What follows belongs to an exercise in optimizing a design on an open flow for small area; a production flow would make more cautious choices. At most, simulation tests tie the RTL to the original design; equivalence was not proved. Some runs may be left out. An edit can pass the tests and still lose a function that they never use. Function not checked in run 1: the RTL went through the layout flow alone. The clock port is modelled as an ideal driver; clocking choices that lean on that would not hold on a real chip.

==> flow/design.v, too long to show whole: its modules and the start of the top module <==
// module power: 7197 lines
// module power_fa: 10 lines
// module power_inv: 6 lines
module power #(
    parameter DATA_WIDTH = 32
)(
    input  wire                     clk,
    input  wire                     reset_n,
    input  wire                     s_valid,
    input  wire  [DATA_WIDTH-1:0]   s_data,
    output wire                     s_ready,
    input  wire                     m_ready,
    output wire                     m_valid,
    output wire  [63:0]             m_data
);
  // ...
==> flow/flow/run.sh <==
#!/bin/bash
# The standard layout (standard.sh, its synthesis unchanged), with two
# changes after synthesis:
#  - the port buffers that global placement inserts are buf_1 cells
#    (buffer_ports picks clkdlybuf4s50_1 on its own);
#  - clock tree synthesis inserts no dummy loads (its arguments are ORFS's
#    own, with the buffer list of config.mk, plus -dont_use_dummy_load).
set -euo pipefail
bash standard.sh 'BUFFER_PORTS_ARGS=-buffer_cell sky130_fd_sc_hd__buf_1' \
  'CTS_ARGS=-sink_clustering_enable -repair_clock_nets -buf_list sky130_fd_sc_hd__clkbuf_8 -dont_use_dummy_load' \
  finish > standard_flow.log 2>&1
==> flow/standard.sh <==
#!/bin/bash
# synth_recipe.tcl (not shown) runs the flow's synth.tcl, then flattens the netlist and writes it again
# the make line also repeats each setting of config.mk as NAME=value (left out here)
make -C /OpenROAD-flow-scripts/flow DESIGN_CONFIG=/design/flow/config.mk WORK_HOME=/design/flow/orfs CLKGATE_MAP_FILE= SYNTH_SCRIPT=/design/flow/synth_recipe.tcl "${@:-finish}"
==> flow/config.mk <==
export PLATFORM = sky130hd
export DESIGN_NAME = power
export DESIGN_NICKNAME = power
export VERILOG_FILES = /design/flow/design.v
export SDC_FILE = /design/flow/constraint.sdc
export NUM_CORES = 4
export LEC_CHECK = 0
export CAP_MARGIN = 20
export CORE_MARGIN = 2
export CORE_UTILIZATION = 40
export CTS_BUF_LIST = sky130_fd_sc_hd__clkbuf_8
export SLEW_MARGIN = 20
export SYNTH_HIERARCHICAL = 1
==> flow/constraint.sdc <==
create_clock -name core_clock -period 11.0 [get_ports {clk}]
set_input_delay 2.2000 -clock core_clock [delete_from_list [all_inputs] [get_ports {clk}]]
set_output_delay 2.2000 -clock core_clock [all_outputs]
set_load 0.01 [all_outputs]
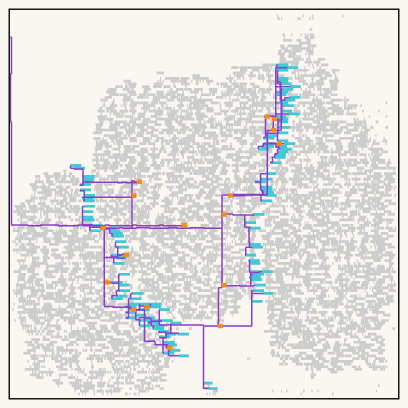
*Clock network drawn from the DEF, run 1*
(1 px per um)
Purple marks clock wires, length 2430 um. Orange marks clock-net drivers, count 17. Cyan marks flip-flops, count 123.
There are 18 routed clock nets.
clock skew after layout: 0.0303 ns
clock latency on the worst-skew pair: 0.54 ns

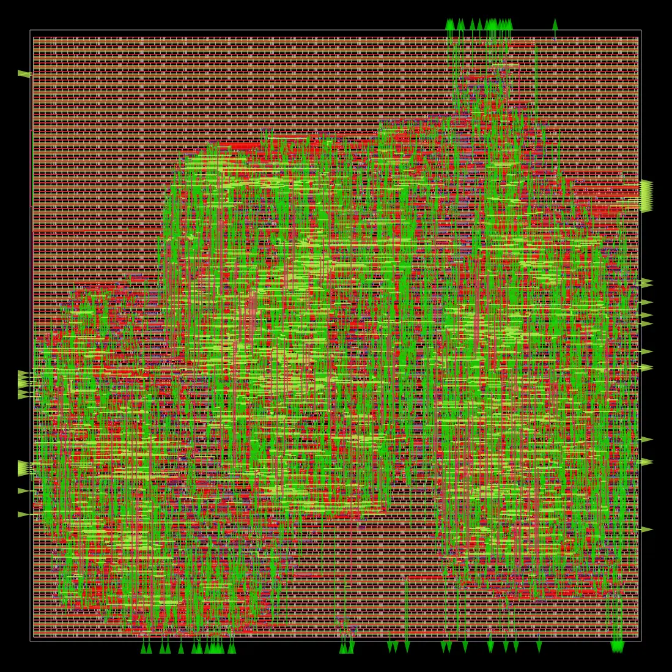
*Wires after detailed routing, run 1*
WL met1: 69.3 mm
Post-Route WL: 186 mm
DR WL met3: 15.8 mm

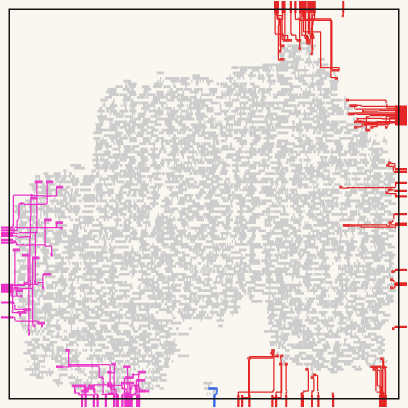
*Wires at chosen ports, followed through buffers, run 1*
(1 px per um)
Magenta marks s_data, bits 32, direction input, edge 17 bottom, 15 left, end cells 63, buffers 32, wire 1540 um. Red marks m_data, bits 64, direction output, edge 26 right, 20 top, 18 bottom, end cells 64, buffers 60, wire 2350 um. Blue marks m_valid, bits 1, direction output, edge bottom, end cells 1, buffers 1, wire 11.5 um.
IO Count: 102
IO Port Bufs: 97

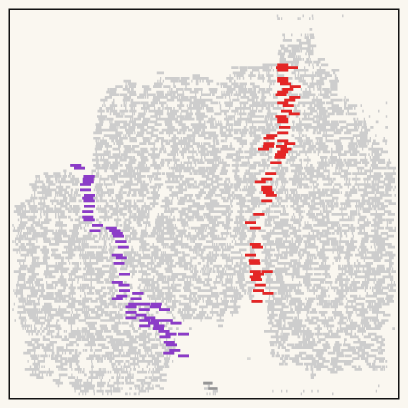
*Where the registers sit, run 1*
(1 px per um)
Purple marks r_x2, sequential cells 61. Red marks r_x4, sequential cells 60.

==> impl_metrics.ini, run 1 <==
[run_status]
status = finished clean

[synth]
netlist.area_leader.share_pct = 64.9
synthMostInstantiatedCell = nor2_1
ys_types = 63
syn_inst = 5644
netlist_top_cells_area = fa_1 (65%), nor2_1 (14%), edfxtp_1 (6.2%)
synth_area_per_cell_um2 = 10.5
ys_warn_count = 7
ys_ff_latch = 123
synth-edff-count = 121
yosysSeqAreaShare_pct = 6.24

[sta]
rsz0062_at_grt = false
fmax_ghz = 0.0942
finalHoldViolations = 0
final_max_slew_viol_count = 0
post-route-min-period_ns = 10.61
setup_violations = 0

[critical_path]
crit_path_max_fanout = 35
crit_path_top_delay_cell = edfxtp_1
r2r_slack_ns = 3.19
crit_chain = buf_4 -> nor2_1 -> fa_1 -> fa_1 -> fa_1 -> fa_1 -> fa_1 -> fa_1 -> fa_1 -> ha_1 -> nand2_1 -> nor3_1 -> o211ai_1 -> a211oi_2 -> o211a_1 -> a31oi_1 -> o31ai_2 -> nand4_1 -> nand4b_1 -> buf_4 -> buf_4 -> nand2_1 -> xnor2_1 -> buf_1
cpPeakStageDelay_ns = 0.71
crit_required_ns = 8.80
endpoint_kind = output pin
cp.depth = 24
path_delay_family = adder cells
reg2regPathDepth = 20
path_buf_inv = 4
cp-start-kind = flop

[route]
wl_per_cell_um = 25.3
initialDrtViolationCount = 3769
via_per_inst = 5.65
dr.pass1.iters = 6

[final_layout]
area_growth_pct = 4.15
final_cell_count_no_fill = 7365
fin_util_pct = 42.1

[cts]
hold_buffers = 0
cts_root_buf = clkbuf_8
clkTransAtPathRegs_ns = 0.08
cts_made_buffers = 17
ctsHtreeMaxLevel = 4
tritoncts = built

[placement]
place_congestion = 0.948
hpwl_mm = 138

[hold_path]
hold-path-cell-count = 1

[die]
num_rows = 140
core_area_mm2 = 0.146
dieHeight_um = 388

[global_route]
grt_max_degree = 61
grt_pass1_wl_mm = 290
-- run 1: cells by family (layout without fill, tap and decap cells) --
kind of cell	after synthesis	count (layout)	synth area share, %
other	1	6	0.00636
flip-flops	123	123	6.24
multiplexers	1	1	0.0191
buffers and inverters	684	483	4.75
adder cells (fa/ha/maj)	2068	2068	68.2
XOR/XNOR	221	221	3.28
AO/OA/AOI/OAI	152	152	1.84
AND/OR/NAND/NOR	2394	2394	15.7
-- run 1: placed cells by master (no fill, tap or decap), drive strengths merged, types with 14 or more instances in the layout --
cell and n:
inv 155, buf 311, a21o 21, xor2 64, clkbuf 17, o21ai 29, nor2 2244, xnor2 157
fa 1912, nand2 50, nand3 14, a21oi 40, ha 156, edfxtp 121
-- run 1: timing repair --
| item | CTS | global route |
|---|---|---|
| pin swaps | 1 | 0 |
| resized for setup | 1 | 1 |
| setup buffers | 2 | 1 |
| setup endpoints to repair | 2 | 3 |
-- run 1: per-stage QoR --
| stage | setup slack [ns] | instance area [um^2] |
|---|---|---|
| finish | 0.387 | 61400 |
| global route | 0.0388 | 61400 |
| CTS | 0.135 | 61400 |
| detailed placement | 0.373 | 61100 |
| global placement | 0.372 | 61100 |
| floorplan | 1.12 | 59000 |
-- run 1: layout make-up --
type | instances | area [um^2]
inverters | 155 | 582
fillers | 14000 | 84700
repair buffers | 311 | 2010
flip-flops and latches | 123 | 3680
multi-input cells | 4840 | 52500
clock buffers | 17 | 234
diodes | 2 | 5.00
well taps | 1917 | 2400
-- run 1: metal layers --
layer / vias up / share of wire, % / GRT usage, %
met5: - / 0 / 0
met4: 0 / 4.8 / 11.5
met3: 565 / 8.5 / 4.35
met2: 2403 / 50 / 43.5
met1: 22200 / 37 / 31.6
li1: 16400 / - / -
## Run 2: large edit since run 1, in outline
flow/design.v: 7216 -> 7502 lines; modules unchanged: 2
  power: edited, 7197 -> 7483 lines
==> flow/run.sh (new file) <==
#!/bin/bash
# synth_recipe.tcl (not shown) runs the flow's synth.tcl, then flattens the netlist and writes it again
# the make line also repeats each setting of config.mk as NAME=value (left out here)
make -C /OpenROAD-flow-scripts/flow DESIGN_CONFIG=/design/flow/config.mk WORK_HOME=/design/flow/orfs CLKGATE_MAP_FILE= SYNTH_SCRIPT=/design/flow/synth_recipe.tcl finish
--- a/flow/config.mk
+++ b/flow/config.mk
@@ -8,6 +8,6 @@
 export CAP_MARGIN = 20
 export CORE_MARGIN = 2
-export CORE_UTILIZATION = 40
-export CTS_BUF_LIST = sky130_fd_sc_hd__clkbuf_8
+export CORE_UTILIZATION = 65
+export PLACE_DENSITY = 0.75
 export SLEW_MARGIN = 20
 export SYNTH_HIERARCHICAL = 1
removed: flow/flow/run.sh
removed: flow/standard.sh
==> impl_metrics.ini, run 2 <==
[run_status]
status = finished clean

[critical_path]
endpoint_kind = output pin
crit_path_top_delay_cell = edfxtp_1
cpPeakStageDelay_ns = 1.09
crit_path_max_fanout = 16
crit_required_ns = 8.80
cp-start-kind = flop
crit_chain = nor2_1 -> fa_1 -> fa_1 -> fa_1 -> fa_1 -> fa_1 -> fa_1 -> ha_1 -> nand4_1 -> or3_1 -> a2111oi_4 -> o21ai_1 -> o21ai_0 -> a21oi_1 -> nor2b_1 -> o21a_1 -> nor2_1 -> fa_1 -> xnor2_1 -> clkdlybuf4s50_1
reg2regPathDepth = 20

[cts]
ctsHtreeMaxLevel = 4
cts_made_buffers = 17
clkTransAtPathRegs_ns = 0.07
hold_buffers = 0
cts_root_buf = clkbuf_16
post_cts_buffers = 0
cts_resized = 0

[route]
wl_mm = 178
via_per_inst = 6.46
dr.pass1.iters = 9
initialDrtViolationCount = 4420

[synth]
syn_inst = 5890
synth-edff-count = 121
netlist.area_leader.share_pct = 61.7
ys_ff_latch = 123
ys_types = 71
yosysSeqAreaShare_pct = 6.06

[final_layout]
final_cell_mix = nor2_1 (2261), fa_1 (1873), ha_1 (289)
ff_latch_area_mm2 = 0.00368
antenna_cells = 0

[die]
dieHeight_um = 310

[global_route]
grt_max_degree = 64
grt_pass1_wl_mm = 284

[sta]
post-route-min-period_ns = 10.23
fmax_ghz = 0.0977
final_max_slew_viol_count = 0
finalHoldViolations = 0

[placement]
portBuffers = 97
place_congestion = 0.992
hpwl_mm = 131

[hold_path]
hold-path-cell-count = 1
==> run 2: cell types whose count changed after synthesis, moves of 6 or more <==
cell      delta
o21ai_0     +16
nand2_1     -14
inv_1       +22
clkbuf_1    +14
ha_1       +133
a21oi_1     +37
nor2_1      +17
buf_1       -14
a21o_1      +22
xnor2_1     +16
fa_1        -39
or2_2        -6
==> run 2: critical path, delay by kind of cell (launching register included) <==
kind	cells	cell delay, ns
fa+ha+maj	8	3.52
buf+inv	1	0.54
simple gates	5	0.94
xor+xnor	1	0.14
flops	1	1.09
compound gates	5	1.31
==> run 2: layout make-up <==
cell class              instances  area share (%)
clock inverters                15           0.238
multi-input cells            5063            86.0
flip-flops and latches        123            5.84
inverters                     177            1.05
well taps                    1254            2.49
repair buffers                270            3.66
clock buffers                  17           0.675
==> run 2: per-layer routing <==
layer	up-vias	GRT usage [%]	wire length (um)
li1	17400	-	-
met1	23000	47.9	59300
met2	3355	64.6	85400
met3	997	9.81	20600
met4	4	23.5	12600
met5	-	0	30
==> run 2: cells by family (layout without fill, tap and decap cells) <==
family                   after synthesis  after routing  synth area share [%]
AND/OR/NAND/NOR                     2414           2414                  15.4
multiplexers                           2              2                0.0350
other                                  1              4               0.00617
AO/OA/AOI/OAI                        246            246                  2.78
buffers and inverters                707            479                  4.76
XOR/XNOR                             235            235                  3.39
flip-flops                           123            123                  6.06
adder cells (fa/ha/maj)             2162           2162                  67.6
==> run 2: per-stage QoR <==
step,hold slack (ns),std cells,utilization [%],worst slack (ns),area [um^2]
floorplan,0.424,5893,-,2.48,60800
global placement,0.441,6887,67.1,1.33,62500
detailed placement,0.449,6887,67.1,1.29,62500
CTS,0.464,6919,67.8,0.761,63000
global route,0.491,6919,67.8,0.353,63000
finish,0.462,6919,67.8,0.768,63000
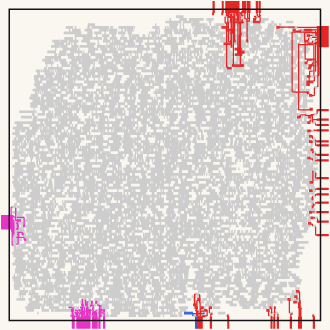
*Wires at chosen ports, followed through buffers, run 2*
(1 px per um)
Magenta marks s_data, bits 32, direction input, edge 22 bottom, 10 left, end cells 32, buffers 32, wire 470 um. Blue marks m_valid, bits 1, direction output, edge bottom, end cells 1, buffers 1, wire 17.0 um. Red marks m_data, bits 64, direction output, edge 30 right, 19 top, 15 bottom, end cells 64, buffers 60, wire 1650 um.

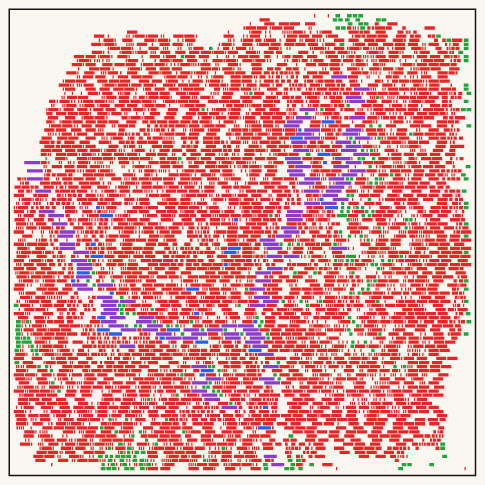
*Cell classes on the final placement, run 2*
(1.5 px per um)
Purple marks registers, cells 123, share of their area 6.0%. Red marks remaining logic cells, cells 5240, share of their area 89%. Blue marks clock drivers and dummy loads, cells 32, share of their area 0.94%. Green marks remaining buffers and delay cells, cells 270, share of their area 3.8%.
Seq/total area: 5.84%
row count: 112

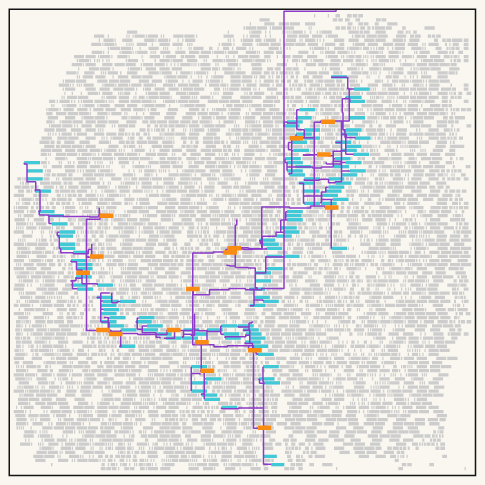
*Clock network drawn from the DEF, run 2*
(1.5 px per um)
Orange marks clock-net drivers, count 17. Purple marks clock wires, length 2180 um. Cyan marks flip-flops, count 123.
There are 18 routed clock nets.
clock latency on the worst-skew pair: 0.48 ns
clock skew after layout: 0.0131 ns

==> run 2 -> run 3 <==
--- a/flow/config.mk
+++ b/flow/config.mk
@@ -5,9 +5,9 @@
 export SDC_FILE = /design/flow/constraint.sdc
 export NUM_CORES = 4
 export LEC_CHECK = 0
-export CAP_MARGIN = 20
+export CAP_MARGIN = 5
 export CORE_MARGIN = 2
 export CORE_UTILIZATION = 65
 export PLACE_DENSITY = 0.75
-export SLEW_MARGIN = 20
+export SLEW_MARGIN = 5
 export SYNTH_HIERARCHICAL = 1
==> impl_metrics.ini, run 3 <==
[run_status]
status = finished clean

[die]
io_pins = 102
num_rows = 112
dieHeight_um = 310

[critical_path]
cp.depth = 20
crit_required_ns = 8.80
crit_path_top_delay_cell = edfxtp_1
crit_chain = nor2_1 -> fa_1 -> fa_1 -> fa_1 -> fa_1 -> fa_1 -> fa_1 -> ha_1 -> nand4_1 -> or3_1 -> a2111oi_4 -> o21ai_1 -> o21ai_0 -> a21oi_1 -> nor2b_1 -> o21a_1 -> nor2_1 -> fa_1 -> xnor2_1 -> clkdlybuf4s50_1
cp-start-kind = flop
r2r_slack_ns = 2.93

[route]
dr.pass1.iters = 9
via_per_inst = 6.46
wl_per_cell_um = 25.7

[sta]
post-route-min-period_ns = 10.23
setup_violations = 0
final_max_slew_viol_count = 0

[cts]
ctsHtreeMaxLevel = 4
post_cts_buffers = 0
hold_buffers = 0
clk_latency_ns = 0.48
cts_resized = 0

[placement]
dpl_worst_slack_ns = 1.29

[hold_path]
hold-path-cell-count = 1

[synth]
synth_compound_area_share_pct = 2.78
netlist_top_cells_area = fa_1 (62%), nor2_1 (14%), edfxtp_1 (6.0%)
ys_warn_count = 7
synthMostInstantiatedCell = nor2_1

[final_layout]
finalInstanceArea_mm2 = 0.0630
## run 3: cell counts after synthesis
Identical to the previous run, type by type.
## run 3: layer usage
| metal | track usage (%) | wire (um) | vias up |
|---|---|---|---|
| li1 | - | - | 17400 |
| met1 | 47.9 | 59300 | 23000 |
| met2 | 64.6 | 85400 | 3355 |
| met3 | 9.81 | 20600 | 997 |
| met4 | 23.5 | 12600 | 4 |
| met5 | 0 | 30 | - |
## run 3: layout make-up
cell class	instances	area share, %
Clock buffer	17	0.675
Inverter	177	1.05
Timing Repair Buffer	270	3.66
Multi-Input combinational cell	5063	86.0
Clock inverter	15	0.238
Sequential cell	123	5.84
Tap cell	1254	2.49
## run 3: stage by stage
step | hold slack [ns] | instances
after floorplan | 0.424 | 5893
after global placement | 0.441 | 6887
after detailed placement | 0.449 | 6887
after CTS | 0.464 | 6919
after global routing | 0.491 | 6919
final | 0.462 | 6919
## run 3: logic make-up after synthesis
logic type,Yosys count
compound gates,246
xor+xnor,235
fa+ha+maj,2162
buf+inv,707
flops,123
mux,2
other cells,1
simple gates,2414
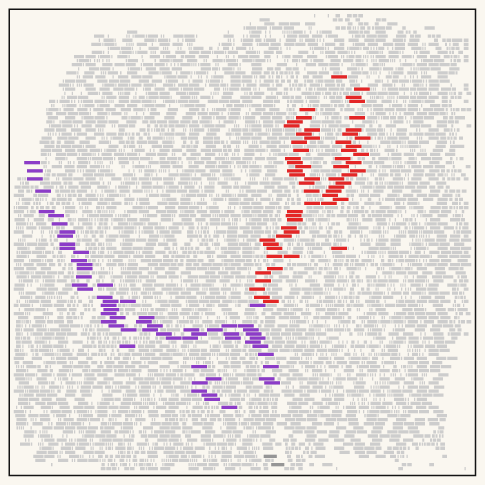
*Where the registers sit, run 3*
(1.5 px per um)
Red marks r_x4, sequential cells 60. Purple marks r_x2, sequential cells 61.
Another 2 sequential cells are not coloured.
Core Util, Final: 67.8%

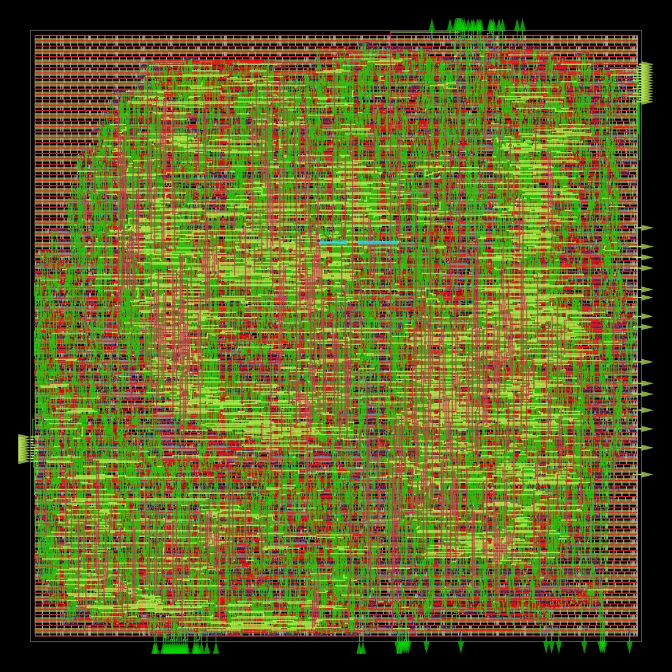
*Wires after detailed routing, run 3*
Post-Route WL: 178 mm
DR WL met3: 20.6 mm

==> run 3 -> run 4 <==
==> flow/config.mk (replaced) <==
export PLATFORM = sky130hd
export DESIGN_NAME = power
export DESIGN_NICKNAME = power
export VERILOG_FILES = /design/flow/design.v
export SDC_FILE = /design/flow/constraint.sdc
export NUM_CORES = 4
export LEC_CHECK = 0
export CAP_MARGIN = 20
export CORE_MARGIN = 2
export CORE_UTILIZATION = 40
export SLEW_MARGIN = 20
export SYNTH_HIERARCHICAL = 1
==> impl_metrics.ini, run 4 <==
[die]
dieHeight_um = 394
num_rows = 143
io_pins = 102

[critical_path]
crit_required_ns = 8.80
reg2regPathDepth = 20
path_delay_family = adder cells
r2r_slack_ns = 3.32
crit_chain = buf_12 -> nor2_1 -> fa_1 -> fa_1 -> fa_1 -> fa_1 -> fa_1 -> fa_1 -> ha_1 -> nand4_1 -> or3_1 -> a2111oi_4 -> o21ai_1 -> o21ai_0 -> a21oi_1 -> nor2b_1 -> o21a_1 -> nor2_1 -> fa_1 -> xnor2_1 -> clkdlybuf4s50_1
cp.depth = 21
cp-start-kind = flop

[final_layout]
antenna_cells = 0

[route]
wl_per_cell_um = 24.7

[placement]
portBuffers = 97
hpwl_mm = 136

[synth]
ys_ff_latch = 123
synth_area_per_cell_um2 = 10.3
synth-edff-count = 121
syn_inst = 5890
yosysSeqAreaShare_pct = 6.06

[cts]
cts_resized = 0
hold_buffers = 0
post_cts_buffers = 0
clkTransAtPathRegs_ns = 0.08

[sta]
final.setup.worst_slack_ns = 0.758
fmax_ghz = 0.0976
setup_violations = 0

[run_status]
status = finished clean

[power_and_ir_drop]
run 4: cell count changes in the layout (fill, tap and decap cells not counted), sizes merged:
| cell | delta |
|---|---|
| buf | +3 |
| clkinvlp | +2 |
| bufinv | +1 |
| clkinv | -1 |
| inv | -2 |
run 4: layer usage:
metal  vias up  part of all wire (%)  track usage (%)
met5         -                0.0068                0
met2      2582                    49             42.3
met3       623                   8.9             4.72
met4         2                   4.9             11.2
met1     23300                    37             31.2
li1      17400                     -                -
run 4: logic make-up after synthesis:
family	share of synthesized area [%]
and+or+nand+nor	15.4
AOI/OAI and AO/OA	2.78
DFF	6.06
xor gates and xnor gates	3.39
other	0.00617
muxes	0.0350
buffers and inverters	4.76
adders and majority gates	67.6
run 4: cell type report:
cell class | count | area, um^2
timing repair buffer | 273 | 2340
fill | 14500 | 87300
sequential | 123 | 3680
clock inverter | 15 | 155
tap | 2030 | 2540
inverter | 177 | 664
multi-input combinational | 5063 | 54200
clock buffer | 17 | 425
run 4: metrics by stage:
| step | cells | utilization (%) | hold slack (ns) |
|---|---|---|---|
| floorplan | 5893 | - | 0.424 |
| global placement | 7665 | 41.9 | 0.442 |
| detailed placement | 7665 | 41.9 | 0.453 |
| CTS | 7697 | 42.3 | 0.467 |
| global route | 7698 | 42.3 | 0.506 |
| finish | 7698 | 42.3 | 0.461 |
run 4: worst reg2reg max path, cell delays in order (launching register included):
cell      delay, ns
edfxtp_1       0.78
buf_4          0.80
nor2_1         0.16
fa_1           0.44
fa_1           0.49
fa_1           0.44
fa_1           0.56
fa_1           0.42
fa_1           0.51
fa_1           0.41
ha_1           0.33
a21o_1         0.19
a21o_1         0.19
a21o_1         0.18
a21o_1         0.20
a21o_1         0.18
a21o_1         0.18
and2_1         0.17
a211o_1        0.25
a31oi_1        0.29
xnor2_1        0.27
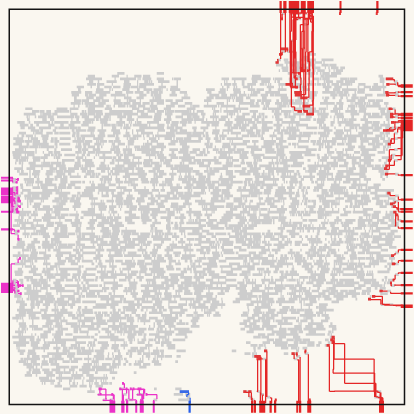
*Wires at chosen ports, followed through buffers, run 4*
(1 px per um)
Blue marks m_valid, bits 1, direction output, edge bottom, end cells 1, buffers 1, wire 12.3 um. Red marks m_data, bits 64, direction output, edge 28 right, 21 top, 15 bottom, end cells 64, buffers 60, wire 2780 um. Magenta marks s_data, bits 32, direction input, edge 21 left, 11 bottom, end cells 32, buffers 32, wire 474 um.

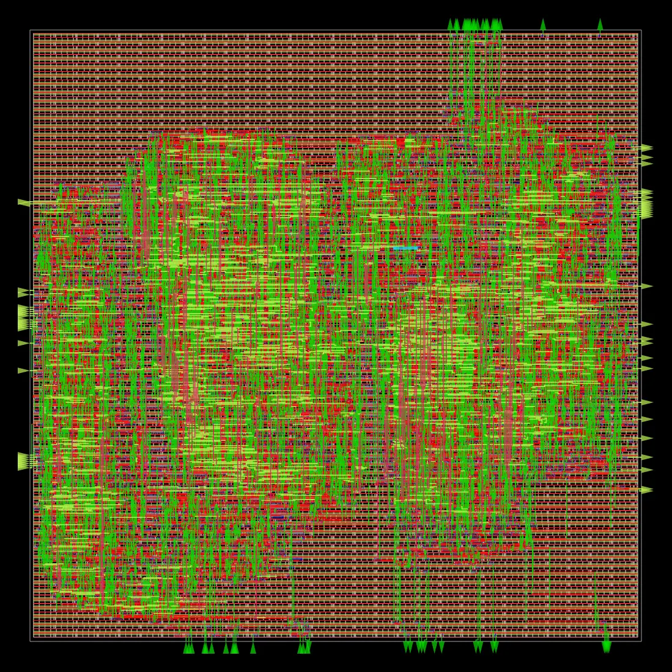
*Wires after detailed routing, run 4*
DR WL met3: 17.0 mm
WL met1: 71.2 mm
Post-Route WL: 190 mm

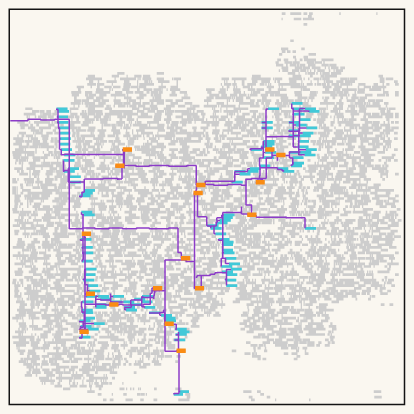
*Clock network drawn from the DEF, run 4*
(1 px per um)
Orange marks clock-net drivers, count 17. Purple marks clock wires, length 2570 um. Cyan marks flip-flops, count 123.
There are 18 routed clock nets.
clock latency on the worst-skew pair: 0.51 ns

--- run 5: outline of the changes from run 4 ---
flow/design.v: 7502 -> 7266 lines; modules unchanged: 2
  power: edited, 7483 -> 7247 lines
==> impl_metrics.ini, run 5 <==
[die]
num_rows = 141
io_pins = 102
dieHeight_um = 389
core_area_mm2 = 0.147

[synth]
yosysSeqAreaShare_pct = 6.22
synth-edff-count = 121
ys_warn_count = 7
synth_area_per_cell_um2 = 10.4
ys_types = 61
ys_ff_latch = 123
netlist_top_cells_area = fa_1 (64%), nor2_1 (14%), edfxtp_1 (6.1%)
syn_inst = 5675
synthMostInstantiatedCell = nor2_1
netlist.area_leader.share_pct = 64.2

[final_layout]
fin_util_pct = 42.4
fillers = 13900
mostFrequentLayoutCell = nor2_1
ff_latch_area_mm2 = 0.00368
multiInputGateArea_mm2 = 0.0527
finalInstanceArea_mm2 = 0.0625
area_growth_pct = 5.65
final_cell_count_no_fill = 7417
final_cell_mix = nor2_1 (2245), fa_1 (1899), buf_4 (205)

[sta]
hold-worst-slack_ns = 0.459
final_max_slew_viol_count = 0
fmax_ghz = 0.0948
rsz0062_at_grt = false
setup_violations = 0
finalHoldViolations = 0
post-route-min-period_ns = 10.55

[route]
wl_per_cell_um = 25.1
dr.pass1.iters = 5
via_per_inst = 5.69

[cts]
hold_buffers = 0
ctsHtreeMaxLevel = 4
cts_resized = 0
cts_made_buffers = 17

[critical_path]
cp-start-kind = flop
crit_chain = buf_4 -> nor2_1 -> fa_1 -> fa_1 -> fa_1 -> fa_1 -> fa_1 -> fa_1 -> ha_1 -> a31o_2 -> a21oi_1 -> o21ai_0 -> a21o_1 -> a31oi_1 -> o41ai_2 -> buf_4 -> a21oi_1 -> a21oi_1 -> buf_4 -> a21oi_1 -> xnor2_1 -> clkdlybuf4s50_1
endpoint_kind = output pin
crit_required_ns = 8.80
r2r_slack_ns = 2.80

[hold_path]
hold-path-cell-count = 1

[global_route]
grt_pass1_wl_mm = 290
grt_max_degree = 61

[placement]
portBuffers = 97
place_congestion = 0.925
place_area_mm2 = 0.0620

[run_status]
status = finished clean
-- run 5: area by class of cell --
cell class / count / share of cell area, %
multi-input combinational: 4870 / 84.3
sequential: 123 / 5.89
timing repair buffer: 306 / 4.13
tap: 1930 / 3.86
inverter: 156 / 0.936
clock buffer: 18 / 0.686
clock inverter: 14 / 0.196
-- run 5: metal layers --
layer	vias to the layer above	routed length, um	track usage [%]
met2	2577	92200	43.2
met3	561	16600	4.36
met5	-	24	0
li1	16600	-	-
met4	4	7820	10.1
met1	22400	69300	32.0
-- run 5: kinds of logic after synthesis --
logic type      count (synthesis)  synth area share [%]
simple gates                 2376                  15.4
compound gates                178                  2.14
xor+xnor                      235                  3.48
buf+inv                       685                  4.74
fa+ha+maj                    2076                  68.0
flops                         123                  6.22
mux                             1                0.0190
other cells                     1               0.00634
-- run 5: critical path, delay by kind of cell, from the launching register on --
| kind | cells | cell delay, ns |
|---|---|---|
| AO/OA/AOI/OAI | 9 | 2.02 |
| XOR/XNOR | 1 | 0.13 |
| adder cells (fa/ha/maj) | 7 | 3.31 |
| buffers and inverters | 4 | 1.42 |
| flip-flops | 1 | 0.86 |
| AND/OR/NAND/NOR | 1 | 0.13 |
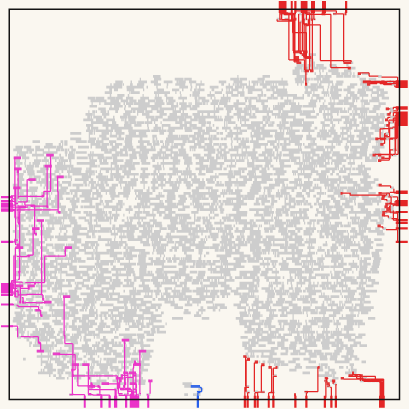
*Wires at chosen ports, followed through buffers, run 5*
(1 px per um)
Blue marks m_valid, bits 1, direction output, edge bottom, end cells 1, buffers 1, wire 18.8 um. Red marks m_data, bits 64, direction output, edge 28 right, 20 top, 16 bottom, end cells 64, buffers 60, wire 2490 um. Magenta marks s_data, bits 32, direction input, edge 18 left, 14 bottom, end cells 63, buffers 32, wire 1880 um.

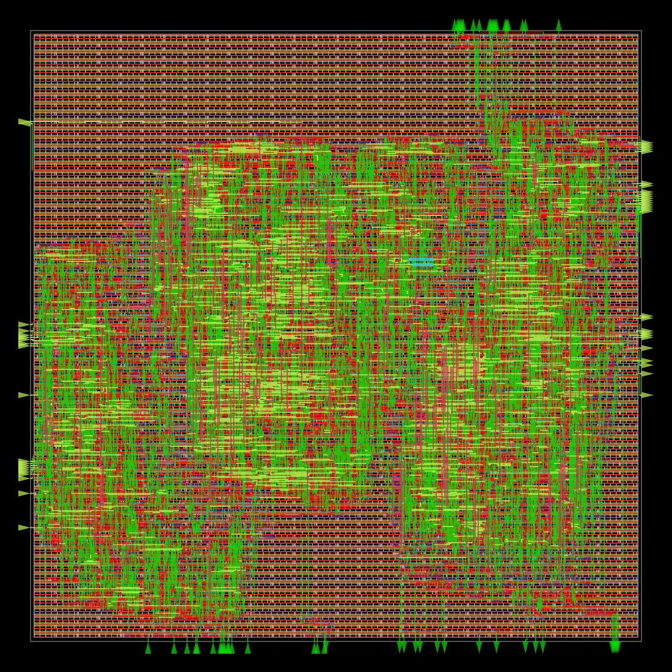
*Wires after detailed routing, run 5*
Highest Signal Layer: met5
DR WL met2: 92.2 mm
Post-Route WL: 186 mm
DR WL met3: 16.6 mm
WL met1: 69.3 mm

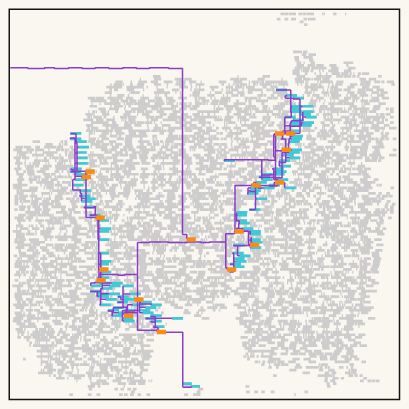
*Clock network drawn from the DEF, run 5*
(1 px per um)
Purple marks clock wires, length 2360 um. Cyan marks flip-flops, count 123. Orange marks clock-net drivers, count 17.
There are 18 routed clock nets.
clock skew after layout: 0.0195 ns
clock latency on the worst-skew pair: 0.48 ns

==> run 5 -> run 6 <==
==> flow/flow/run.sh (new file) <==
#!/bin/bash
# The standard layout, with one change: the port buffers that global
# placement inserts are buf_1 cells (buffer_ports picks clkdlybuf4s50_1 on
# its own).  Everything else, synthesis included, is standard.sh's.
set -euo pipefail
bash standard.sh 'BUFFER_PORTS_ARGS=-buffer_cell sky130_fd_sc_hd__buf_1' finish > standard_flow.log 2>&1
==> flow/standard.sh (new file) <==
#!/bin/bash
# synth_recipe.tcl (not shown) runs the flow's synth.tcl, then flattens the netlist and writes it again
# the make line also repeats each setting of config.mk as NAME=value (left out here)
make -C /OpenROAD-flow-scripts/flow DESIGN_CONFIG=/design/flow/config.mk WORK_HOME=/design/flow/orfs CLKGATE_MAP_FILE= SYNTH_SCRIPT=/design/flow/synth_recipe.tcl "${@:-finish}"
removed: flow/run.sh
==> impl_metrics.ini, run 6 <==
[sta]
rsz0062_at_grt = false
finalHoldViolations = 0
setup_violations = 0
post-route-min-period_ns = 10.49
final_max_slew_viol_count = 0

[final_layout]
mostFrequentLayoutCell = nor2_1
antenna_cells = 0
final_cell_mix = nor2_1 (2245), fa_1 (1899), ha_1 (177), buf_4 (177), xnor2_1 (174)
fillers = 14000

[die]
dieHeight_um = 389
core_area_mm2 = 0.147

[placement]
hpwl_mm = 135
portBuffers = 97

[synth]
yosysSeqAreaShare_pct = 6.22
syn_inst = 5675
ys_types = 61
synth_compound_area_share_pct = 2.14
synthMostInstantiatedCell = nor2_1
yosys.area_share.simple_pct = 15.4
synth-edff-count = 121
ys_warn_count = 7

[critical_path]
crit_required_ns = 8.80
cp-start-kind = flop

[route]
met2_length_mm = 91.9
route.met3.wl_mm = 17.6

[hold_path]
hold-path-cell-count = 1

[global_route]
grt_pass1_wl_mm = 289

[cts]
cts_made_buffers = 17

[run_status]
status = finished clean
-- run 6: cell counts after synthesis --
Identical to the previous run, type by type.
-- run 6: layer usage --
| layer | global-route usage, % | vias up |
|---|---|---|
| li1 | - | 16500 |
| met1 | 31.8 | 22400 |
| met2 | 42.8 | 2659 |
| met3 | 4.76 | 522 |
| met4 | 10.2 | 0 |
| met5 | 0 | - |
-- run 6: kinds of logic (layout without fill, tap and decap cells) --
kind of cell,count (synthesis),in the layout
other cells,1,4
mux,1,1
flops,123,123
xor+xnor,235,235
fa+ha+maj,2076,2076
buf+inv,685,464
compound gates,178,178
simple gates,2376,2376
-- run 6: cell type report --
class	count	area, um^2	share of cell area, %
Inverter	156	586	0.949
Multi-Input combinational cell	4870	52700	85.4
Timing Repair Buffer	276	1730	2.81
Tap cell	1930	2410	3.91
Sequential cell	123	3680	5.97
Clock buffer	17	425	0.689
Clock inverter	15	149	0.241
-- run 6: stage by stage --
stage	area [um^2]	hold WS (ns)	worst slack (ns)	utilization, %	std cells
4_1_cts	61700	0.463	0.0151	41.9	7380
3_5_place_dp	61100	0.448	0.545	41.5	7348
6_report	61700	0.464	0.505	41.9	7387
3_3_place_gp	61100	0.439	0.695	41.5	7348
5_1_grt	61700	0.504	0.158	41.9	7387
2_1_floorplan	59200	0.424	2.46	-	5678
-- run 6: what timing repair did --
action,4_1_cts,5_1_grt
setup endpoints to repair,0,2
buffers inserted,0,7
resized for setup,0,1
hold buffers,0,0
-- run 6: critical path, cell delays in order (launching register included) --
cell	delay, ns
edfxtp_1	0.70
buf_4	0.36
nor2_1	0.11
fa_1	0.43
fa_1	0.58
fa_1	0.45
fa_1	0.47
fa_1	0.44
fa_1	0.42
fa_1	0.39
ha_1	0.35
nand4_1	0.17
nor3_1	0.27
o2111a_1	0.27
o21a_1	0.20
a31oi_1	0.33
o41ai_2	0.43
buf_4	0.20
a21oi_1	0.10
a21oi_2	0.40
a21oi_1	0.17
xnor2_1	0.37
buf_1	0.20
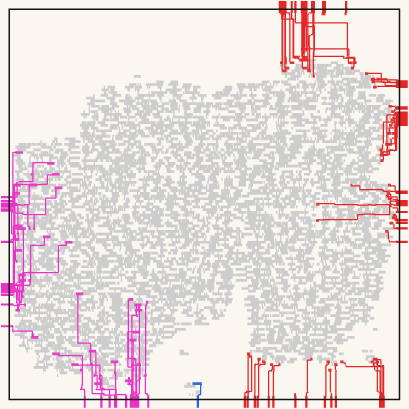
*Wires at chosen ports, followed through buffers, run 6*
(1 px per um)
Red marks m_data, bits 64, direction output, edge 28 right, 20 top, 16 bottom, end cells 64, buffers 60, wire 2580 um. Blue marks m_valid, bits 1, direction output, edge bottom, end cells 1, buffers 1, wire 17.7 um. Magenta marks s_data, bits 32, direction input, edge 18 left, 14 bottom, end cells 63, buffers 32, wire 2180 um.

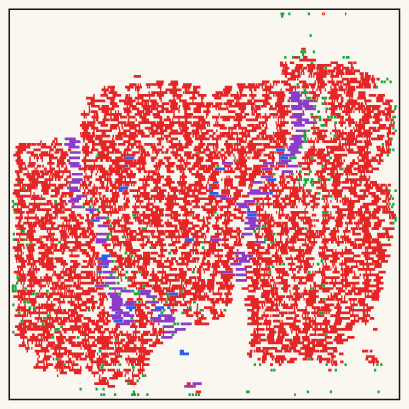
*Cell classes on the final placement, run 6*
(1 px per um)
Red marks remaining logic cells, cells 5026, share of their area 90%. Purple marks registers, cells 123, share of their area 6.2%. Green marks remaining buffers and delay cells, cells 276, share of their area 2.9%. Blue marks clock drivers and dummy loads, cells 32, share of their area 0.97%.
Core Util, Final: 41.9%
Design Area, Final: 0.0617 mm^2

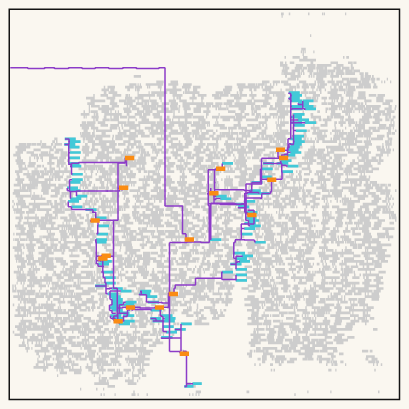
*Clock network drawn from the DEF, run 6*
(1 px per um)
Orange marks clock-net drivers, count 17. Purple marks clock wires, length 2560 um. Cyan marks flip-flops, count 123.
There are 18 routed clock nets.
clock skew after layout: 0.0158 ns

==> run 6 -> run 7 <==
--- a/flow/config.mk
+++ b/flow/config.mk
@@ -8,5 +8,6 @@
 export CAP_MARGIN = 20
 export CORE_MARGIN = 2
 export CORE_UTILIZATION = 40
+export CTS_BUF_LIST = sky130_fd_sc_hd__clkbuf_8
 export SLEW_MARGIN = 20
 export SYNTH_HIERARCHICAL = 1
==> impl_metrics.ini, run 7 <==
[sta]
setup_violations = 0
final_max_slew_viol_count = 0
fmax_ghz = 0.0947

[critical_path]
r2r_slack_ns = 2.64
cp.depth = 22
reg2regPathDepth = 22
endpoint_kind = output pin
crit_path_top_delay_cell = edfxtp_1
cp-start-kind = flop

[synth]
ys_warn_count = 7
synth_area_per_cell_um2 = 10.4
ys_types = 61
netlist.area_leader.share_pct = 64.2
synthMostInstantiatedCell = nor2_1
synth-edff-count = 121

[die]
core_area_mm2 = 0.147
io_pins = 102

[route]
wl_mm = 186
via_per_inst = 5.69
dr.pass1.iters = 6
wl_per_cell_um = 25.1

[run_status]
status = finished clean

[cts]
tritoncts = built
cts_root_buf = clkbuf_8
hold_buffers = 0

[placement]
place_congestion = 0.939

[final_layout]
mostFrequentLayoutCell = nor2_1
final_cell_mix = nor2_1 (2245), fa_1 (1899), ha_1 (177)
area_growth_pct = 3.88

[global_route]
grt_max_degree = 61

[hold_path]
hold-path-cell-count = 1
## run 7: cell counts after synthesis
Identical to the previous run, type by type.
## run 7: cells by family (layout without fill, tap and decap cells)
family	after synthesis	count (layout)	share of synthesized area, %
simple gates	2376	2376	15.4
fa+ha+maj	2076	2076	68.0
buf+inv	685	459	4.74
xor+xnor	235	235	3.48
compound gates	178	178	2.14
flops	123	123	6.22
other cells	1	5	0.00634
mux	1	1	0.0190
## run 7: what timing repair did
item                                    in CTS  in global routing
pin swaps                                    0                  0
endpoints found under the setup margin       1                  1
setup buffers                                2                  0
gates resized for setup                      0                  1
## run 7: layout make-up
cell class                 count  area [um^2]
fill                       14000        85800
clock inverter                15          149
timing repair buffer         271         1700
tap                         1930         2410
antenna                        1         2.50
clock buffer                  17          234
sequential                   123         3680
inverter                     156          586
multi-input combinational   4870        52700
## run 7: metal layers
metal  wire length (um)  global-route usage (%)  vias to the layer above
li1                   -                       -                    16500
met1              69200                    31.9                    22400
met2              91500                    42.8                     2573
met3              17200                    4.81                      519
met4               7720                    10.1                        2
met5                 13                       0                        -
## run 7: stage by stage
step	hold WS [ns]	utilization, %	cell area (um^2)	std cells	setup WS, ns
after floorplan	0.424	-	59200	5678	2.46
after global placement	0.439	41.5	61100	7348	0.695
after detailed placement	0.448	41.5	61100	7348	0.545
after CTS	0.469	41.7	61500	7382	0.0859
after global routing	0.510	41.7	61500	7383	0.0730
final	0.470	41.7	61500	7383	0.439
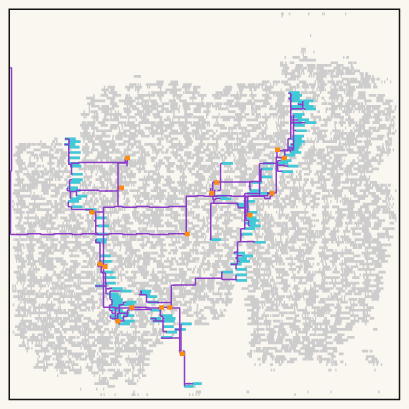
*Clock network drawn from the DEF, run 7*
(1 px per um)
Orange marks clock-net drivers, count 17. Purple marks clock wires, length 2490 um. Cyan marks flip-flops, count 123.
There are 18 routed clock nets.
clock skew after layout: 0.0257 ns
clock latency on the worst-skew pair: 0.55 ns

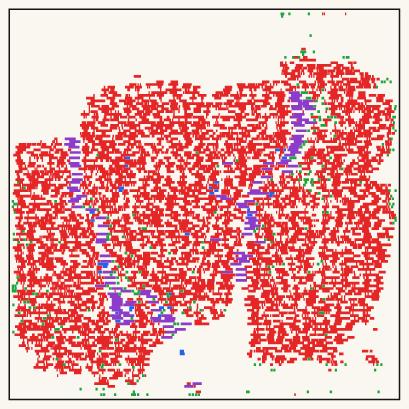
*Cell classes on the final placement, run 7*
(1 px per um)
Red marks remaining logic cells, cells 5026, share of their area 90%. Green marks remaining buffers and delay cells, cells 271, share of their area 2.9%. Purple marks registers, cells 123, share of their area 6.2%. Blue marks clock drivers and dummy loads, cells 32, share of their area 0.65%.
row count: 141
Core Util, Final: 41.7%

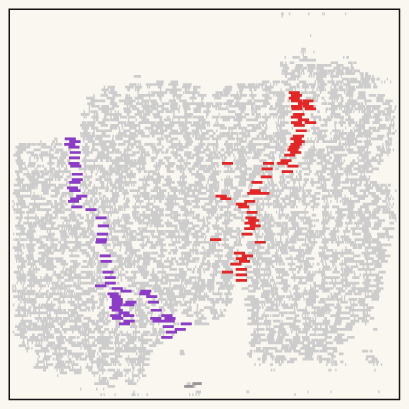
*Where the registers sit, run 7*
(1 px per um)
Red marks r_x4, sequential cells 60. Purple marks r_x2, sequential cells 61.
Another 2 sequential cells are not coloured.

==> run 7 -> run 8 <==
--- a/flow/config.mk
+++ b/flow/config.mk
@@ -9,5 +9,7 @@
 export CORE_MARGIN = 2
 export CORE_UTILIZATION = 40
 export CTS_BUF_LIST = sky130_fd_sc_hd__clkbuf_8
+export CTS_CLUSTER_DIAMETER = 150
+export CTS_CLUSTER_SIZE = 40
 export SLEW_MARGIN = 20
 export SYNTH_HIERARCHICAL = 1
==> impl_metrics.ini, run 8 <==
[global_route]
busiest_layer = met2
grt_max_degree = 61
use_met3_pct = 4.81
grtUsageMet1_pct = 31.9
use_met2_pct = 42.8
grt_pass1_wl_mm = 289

[final_layout]
fin_util_pct = 41.7
mostFrequentLayoutCell = nor2_1
final_cell_mix = nor2_1 (2245), fa_1 (1899), ha_1 (177)
fillers = 14000
area_growth_pct = 3.88

[synth]
netlist.area_leader.share_pct = 64.2
ys_types = 61
ys_ff_latch = 123
synthMostInstantiatedCell = nor2_1
synth-edff-count = 121
ys_warn_count = 7
synth_area_per_cell_um2 = 10.4

[cts]
cts_made_buffers = 17
ctsHtreeMaxLevel = 4
tritoncts = built
hold_buffers = 0
clk_latency_ns = 0.55

[sta]
fmax_ghz = 0.0947
rsz0062_at_grt = false
finalHoldViolations = 0
post-route-min-period_ns = 10.56
setup_violations = 0
skew_ns = 0.0257

[run_status]
status = finished clean

[route]
dr.pass1.iters = 6
wl_per_cell_um = 25.1
initialDrtViolationCount = 3568
via_per_inst = 5.69

[critical_path]
endpoint_kind = output pin
crit_required_ns = 8.80
cp-start-kind = flop
reg2regPathDepth = 22
crit_path_max_fanout = 16

[placement]
place_congestion = 0.939

[hold_path]
hold-path-cell-count = 1

[die]
dieHeight_um = 389
## run 8: cell counts in the layout (fill, tap and decap cells not counted)
Identical to the previous run, type by type.
## run 8: critical path, stage by stage (launching register included)
cell,delay (ns)
edfxtp_1,0.70
buf_4,0.36
nor2_1,0.11
fa_1,0.43
fa_1,0.58
fa_1,0.46
fa_1,0.48
fa_1,0.44
fa_1,0.43
fa_1,0.39
ha_1,0.35
nand4_1,0.17
nor3_1,0.27
o2111a_1,0.27
o21a_1,0.19
a31oi_1,0.32
o41ai_2,0.43
buf_4,0.20
a21oi_1,0.10
a21oi_2,0.40
a21oi_1,0.17
xnor2_1,0.37
buf_1,0.20
## run 8: timing repair
| action | in CTS | in global routing |
|---|---|---|
| resized for setup | 0 | 1 |
| setup endpoints to repair | 1 | 1 |
| setup buffers | 2 | 0 |
## run 8: cell type report
type	count	area, um^2	area share [%]
clock inverters	15	149	0.242
clock buffers	17	234	0.381
inverters	156	586	0.952
flip-flops and latches	123	3680	5.99
diodes	1	2.50	0.00407
repair buffers	271	1700	2.76
multi-input cells	4870	52700	85.7
well taps	1930	2410	3.93
## run 8: kinds of logic after synthesis
logic type / synth area share (%)
buf+inv: 4.74
simple gates: 15.4
fa+ha+maj: 68.0
flops: 6.22
xor+xnor: 3.48
compound gates: 2.14
mux: 0.0190
other cells: 0.00634
## run 8: routing by layer
layer	part of all wire (%)	up-vias	routed length, um
met2	49	2573	91500
met4	4.2	2	7720
met1	37	22400	69200
met5	0.0070	-	13
li1	-	16500	-
met3	9.3	519	17200
## run 8: stage by stage
step	setup WS, ns	std cells	instance area (um^2)
3_5_place_dp	0.545	7348	61100
6_report	0.439	7383	61500
5_1_grt	0.0730	7383	61500
4_1_cts	0.0859	7382	61500
3_3_place_gp	0.695	7348	61100
2_1_floorplan	2.46	5678	59200
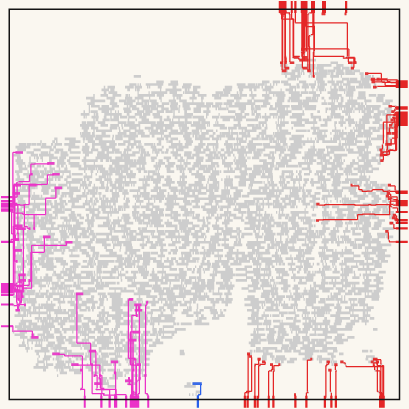
*Wires at chosen ports, followed through buffers, run 8*
(1 px per um)
Blue marks m_valid, bits 1, direction output, edge bottom, end cells 1, buffers 1, wire 17.7 um. Red marks m_data, bits 64, direction output, edge 28 right, 20 top, 16 bottom, end cells 64, buffers 60, wire 2580 um. Magenta marks s_data, bits 32, direction input, edge 18 left, 14 bottom, end cells 63, buffers 32, wire 2180 um.

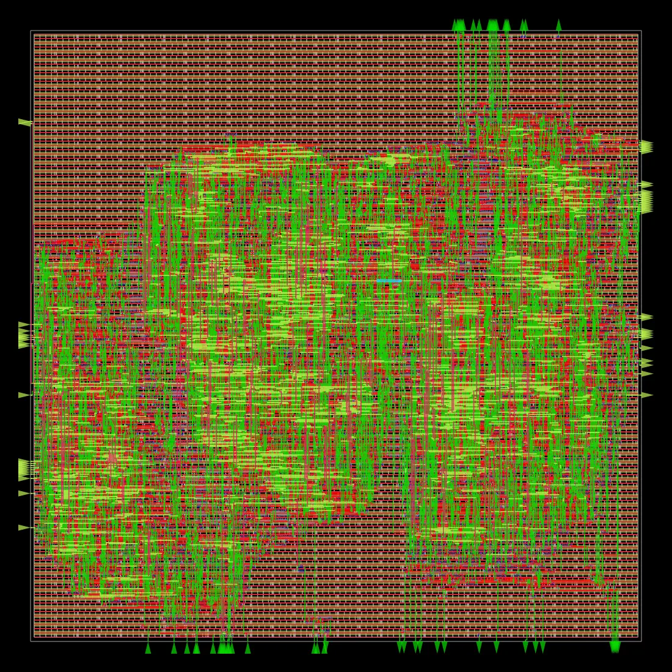
*Wires after detailed routing, run 8*
DR WL met2: 91.5 mm
WL met1: 69.2 mm
Post-Route WL: 186 mm

==> run 8 -> run 9 <==
==> flow/flow/run.sh (replaced) <==
#!/bin/bash
# The standard layout (standard.sh, its synthesis unchanged), with two
# changes after synthesis:
#  - the port buffers that global placement inserts are buf_1 cells
#    (buffer_ports picks clkdlybuf4s50_1 on its own);
#  - clock tree synthesis inserts no dummy loads (its arguments are ORFS's
#    own, with the buffer list of config.mk, plus -dont_use_dummy_load).
set -euo pipefail
bash standard.sh 'BUFFER_PORTS_ARGS=-buffer_cell sky130_fd_sc_hd__buf_1' \
  'CTS_ARGS=-sink_clustering_enable -repair_clock_nets -buf_list sky130_fd_sc_hd__clkbuf_8 -sink_clustering_size 30 -sink_clustering_max_diameter 100 -dont_use_dummy_load' \
  finish > standard_flow.log 2>&1
--- a/flow/config.mk
+++ b/flow/config.mk
@@ -9,7 +9,5 @@
 export CORE_MARGIN = 2
 export CORE_UTILIZATION = 40
 export CTS_BUF_LIST = sky130_fd_sc_hd__clkbuf_8
-export CTS_CLUSTER_DIAMETER = 150
-export CTS_CLUSTER_SIZE = 40
 export SLEW_MARGIN = 20
 export SYNTH_HIERARCHICAL = 1
==> impl_metrics.ini, run 9 <==
[run_status]
status = finished clean

[synth]
synth_area_per_cell_um2 = 10.4
synthAdderAreaFrac_pct = 68.0
syn_inst = 5675
ys_types = 61
synth_xor_area_share_pct = 3.48
ys_ff_latch = 123
synth_mux_area_share_pct = 0.0190

[cts]
clkTransAtPathRegs_ns = 0.09
clk_latency_ns = 0.54
cts_root_buf = clkbuf_8
cts_made_buffers = 17
ctsHtreeMaxLevel = 4

[placement]
place_area_mm2 = 0.0611
place_congestion = 0.939
portBuffers = 97

[critical_path]
r2r_slack_ns = 2.55
crit_path_max_fanout = 15
endpoint_kind = output pin
crit_required_ns = 8.80

[sta]
final_max_slew_viol_count = 0
skew_ns = 0.0409
setup_violations = 0

[global_route]
grt_max_degree = 61

[final_layout]
fillers = 14000
ff_latch_area_mm2 = 0.00368
mostFrequentLayoutCell = nor2_1
area_growth_pct = 3.63

[die]
num_rows = 141
dieHeight_um = 389
io_pins = 102

[hold_path]
hold-path-cell-count = 1
==> run 9: cell families after synthesis <==
group,Yosys count
AND/OR/NAND/NOR,2376
adder cells (fa/ha/maj),2076
buffers and inverters,685
XOR/XNOR,235
AO/OA/AOI/OAI,178
flip-flops,123
other,1
multiplexers,1
==> run 9: layout make-up <==
class	instances	area share, %
multi-input combinational	4870	85.9
sequential	123	6.01
tap	1930	3.94
timing repair buffer	271	2.76
inverter	156	0.955
clock buffer	17	0.381
antenna	2	0.00816
==> run 9: stage by stage <==
stage          worst slack [ns]  util [%]  std cells
6_report                  0.474      41.6       7369
5_1_grt                  0.0750      41.6       7368
4_1_cts                  0.0851      41.6       7367
3_5_place_dp              0.545      41.5       7348
3_3_place_gp              0.695      41.5       7348
2_1_floorplan              2.46         -       5678
==> run 9: critical path, cell delays in order (launching register included) <==
cell and delay (ns):
edfxtp_1 0.74, buf_4 0.33, nor2_1 0.09, fa_1 0.47, fa_1 0.47, fa_1 0.53, fa_1 0.45, fa_1 0.44
fa_1 0.42, fa_1 0.39, ha_1 0.35, nand4_1 0.17, nor3_1 0.25, o2111a_1 0.26, o21a_1 0.19, a31oi_1 0.32
o41ai_2 0.43, buf_4 0.20, a21oi_1 0.10, a21oi_2 0.42, a21oi_1 0.18, xnor2_1 0.36, buf_1 0.20
==> run 9: layer usage <==
metal  up-vias  wire (um)  global-route usage (%)
met5         -          0                       0
met4         0       7830                    10.2
met3       513      17200                    4.76
met2      2583      91500                    42.7
met1     22400      69200                    31.9
li1      16500          -                       -
==> run 9: repair_timing <==
action,CTS,global route
buffers inserted,2,0
gates resized for setup,0,1
pin swaps,0,0
endpoints found under the setup margin,1,1
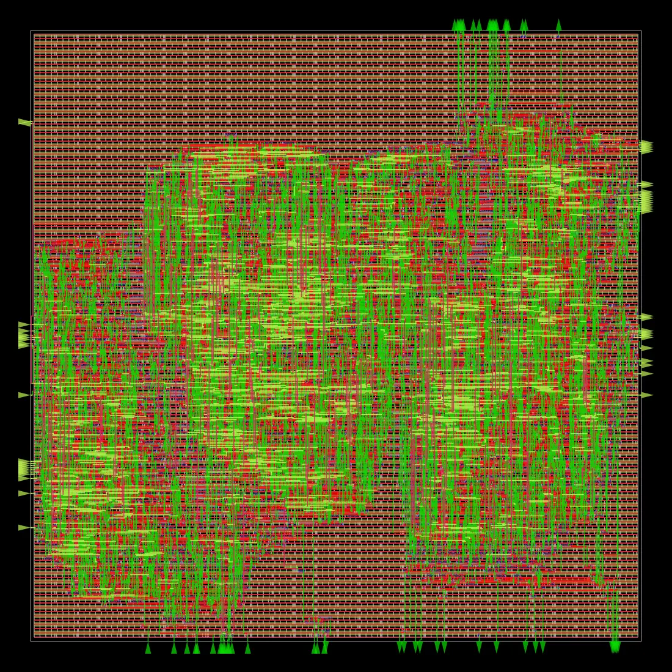
*Wires after detailed routing, run 9*
routed vias: 42000
Highest Signal Layer: met4
mean routed wirelength per cell: 25.2 um
DR WL met3: 17.2 mm
DR WL met2: 91.5 mm

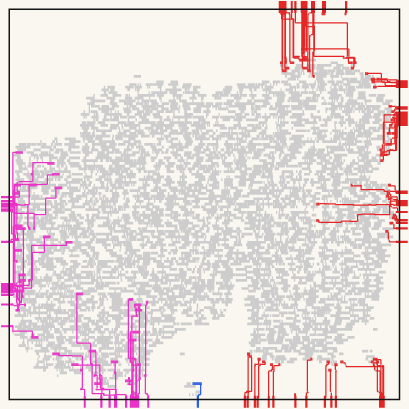
*Wires at chosen ports, followed through buffers, run 9*
(1 px per um)
Red marks m_data, bits 64, direction output, edge 28 right, 20 top, 16 bottom, end cells 64, buffers 60, wire 2590 um. Magenta marks s_data, bits 32, direction input, edge 18 left, 14 bottom, end cells 63, buffers 32, wire 2180 um. Blue marks m_valid, bits 1, direction output, edge bottom, end cells 1, buffers 1, wire 17.7 um.

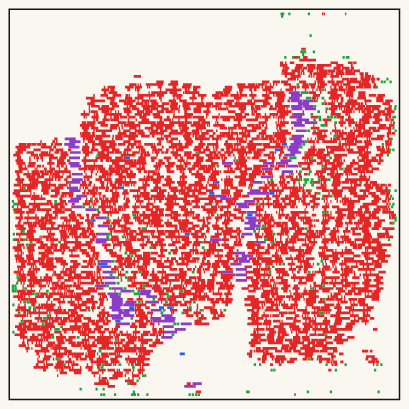
*Cell classes on the final placement, run 9*
(1 px per um)
Blue marks clock-net drivers, cells 17, share of their area 0.40%. Purple marks registers, cells 123, share of their area 6.3%. Red marks remaining logic cells, cells 5026, share of their area 90%. Green marks remaining buffers and delay cells, cells 271, share of their area 2.9%.
Core Util, Final: 41.6%
Design Area, Final: 0.0613 mm^2

==> run 9 -> run 10 <==
--- a/flow/flow/run.sh
+++ b/flow/flow/run.sh
@@ -7,5 +7,5 @@
 #    own, with the buffer list of config.mk, plus -dont_use_dummy_load).
 set -euo pipefail
 bash standard.sh 'BUFFER_PORTS_ARGS=-buffer_cell sky130_fd_sc_hd__buf_1' \
-  'CTS_ARGS=-sink_clustering_enable -repair_clock_nets -buf_list sky130_fd_sc_hd__clkbuf_8 -sink_clustering_size 30 -sink_clustering_max_diameter 100 -dont_use_dummy_load' \
+  'CTS_ARGS=-sink_clustering_enable -repair_clock_nets -buf_list sky130_fd_sc_hd__clkbuf_8 -dont_use_dummy_load' \
   finish > standard_flow.log 2>&1
==> impl_metrics.ini, run 10 <==
[cts]
cts_made_buffers = 17
clkTransAtPathRegs_ns = 0.09
ctsHtreeMaxLevel = 4
cts_root_buf = clkbuf_8

[critical_path]
endpoint_kind = output pin
crit_required_ns = 8.80
crit_path_max_fanout = 15
r2r_slack_ns = 2.55
reg2regPathDepth = 19

[route]
vias = 42000
via_per_inst = 5.70
initialDrtViolationCount = 3604
wl_mm = 186
wl_per_cell_um = 25.2

[die]
dieHeight_um = 389
io_pins = 102

[final_layout]
area_growth_pct = 3.63
finalInstanceArea_mm2 = 0.0613
final_cell_mix = nor2_1 (2245), fa_1 (1899), ha_1 (177)
final_cell_count_no_fill = 7369
mostFrequentLayoutCell = nor2_1

[placement]
portBuffers = 97
place_congestion = 0.939
hpwl_mm = 135
placed_cells = 7348
place_area_mm2 = 0.0611

[synth]
synthMostInstantiatedCell = nor2_1
netlist.area_leader.share_pct = 64.2
yosysSeqAreaShare_pct = 6.22
synth-edff-count = 121
netlist_top_cells_area = fa_1 (64%), nor2_1 (14%), edfxtp_1 (6.1%)
ys_warn_count = 7
ys_types = 61

[hold_path]
hold-path-cell-count = 1

[global_route]
grt_max_degree = 61
grt_pass1_wl_mm = 289

[run_status]
status = finished clean

[sta]
fmax_ghz = 0.0950
post-route-min-period_ns = 10.53
finalHoldViolations = 0
setup_violations = 0
==> run 10: cell counts after synthesis <==
Identical to the previous run, type by type.
==> run 10: cell type report <==
class	count	area, um^2
flip-flops and latches	123	3680
repair buffers	271	1700
inverters	156	586
multi-input cells	4870	52700
clock buffers	17	234
fillers	14000	86000
well taps	1930	2410
diodes	2	5.00
==> run 10: cell families after synthesis <==
group | share of synthesized area (%)
buf+inv | 4.74
compound gates | 2.14
xor+xnor | 3.48
mux | 0.0190
fa+ha+maj | 68.0
simple gates | 15.4
flops | 6.22
other cells | 0.00634
==> run 10: what timing repair did <==
action / in CTS / in global routing
hold buffers: 0 / 0
gates resized for setup: 0 / 1
gates cloned: 0 / 0
endpoints found under the setup margin: 1 / 1
setup buffers: 2 / 0
pin swaps: 0 / 0
==> run 10: worst max-delay path, cell delays in order, from the launching register on <==
cell,delay [ns]
edfxtp_1,0.74
buf_4,0.33
nor2_1,0.09
fa_1,0.47
fa_1,0.47
fa_1,0.53
fa_1,0.45
fa_1,0.44
fa_1,0.42
fa_1,0.39
ha_1,0.35
nand4_1,0.17
nor3_1,0.25
o2111a_1,0.26
o21a_1,0.19
a31oi_1,0.32
o41ai_2,0.43
buf_4,0.20
a21oi_1,0.10
a21oi_2,0.42
a21oi_1,0.18
xnor2_1,0.36
buf_1,0.20
==> run 10: layer usage <==
| layer | routed length, um | up-vias | GRT usage (%) |
|---|---|---|---|
| met3 | 17200 | 513 | 4.76 |
| met5 | 0 | - | 0 |
| met2 | 91500 | 2583 | 42.7 |
| li1 | - | 16500 | - |
| met1 | 69200 | 22400 | 31.9 |
| met4 | 7830 | 0 | 10.2 |
==> run 10: per-stage QoR <==
stage                     setup slack [ns]
final                                0.474
after global routing                0.0750
after CTS                           0.0851
after detailed placement             0.545
after global placement               0.695
after floorplan                       2.46
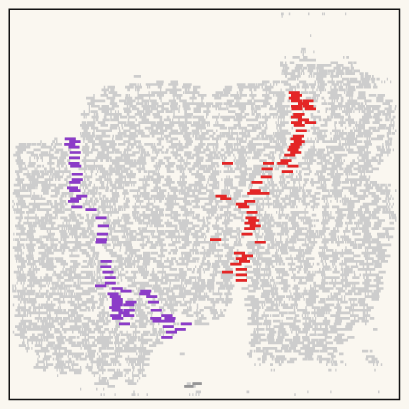
*Where the registers sit, run 10*
(1 px per um)
Red marks r_x4, sequential cells 60. Purple marks r_x2, sequential cells 61.
Another 2 sequential cells are not coloured.
flip-flop and latch area: 0.00368 mm^2
Seq/total area: 6.01%

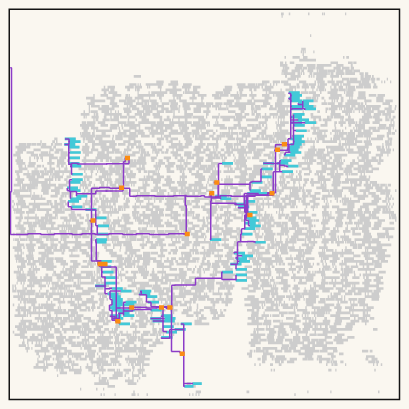
*Clock network drawn from the DEF, run 10*
(1 px per um)
Cyan marks flip-flops, count 123. Purple marks clock wires, length 2480 um. Orange marks clock-net drivers, count 17.
There are 18 routed clock nets.
clock latency on the worst-skew pair: 0.54 ns
clock skew after layout: 0.0409 ns

==> run 10 -> run 11 <==
==> flow/flow/run.sh (replaced) <==
#!/bin/bash
# The standard layout (standard.sh, its synthesis unchanged), with these
# changes after synthesis:
#  - the port buffers that global placement inserts are buf_1 cells
#    (buffer_ports picks clkdlybuf4s50_1 on its own);
#  - clock tree synthesis inserts no dummy loads (its arguments are ORFS's
#    own, with the buffer list of config.mk, plus -dont_use_dummy_load);
set -euo pipefail
bash standard.sh 'BUFFER_PORTS_ARGS=-buffer_cell sky130_fd_sc_hd__buf_1' \
  'CTS_ARGS=-sink_clustering_enable -repair_clock_nets -buf_list sky130_fd_sc_hd__clkbuf_8 -dont_use_dummy_load' \
  PRE_GLOBAL_PLACE_TCL="$PWD/flow/unbuffer.tcl" \
  finish > standard_flow.log 2>&1
==> flow/flow/unbuffer.tcl (new file) <==
# Global placement runs without timing-driven mode here, which would skip
# ORFS's removal of the buffers that synthesis (abc) inserted: remove them.
remove_buffers
--- a/flow/config.mk
+++ b/flow/config.mk
@@ -9,5 +9,6 @@
 export CORE_MARGIN = 2
 export CORE_UTILIZATION = 40
 export CTS_BUF_LIST = sky130_fd_sc_hd__clkbuf_8
+export GPL_TIMING_DRIVEN = 0
 export SLEW_MARGIN = 20
 export SYNTH_HIERARCHICAL = 1
==> impl_metrics.ini, run 11 <==
[synth]
synth_xor_area_share_pct = 3.48
netlist.area_leader.share_pct = 64.2
yosys.area_share.simple_pct = 15.4
ys_ff_latch = 123
synthMostInstantiatedCell = nor2_1
yosysSeqAreaShare_pct = 6.22
synth_mux_area_share_pct = 0.0190
netlist_top_cells_area = fa_1 (64%), nor2_1 (14%), edfxtp_1 (6.1%)
synth-edff-count = 121
synthAdderAreaFrac_pct = 68.0

[critical_path]
endpoint_kind = output pin
crit_path_max_fanout = 15
crit_path_top_delay_cell = edfxtp_1
crit_top_cell = fa_1
cp.depth = 21
cpPeakStageDelay_ns = 0.92
reg2regPathDepth = 23
path_buf_inv = 2

[final_layout]
mostFrequentLayoutCell = nor2_1
area_growth_pct = 7.82
final_cell_mix = nor2_1 (2245), fa_1 (1899), ha_1 (177)

[cts]
cts_made_buffers = 17
clk_latency_ns = 0.57

[placement]
portBuffers = 97
place_congestion = 0.858

[route]
initialDrtViolationCount = 3129
vias = 42300
wl_mm = 184
dr.pass1.iters = 5

[hold_path]
hold-path-cell-count = 1

[sta]
hold-worst-slack_ns = 0.474
post-route-min-period_ns = 10.68
fmax_ghz = 0.0937
setup_violations = 0

[global_route]
grt_max_degree = 60
grt_pass1_wl_mm = 289

[run_status]
status = finished clean

[die]
core_area_mm2 = 0.147
num_rows = 141
-- run 11: changes by cell type in the layout (fill, tap and decap cells not counted), moves of 4 or more --
cell	previous run	this run
buf_4	172	5
buf_8	0	167
buf_16	0	43
inv_1	156	124
inv_2	0	32
buf_6	0	4
-- run 11: repair_timing --
action,in CTS,in global routing
resized for setup,1,1
setup buffers,5,0
endpoints found under the hold margin,0,0
endpoints found under the setup margin,2,2
-- run 11: per-layer routing --
layer  routed length, um  GRT usage [%]  share of wire (%)
met5                   0              0                  0
met4                8560           11.0                4.6
met3               16600           4.40                9.0
met2               91300           42.8                 50
met1               67800           31.4                 37
-- run 11: per-stage QoR --
stage	area, um^2	cells	setup WS, ns	setup TNS, ns
finish	63800	7415	0.324	0
global route	63800	7414	0.0218	0
CTS	63700	7411	0.0698	0
detailed placement	63500	7389	0.572	0
global placement	59800	7176	-0.873	-5.01
floorplan	59200	5678	2.46	0
-- run 11: cell type report --
cell class	count	area, um^2
Fill cell	13600	83500
Multi-Input combinational cell	4870	52700
Timing Repair Buffer	317	4160
Sequential cell	123	3680
Tap cell	1930	2410
Inverter	156	586
Clock buffer	17	234
Antenna cell	2	5.00
-- run 11: kinds of logic after synthesis --
kind of cell             after synthesis
other                                  1
multiplexers                           1
XOR/XNOR                             235
adder cells (fa/ha/maj)             2076
AO/OA/AOI/OAI                        178
AND/OR/NAND/NOR                     2376
flip-flops                           123
buffers and inverters                685
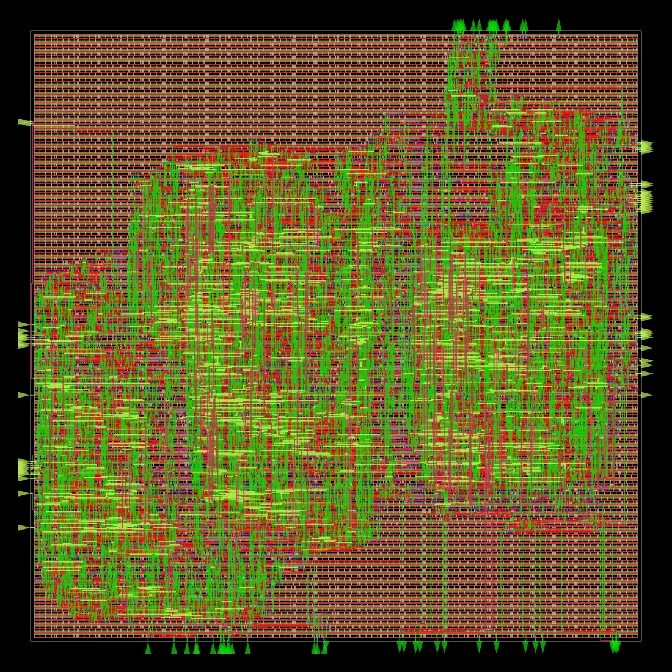
*Wires after detailed routing, run 11*
DR WL met2: 91.3 mm
mean routed wirelength per cell: 24.8 um

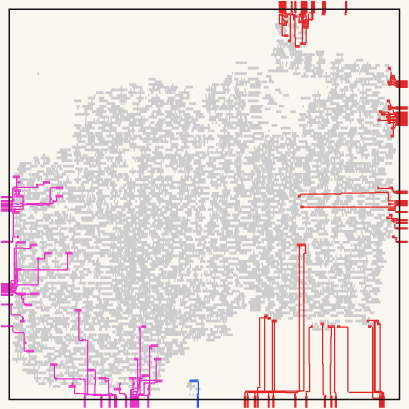
*Wires at chosen ports, followed through buffers, run 11*
(1 px per um)
Magenta marks s_data, bits 32, direction input, edge 18 left, 14 bottom, end cells 63, buffers 32, wire 1420 um. Blue marks m_valid, bits 1, direction output, edge bottom, end cells 1, buffers 1, wire 17.6 um. Red marks m_data, bits 64, direction output, edge 28 right, 20 top, 16 bottom, end cells 64, buffers 60, wire 2390 um.

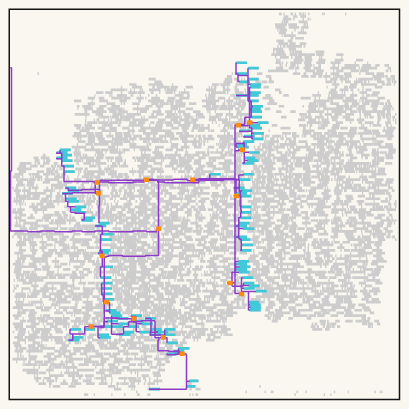
*Clock network drawn from the DEF, run 11*
(1 px per um)
Orange marks clock-net drivers, count 17. Purple marks clock wires, length 2450 um. Cyan marks flip-flops, count 123.
There are 18 routed clock nets.

==> run 11 -> run 12 <==
==> flow/flow/run.sh (replaced) <==
#!/bin/bash
# The standard layout (standard.sh, its synthesis unchanged), with two
# changes after synthesis:
#  - the port buffers that global placement inserts are buf_1 cells
#    (buffer_ports picks clkdlybuf4s50_1 on its own);
#  - the resizer may not use buffers larger than buf_2 (flow/dontuse.tcl,
#    sourced at the start of each layout step).
set -euo pipefail
bash standard.sh synth > standard_synth.log 2>&1
H="$PWD/flow/dontuse.tcl"
bash standard.sh 'BUFFER_PORTS_ARGS=-buffer_cell sky130_fd_sc_hd__buf_1' \
  PRE_FLOORPLAN_TCL="$H" PRE_GLOBAL_PLACE_TCL="$H" PRE_RESIZE_TCL="$H" \
  PRE_DETAIL_PLACE_TCL="$H" PRE_CTS_TCL="$H" PRE_GLOBAL_ROUTE_TCL="$H" \
  PRE_REPAIR_TIMING_POST_PLACE_TCL="$H" PRE_DETAIL_ROUTE_TCL="$H" \
  finish > standard_flow.log 2>&1
==> flow/flow/dontuse.tcl (new file) <==
# Keep the resizer to small buffers: it otherwise splits the fanout of the
# registers with buf_4 cells, where buf_1/buf_2 do.
set_dont_use {sky130_fd_sc_hd__buf_4 sky130_fd_sc_hd__buf_6 sky130_fd_sc_hd__buf_8 sky130_fd_sc_hd__buf_12 sky130_fd_sc_hd__buf_16}
--- a/flow/config.mk
+++ b/flow/config.mk
@@ -9,6 +9,5 @@
 export CORE_MARGIN = 2
 export CORE_UTILIZATION = 40
 export CTS_BUF_LIST = sky130_fd_sc_hd__clkbuf_8
-export GPL_TIMING_DRIVEN = 0
 export SLEW_MARGIN = 20
 export SYNTH_HIERARCHICAL = 1
removed: flow/flow/unbuffer.tcl
==> impl_metrics.ini, run 12 <==
[synth]
netlist_top_cells_area = fa_1 (64%), nor2_1 (14%), edfxtp_1 (6.1%)
yosysSeqAreaShare_pct = 6.22
ys_ff_latch = 123
netlist.area_leader.share_pct = 64.2
synth-edff-count = 121
ys_warn_count = 7
syn_inst = 5675

[placement]
portBuffers = 97
placed_cells = 7368
dpl_worst_slack_ns = 0.893
place_area_mm2 = 0.0619
hpwl_mm = 139

[critical_path]
reg2regPathDepth = 19
crit_path_max_fanout = 26
r2r_slack_ns = 3.10

[route]
via_per_inst = 5.70
met1Wirelength_mm = 69.4
wl_per_cell_um = 25.1
route.met3.wl_mm = 17.2

[final_layout]
fillers = 14000
final_cell_count_no_fill = 7403
area_growth_pct = 5.27
ff_latch_area_mm2 = 0.00368
final_cell_mix = nor2_1 (2245), fa_1 (1899), ha_1 (177)

[sta]
fmax_ghz = 0.0939
setup_tns_ns = 0

[global_route]
grt_pass1_wl_mm = 291

[run_status]
status = finished clean

[cts]
hold_buffers = 0

[die]
core_area_mm2 = 0.147
==> run 12: cell count changes in the layout (fill, tap and decap cells not counted), moves of 4 or more <==
cell             delta
bufbuf_8           +37
inv_2              -32
inv_6               +7
buf_16             -43
inv_1              +32
buf_8             -167
buf_4               -5
buf_6               -4
clkdlybuf4s18_2    +62
dlygate4sd1_1      +92
==> run 12: layer usage <==
layer  up-vias  GRT usage (%)
met2      2575           42.9
met1     22500           32.2
met3       532           4.78
met4         0           9.84
li1      16600              -
met5         -              0
==> run 12: kinds of logic after synthesis <==
logic type / after synthesis / synth area share, %
flip-flops: 123 / 6.22
other: 1 / 0.00634
buffers and inverters: 685 / 4.74
AND/OR/NAND/NOR: 2376 / 15.4
multiplexers: 1 / 0.0190
XOR/XNOR: 235 / 3.48
AO/OA/AOI/OAI: 178 / 2.14
adder cells (fa/ha/maj): 2076 / 68.0
==> run 12: worst max-delay path, cell delays in order (launching register included) <==
cell           delay, ns
edfxtp_1            1.10
nor2_1              0.17
fa_1                0.47
fa_1                0.40
fa_1                0.46
fa_1                0.39
fa_1                0.42
fa_1                0.42
fa_1                0.39
ha_1                0.36
nand4_1             0.14
nor4b_1             0.49
dlygate4sd1_1       0.33
o2111a_1            0.22
o21a_1              0.23
a31oi_1             0.27
o41ai_2             0.42
a21oi_1             0.14
a21oi_1             0.21
dlygate4sd1_1       0.38
a21oi_1             0.13
xnor2_1             0.17
buf_1               0.17
==> run 12: cell type report <==
| cell class | instances | share of cell area [%] |
|---|---|---|
| Multi-Input combinational cell | 4870 | 84.6 |
| Inverter | 156 | 0.940 |
| Sequential cell | 123 | 5.91 |
| Antenna cell | 1 | 0.00402 |
| Clock inverter | 15 | 0.239 |
| Tap cell | 1930 | 3.88 |
| Clock buffer | 17 | 0.376 |
| Timing Repair Buffer | 291 | 4.05 |
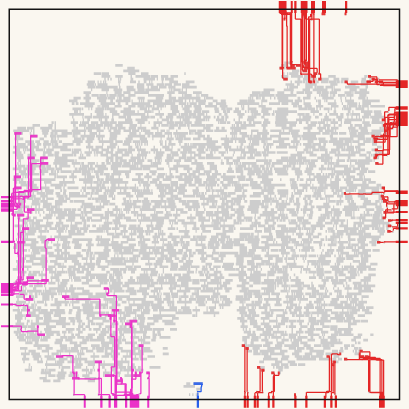
*Wires at chosen ports, followed through buffers, run 12*
(1 px per um)
Blue marks m_valid, bits 1, direction output, edge bottom, end cells 1, buffers 1, wire 18.3 um. Magenta marks s_data, bits 32, direction input, edge 18 left, 14 bottom, end cells 63, buffers 32, wire 2090 um. Red marks m_data, bits 64, direction output, edge 28 right, 20 top, 16 bottom, end cells 64, buffers 60, wire 2720 um.

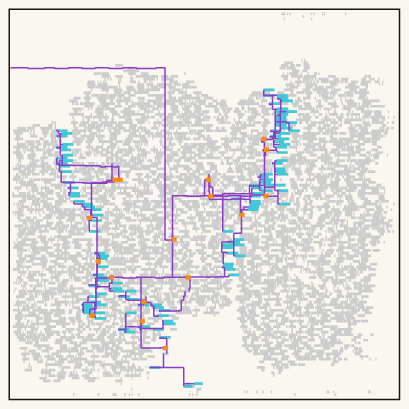
*Clock network drawn from the DEF, run 12*
(1 px per um)
Purple marks clock wires, length 2490 um. Cyan marks flip-flops, count 123. Orange marks clock-net drivers, count 17.
There are 18 routed clock nets.
clock skew after layout: 0.0237 ns
clock latency on the worst-skew pair: 0.55 ns

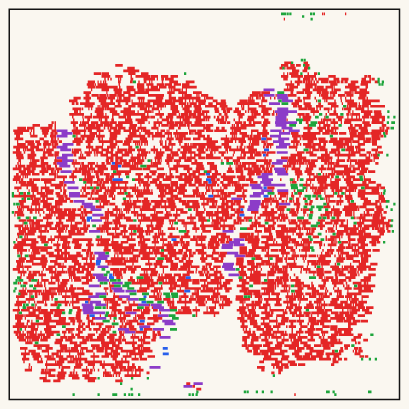
*Cell classes on the final placement, run 12*
(1 px per um)
Blue marks clock drivers and dummy loads, cells 32, share of their area 0.64%. Green marks remaining buffers and delay cells, cells 291, share of their area 4.2%. Red marks remaining logic cells, cells 5026, share of their area 89%. Purple marks registers, cells 123, share of their area 6.2%.
Design Area, Final: 0.0623 mm^2
Core Util, Final: 42.3%
Seq/total area: 5.91%

==> run 13: too many edits to list; what changed since run 12 <==
flow/design.v: 7266 -> 9040 lines; modules unchanged: 0
  power: edited, 7247 -> 9037 lines
  removed: power_fa, power_inv
==> flow/run.sh (new file) <==
#!/bin/bash
# synth_recipe.tcl (not shown) runs the flow's synth.tcl, then flattens the netlist and writes it again
# the make line also repeats each setting of config.mk as NAME=value (left out here)
make -C /OpenROAD-flow-scripts/flow DESIGN_CONFIG=/design/flow/config.mk WORK_HOME=/design/flow/orfs CLKGATE_MAP_FILE= SYNTH_SCRIPT=/design/flow/synth_recipe.tcl finish
--- a/flow/config.mk
+++ b/flow/config.mk
@@ -9,5 +9,3 @@
 export CORE_MARGIN = 2
 export CORE_UTILIZATION = 40
-export CTS_BUF_LIST = sky130_fd_sc_hd__clkbuf_8
 export SLEW_MARGIN = 20
-export SYNTH_HIERARCHICAL = 1
removed: flow/flow/run.sh
removed: flow/flow/dontuse.tcl
removed: flow/standard.sh
==> impl_metrics.ini, run 13 <==
[synth]
ys_types = 46
synth-edff-count = 121
ys_ff_latch = 123
ys_warn_count = 1
yosysSeqAreaShare_pct = 5.14
netlist_top_cells_area = fa_1 (54%), and2_1 (18%), inv_1 (9.4%)
synth_area_per_cell_um2 = 9.78

[route]
dr.pass1.iters = 5
via_per_inst = 4.99

[final_layout]
multiInputGateArea_mm2 = 0.0593
ff_latch_area_mm2 = 0.00368
fillers = 17300

[run_status]
status = finished clean

[placement]
hpwl_mm = 150
dpl_worst_slack_ns = -0.374

[die]
num_rows = 155
dieHeight_um = 427
io_pins = 102

[cts]
cts_made_buffers = 17
clkTransAtPathRegs_ns = 0.07
tritoncts = built
ctsHtreeMaxLevel = 4

[global_route]
grt_pass1_wl_mm = 326
grt_max_degree = 62

[critical_path]
crit_required_ns = 8.80
reg2regPathDepth = 25
cp-start-kind = flop
endpoint_kind = output pin
crit_path_top_delay_cell = edfxtp_1
crit_top_cell = fa_2

[sta]
final.setup.worst_slack_ns = 0.581
setup_violations = 0
hold-worst-slack_ns = 0.472
## run 13: cell families (layout without fill, tap and decap cells)
family          after synthesis  after routing  share of synthesized area [%]
mux                           1              1                         0.0157
compound gates              188            188                           1.72
buf+inv                    2268           2129                           12.2
xor+xnor                    182            182                           2.22
simple gates               2345           2345                           19.7
other cells                   1             11                        0.00523
flops                       123            123                           5.14
fa+ha+maj                  2215           2215                           59.0
## run 13: timing repair
action                                  in CTS  in global routing
setup buffers                                1                  4
hold buffers                                 0                  0
cloned                                       0                  0
endpoints found under the setup margin       2                  1
pin swaps                                    5                  7
gates resized for setup                     17                 11
## run 13: cell type report
type                    instances  area share, %
flip-flops and latches        123           4.85
diodes                          7         0.0231
multi-input cells            4935           78.1
inverters                    1802           8.91
clock inverters                14          0.181
repair buffers                295           3.45
well taps                    2355           3.88
clock buffers                  18          0.565
## run 13: per-layer routing
| layer | up-vias | global-route usage, % | part of all wire (%) |
|---|---|---|---|
| met2 | 1550 | 41.1 | 50 |
| li1 | 20200 | - | - |
| met3 | 394 | 2.64 | 5.9 |
| met5 | - | 0 | 0.028 |
| met4 | 8 | 7.93 | 3.6 |
| met1 | 25500 | 30.7 | 41 |
## run 13: stage by stage
| step | cell area [um^2] | std cells |
|---|---|---|
| final | 75900 | 9549 |
| after global routing | 75900 | 9543 |
| after CTS | 75800 | 9538 |
| after detailed placement | 75200 | 9506 |
| after global placement | 75200 | 9506 |
| after floorplan | 71700 | 7326 |
## run 13: critical path, delay by kind of cell, from the launching register on
family / cells / cell delay [ns]
AOI/OAI and AO/OA: 8 / 1.23
xor gates and xnor gates: 5 / 0.93
adders and majority gates: 13 / 4.21
buffers and inverters: 5 / 0.69
DFF: 1 / 0.40
and+or+nand+nor: 2 / 0.24
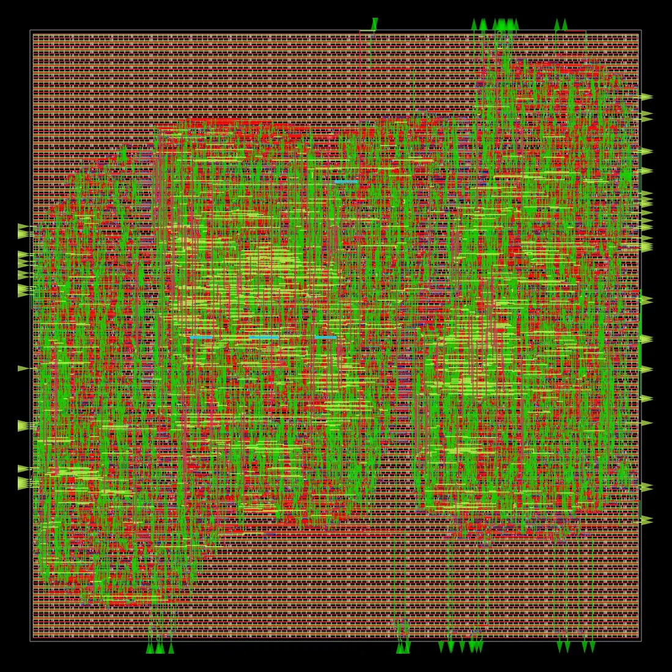
*Wires after detailed routing, run 13*
WL met1: 84.2 mm
mean routed wirelength per cell: 21.6 um
routed vias: 47700
Highest Signal Layer: met5
DR WL met2: 102 mm

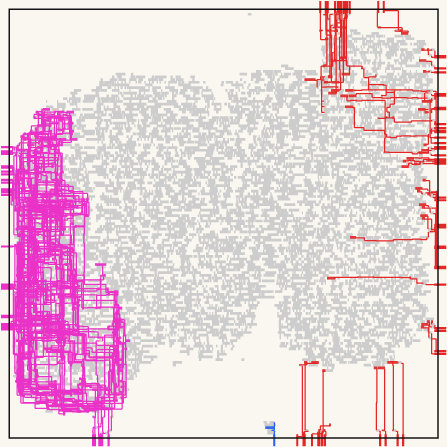
*Wires at chosen ports, followed through buffers, run 13*
(1 px per um)
Magenta marks s_data, bits 32, direction input, edge 26 left, 6 bottom, end cells 526, buffers 54, wire 21.8 mm. Red marks m_data, bits 64, direction output, edge 35 right, 17 top, 12 bottom, end cells 64, buffers 63, wire 3280 um. Blue marks m_valid, bits 1, direction output, edge bottom, end cells 1, buffers 1, wire 16.6 um.

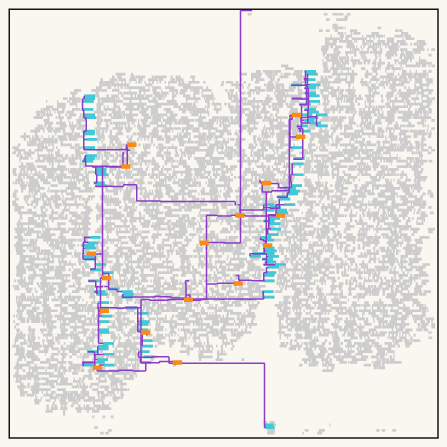
*Clock network drawn from the DEF, run 13*
(1 px per um)
Orange marks clock-net drivers, count 17. Purple marks clock wires, length 2920 um. Cyan marks flip-flops, count 123.
There are 18 routed clock nets.
clock latency on the worst-skew pair: 0.52 ns
clock skew after layout: 0.0244 ns


## Gallery

Cell classes on the final placement.
(1 px per um)
panel A
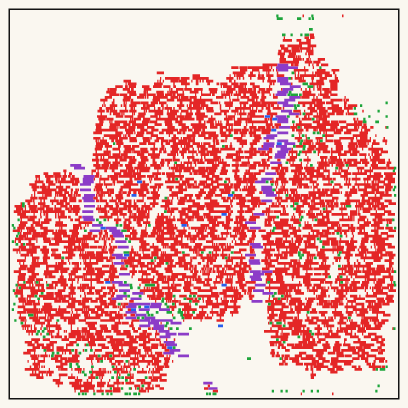
panel B
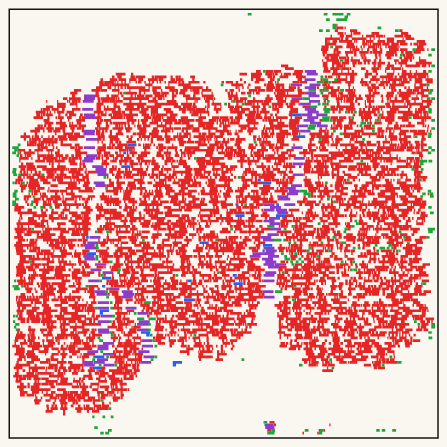
panel C
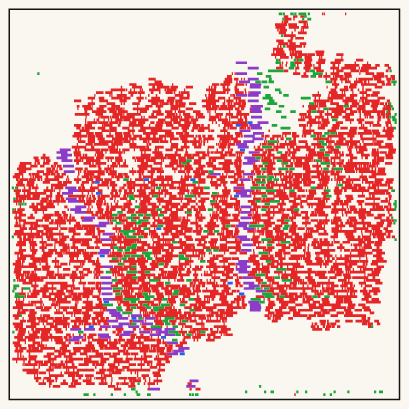
panel D
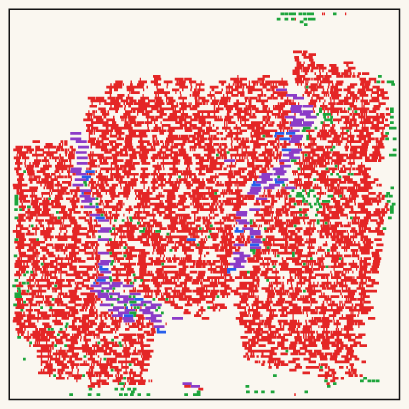
| picture | from |
|---|---|
| panel A | run 1 |
| panel B | run 13 |
| panel D | run 5 |
| panel C | run 11 |

Key to panel B:
Red marks remaining logic cells, cells 6737, share of their area 91%. Blue marks clock drivers and dummy loads, cells 32, share of their area 0.78%. Purple marks registers, cells 123, share of their area 5.1%. Green marks remaining buffers and delay cells, cells 295, share of their area 3.6%.

==> port drivers added, routing unchanged <==
No port has a modelled driver above. Below, the same layouts with a new extraction and two added sets of constraints.
Step 1: set_driving_cell puts a clkbuf_16 on clk and a buf_2 on each other input, an assumption about the parent block.
Step 2 moves the port delays by t, midway between the first and last clock arrival at a register: inputs arrive t later, outputs are due t later. That takes back most of the time a late clock gives input paths.
Slacks: ideal / step 1 / step 2; pairs: ideal / step 1.
run	shift t [ns]	setup slack, ns	worst hold slack (ns)	worst setup path after step 2
run 1	0.595	0.387 / 0.315 / 0.416	0.464 / 0.464 / 0.464	input to register
run 2	0.544	0.768 / 0.692 / 1.236	0.462 / 0.462 / 0.462	register to output
run 3	0.544	0.768 / 0.692 / 1.236	0.462 / 0.462 / 0.462	register to output
run 4	0.572	0.758 / 0.681 / 1.253	0.461 / 0.461 / 0.461	register to output
run 5	0.548	0.448 / 0.370 / 0.918	0.459 / 0.459 / 0.459	register to output
run 6	0.559	0.505 / 0.427 / 0.987	0.464 / 0.464 / 0.464	register to output
run 7	0.611	0.439 / 0.366 / 0.977	0.470 / 0.470 / 0.470	register to output
run 8	0.611	0.439 / 0.366 / 0.977	0.470 / 0.470 / 0.470	register to output
run 9	0.597	0.474 / 0.400 / 0.996	0.459 / 0.459 / 0.459	register to output
run 10	0.597	0.474 / 0.400 / 0.996	0.459 / 0.459 / 0.459	register to output
run 11	0.612	0.324 / 0.259 / 0.871	0.474 / 0.474 / 0.474	register to output
run 12	0.619	0.351 / 0.276 / 0.894	0.465 / 0.465 / 0.465	register to output
run 13	0.583	0.581 / 0.509 / 0.871	0.472 / 0.472 / 0.472	input to register
After both steps every run listed still meets setup and hold.
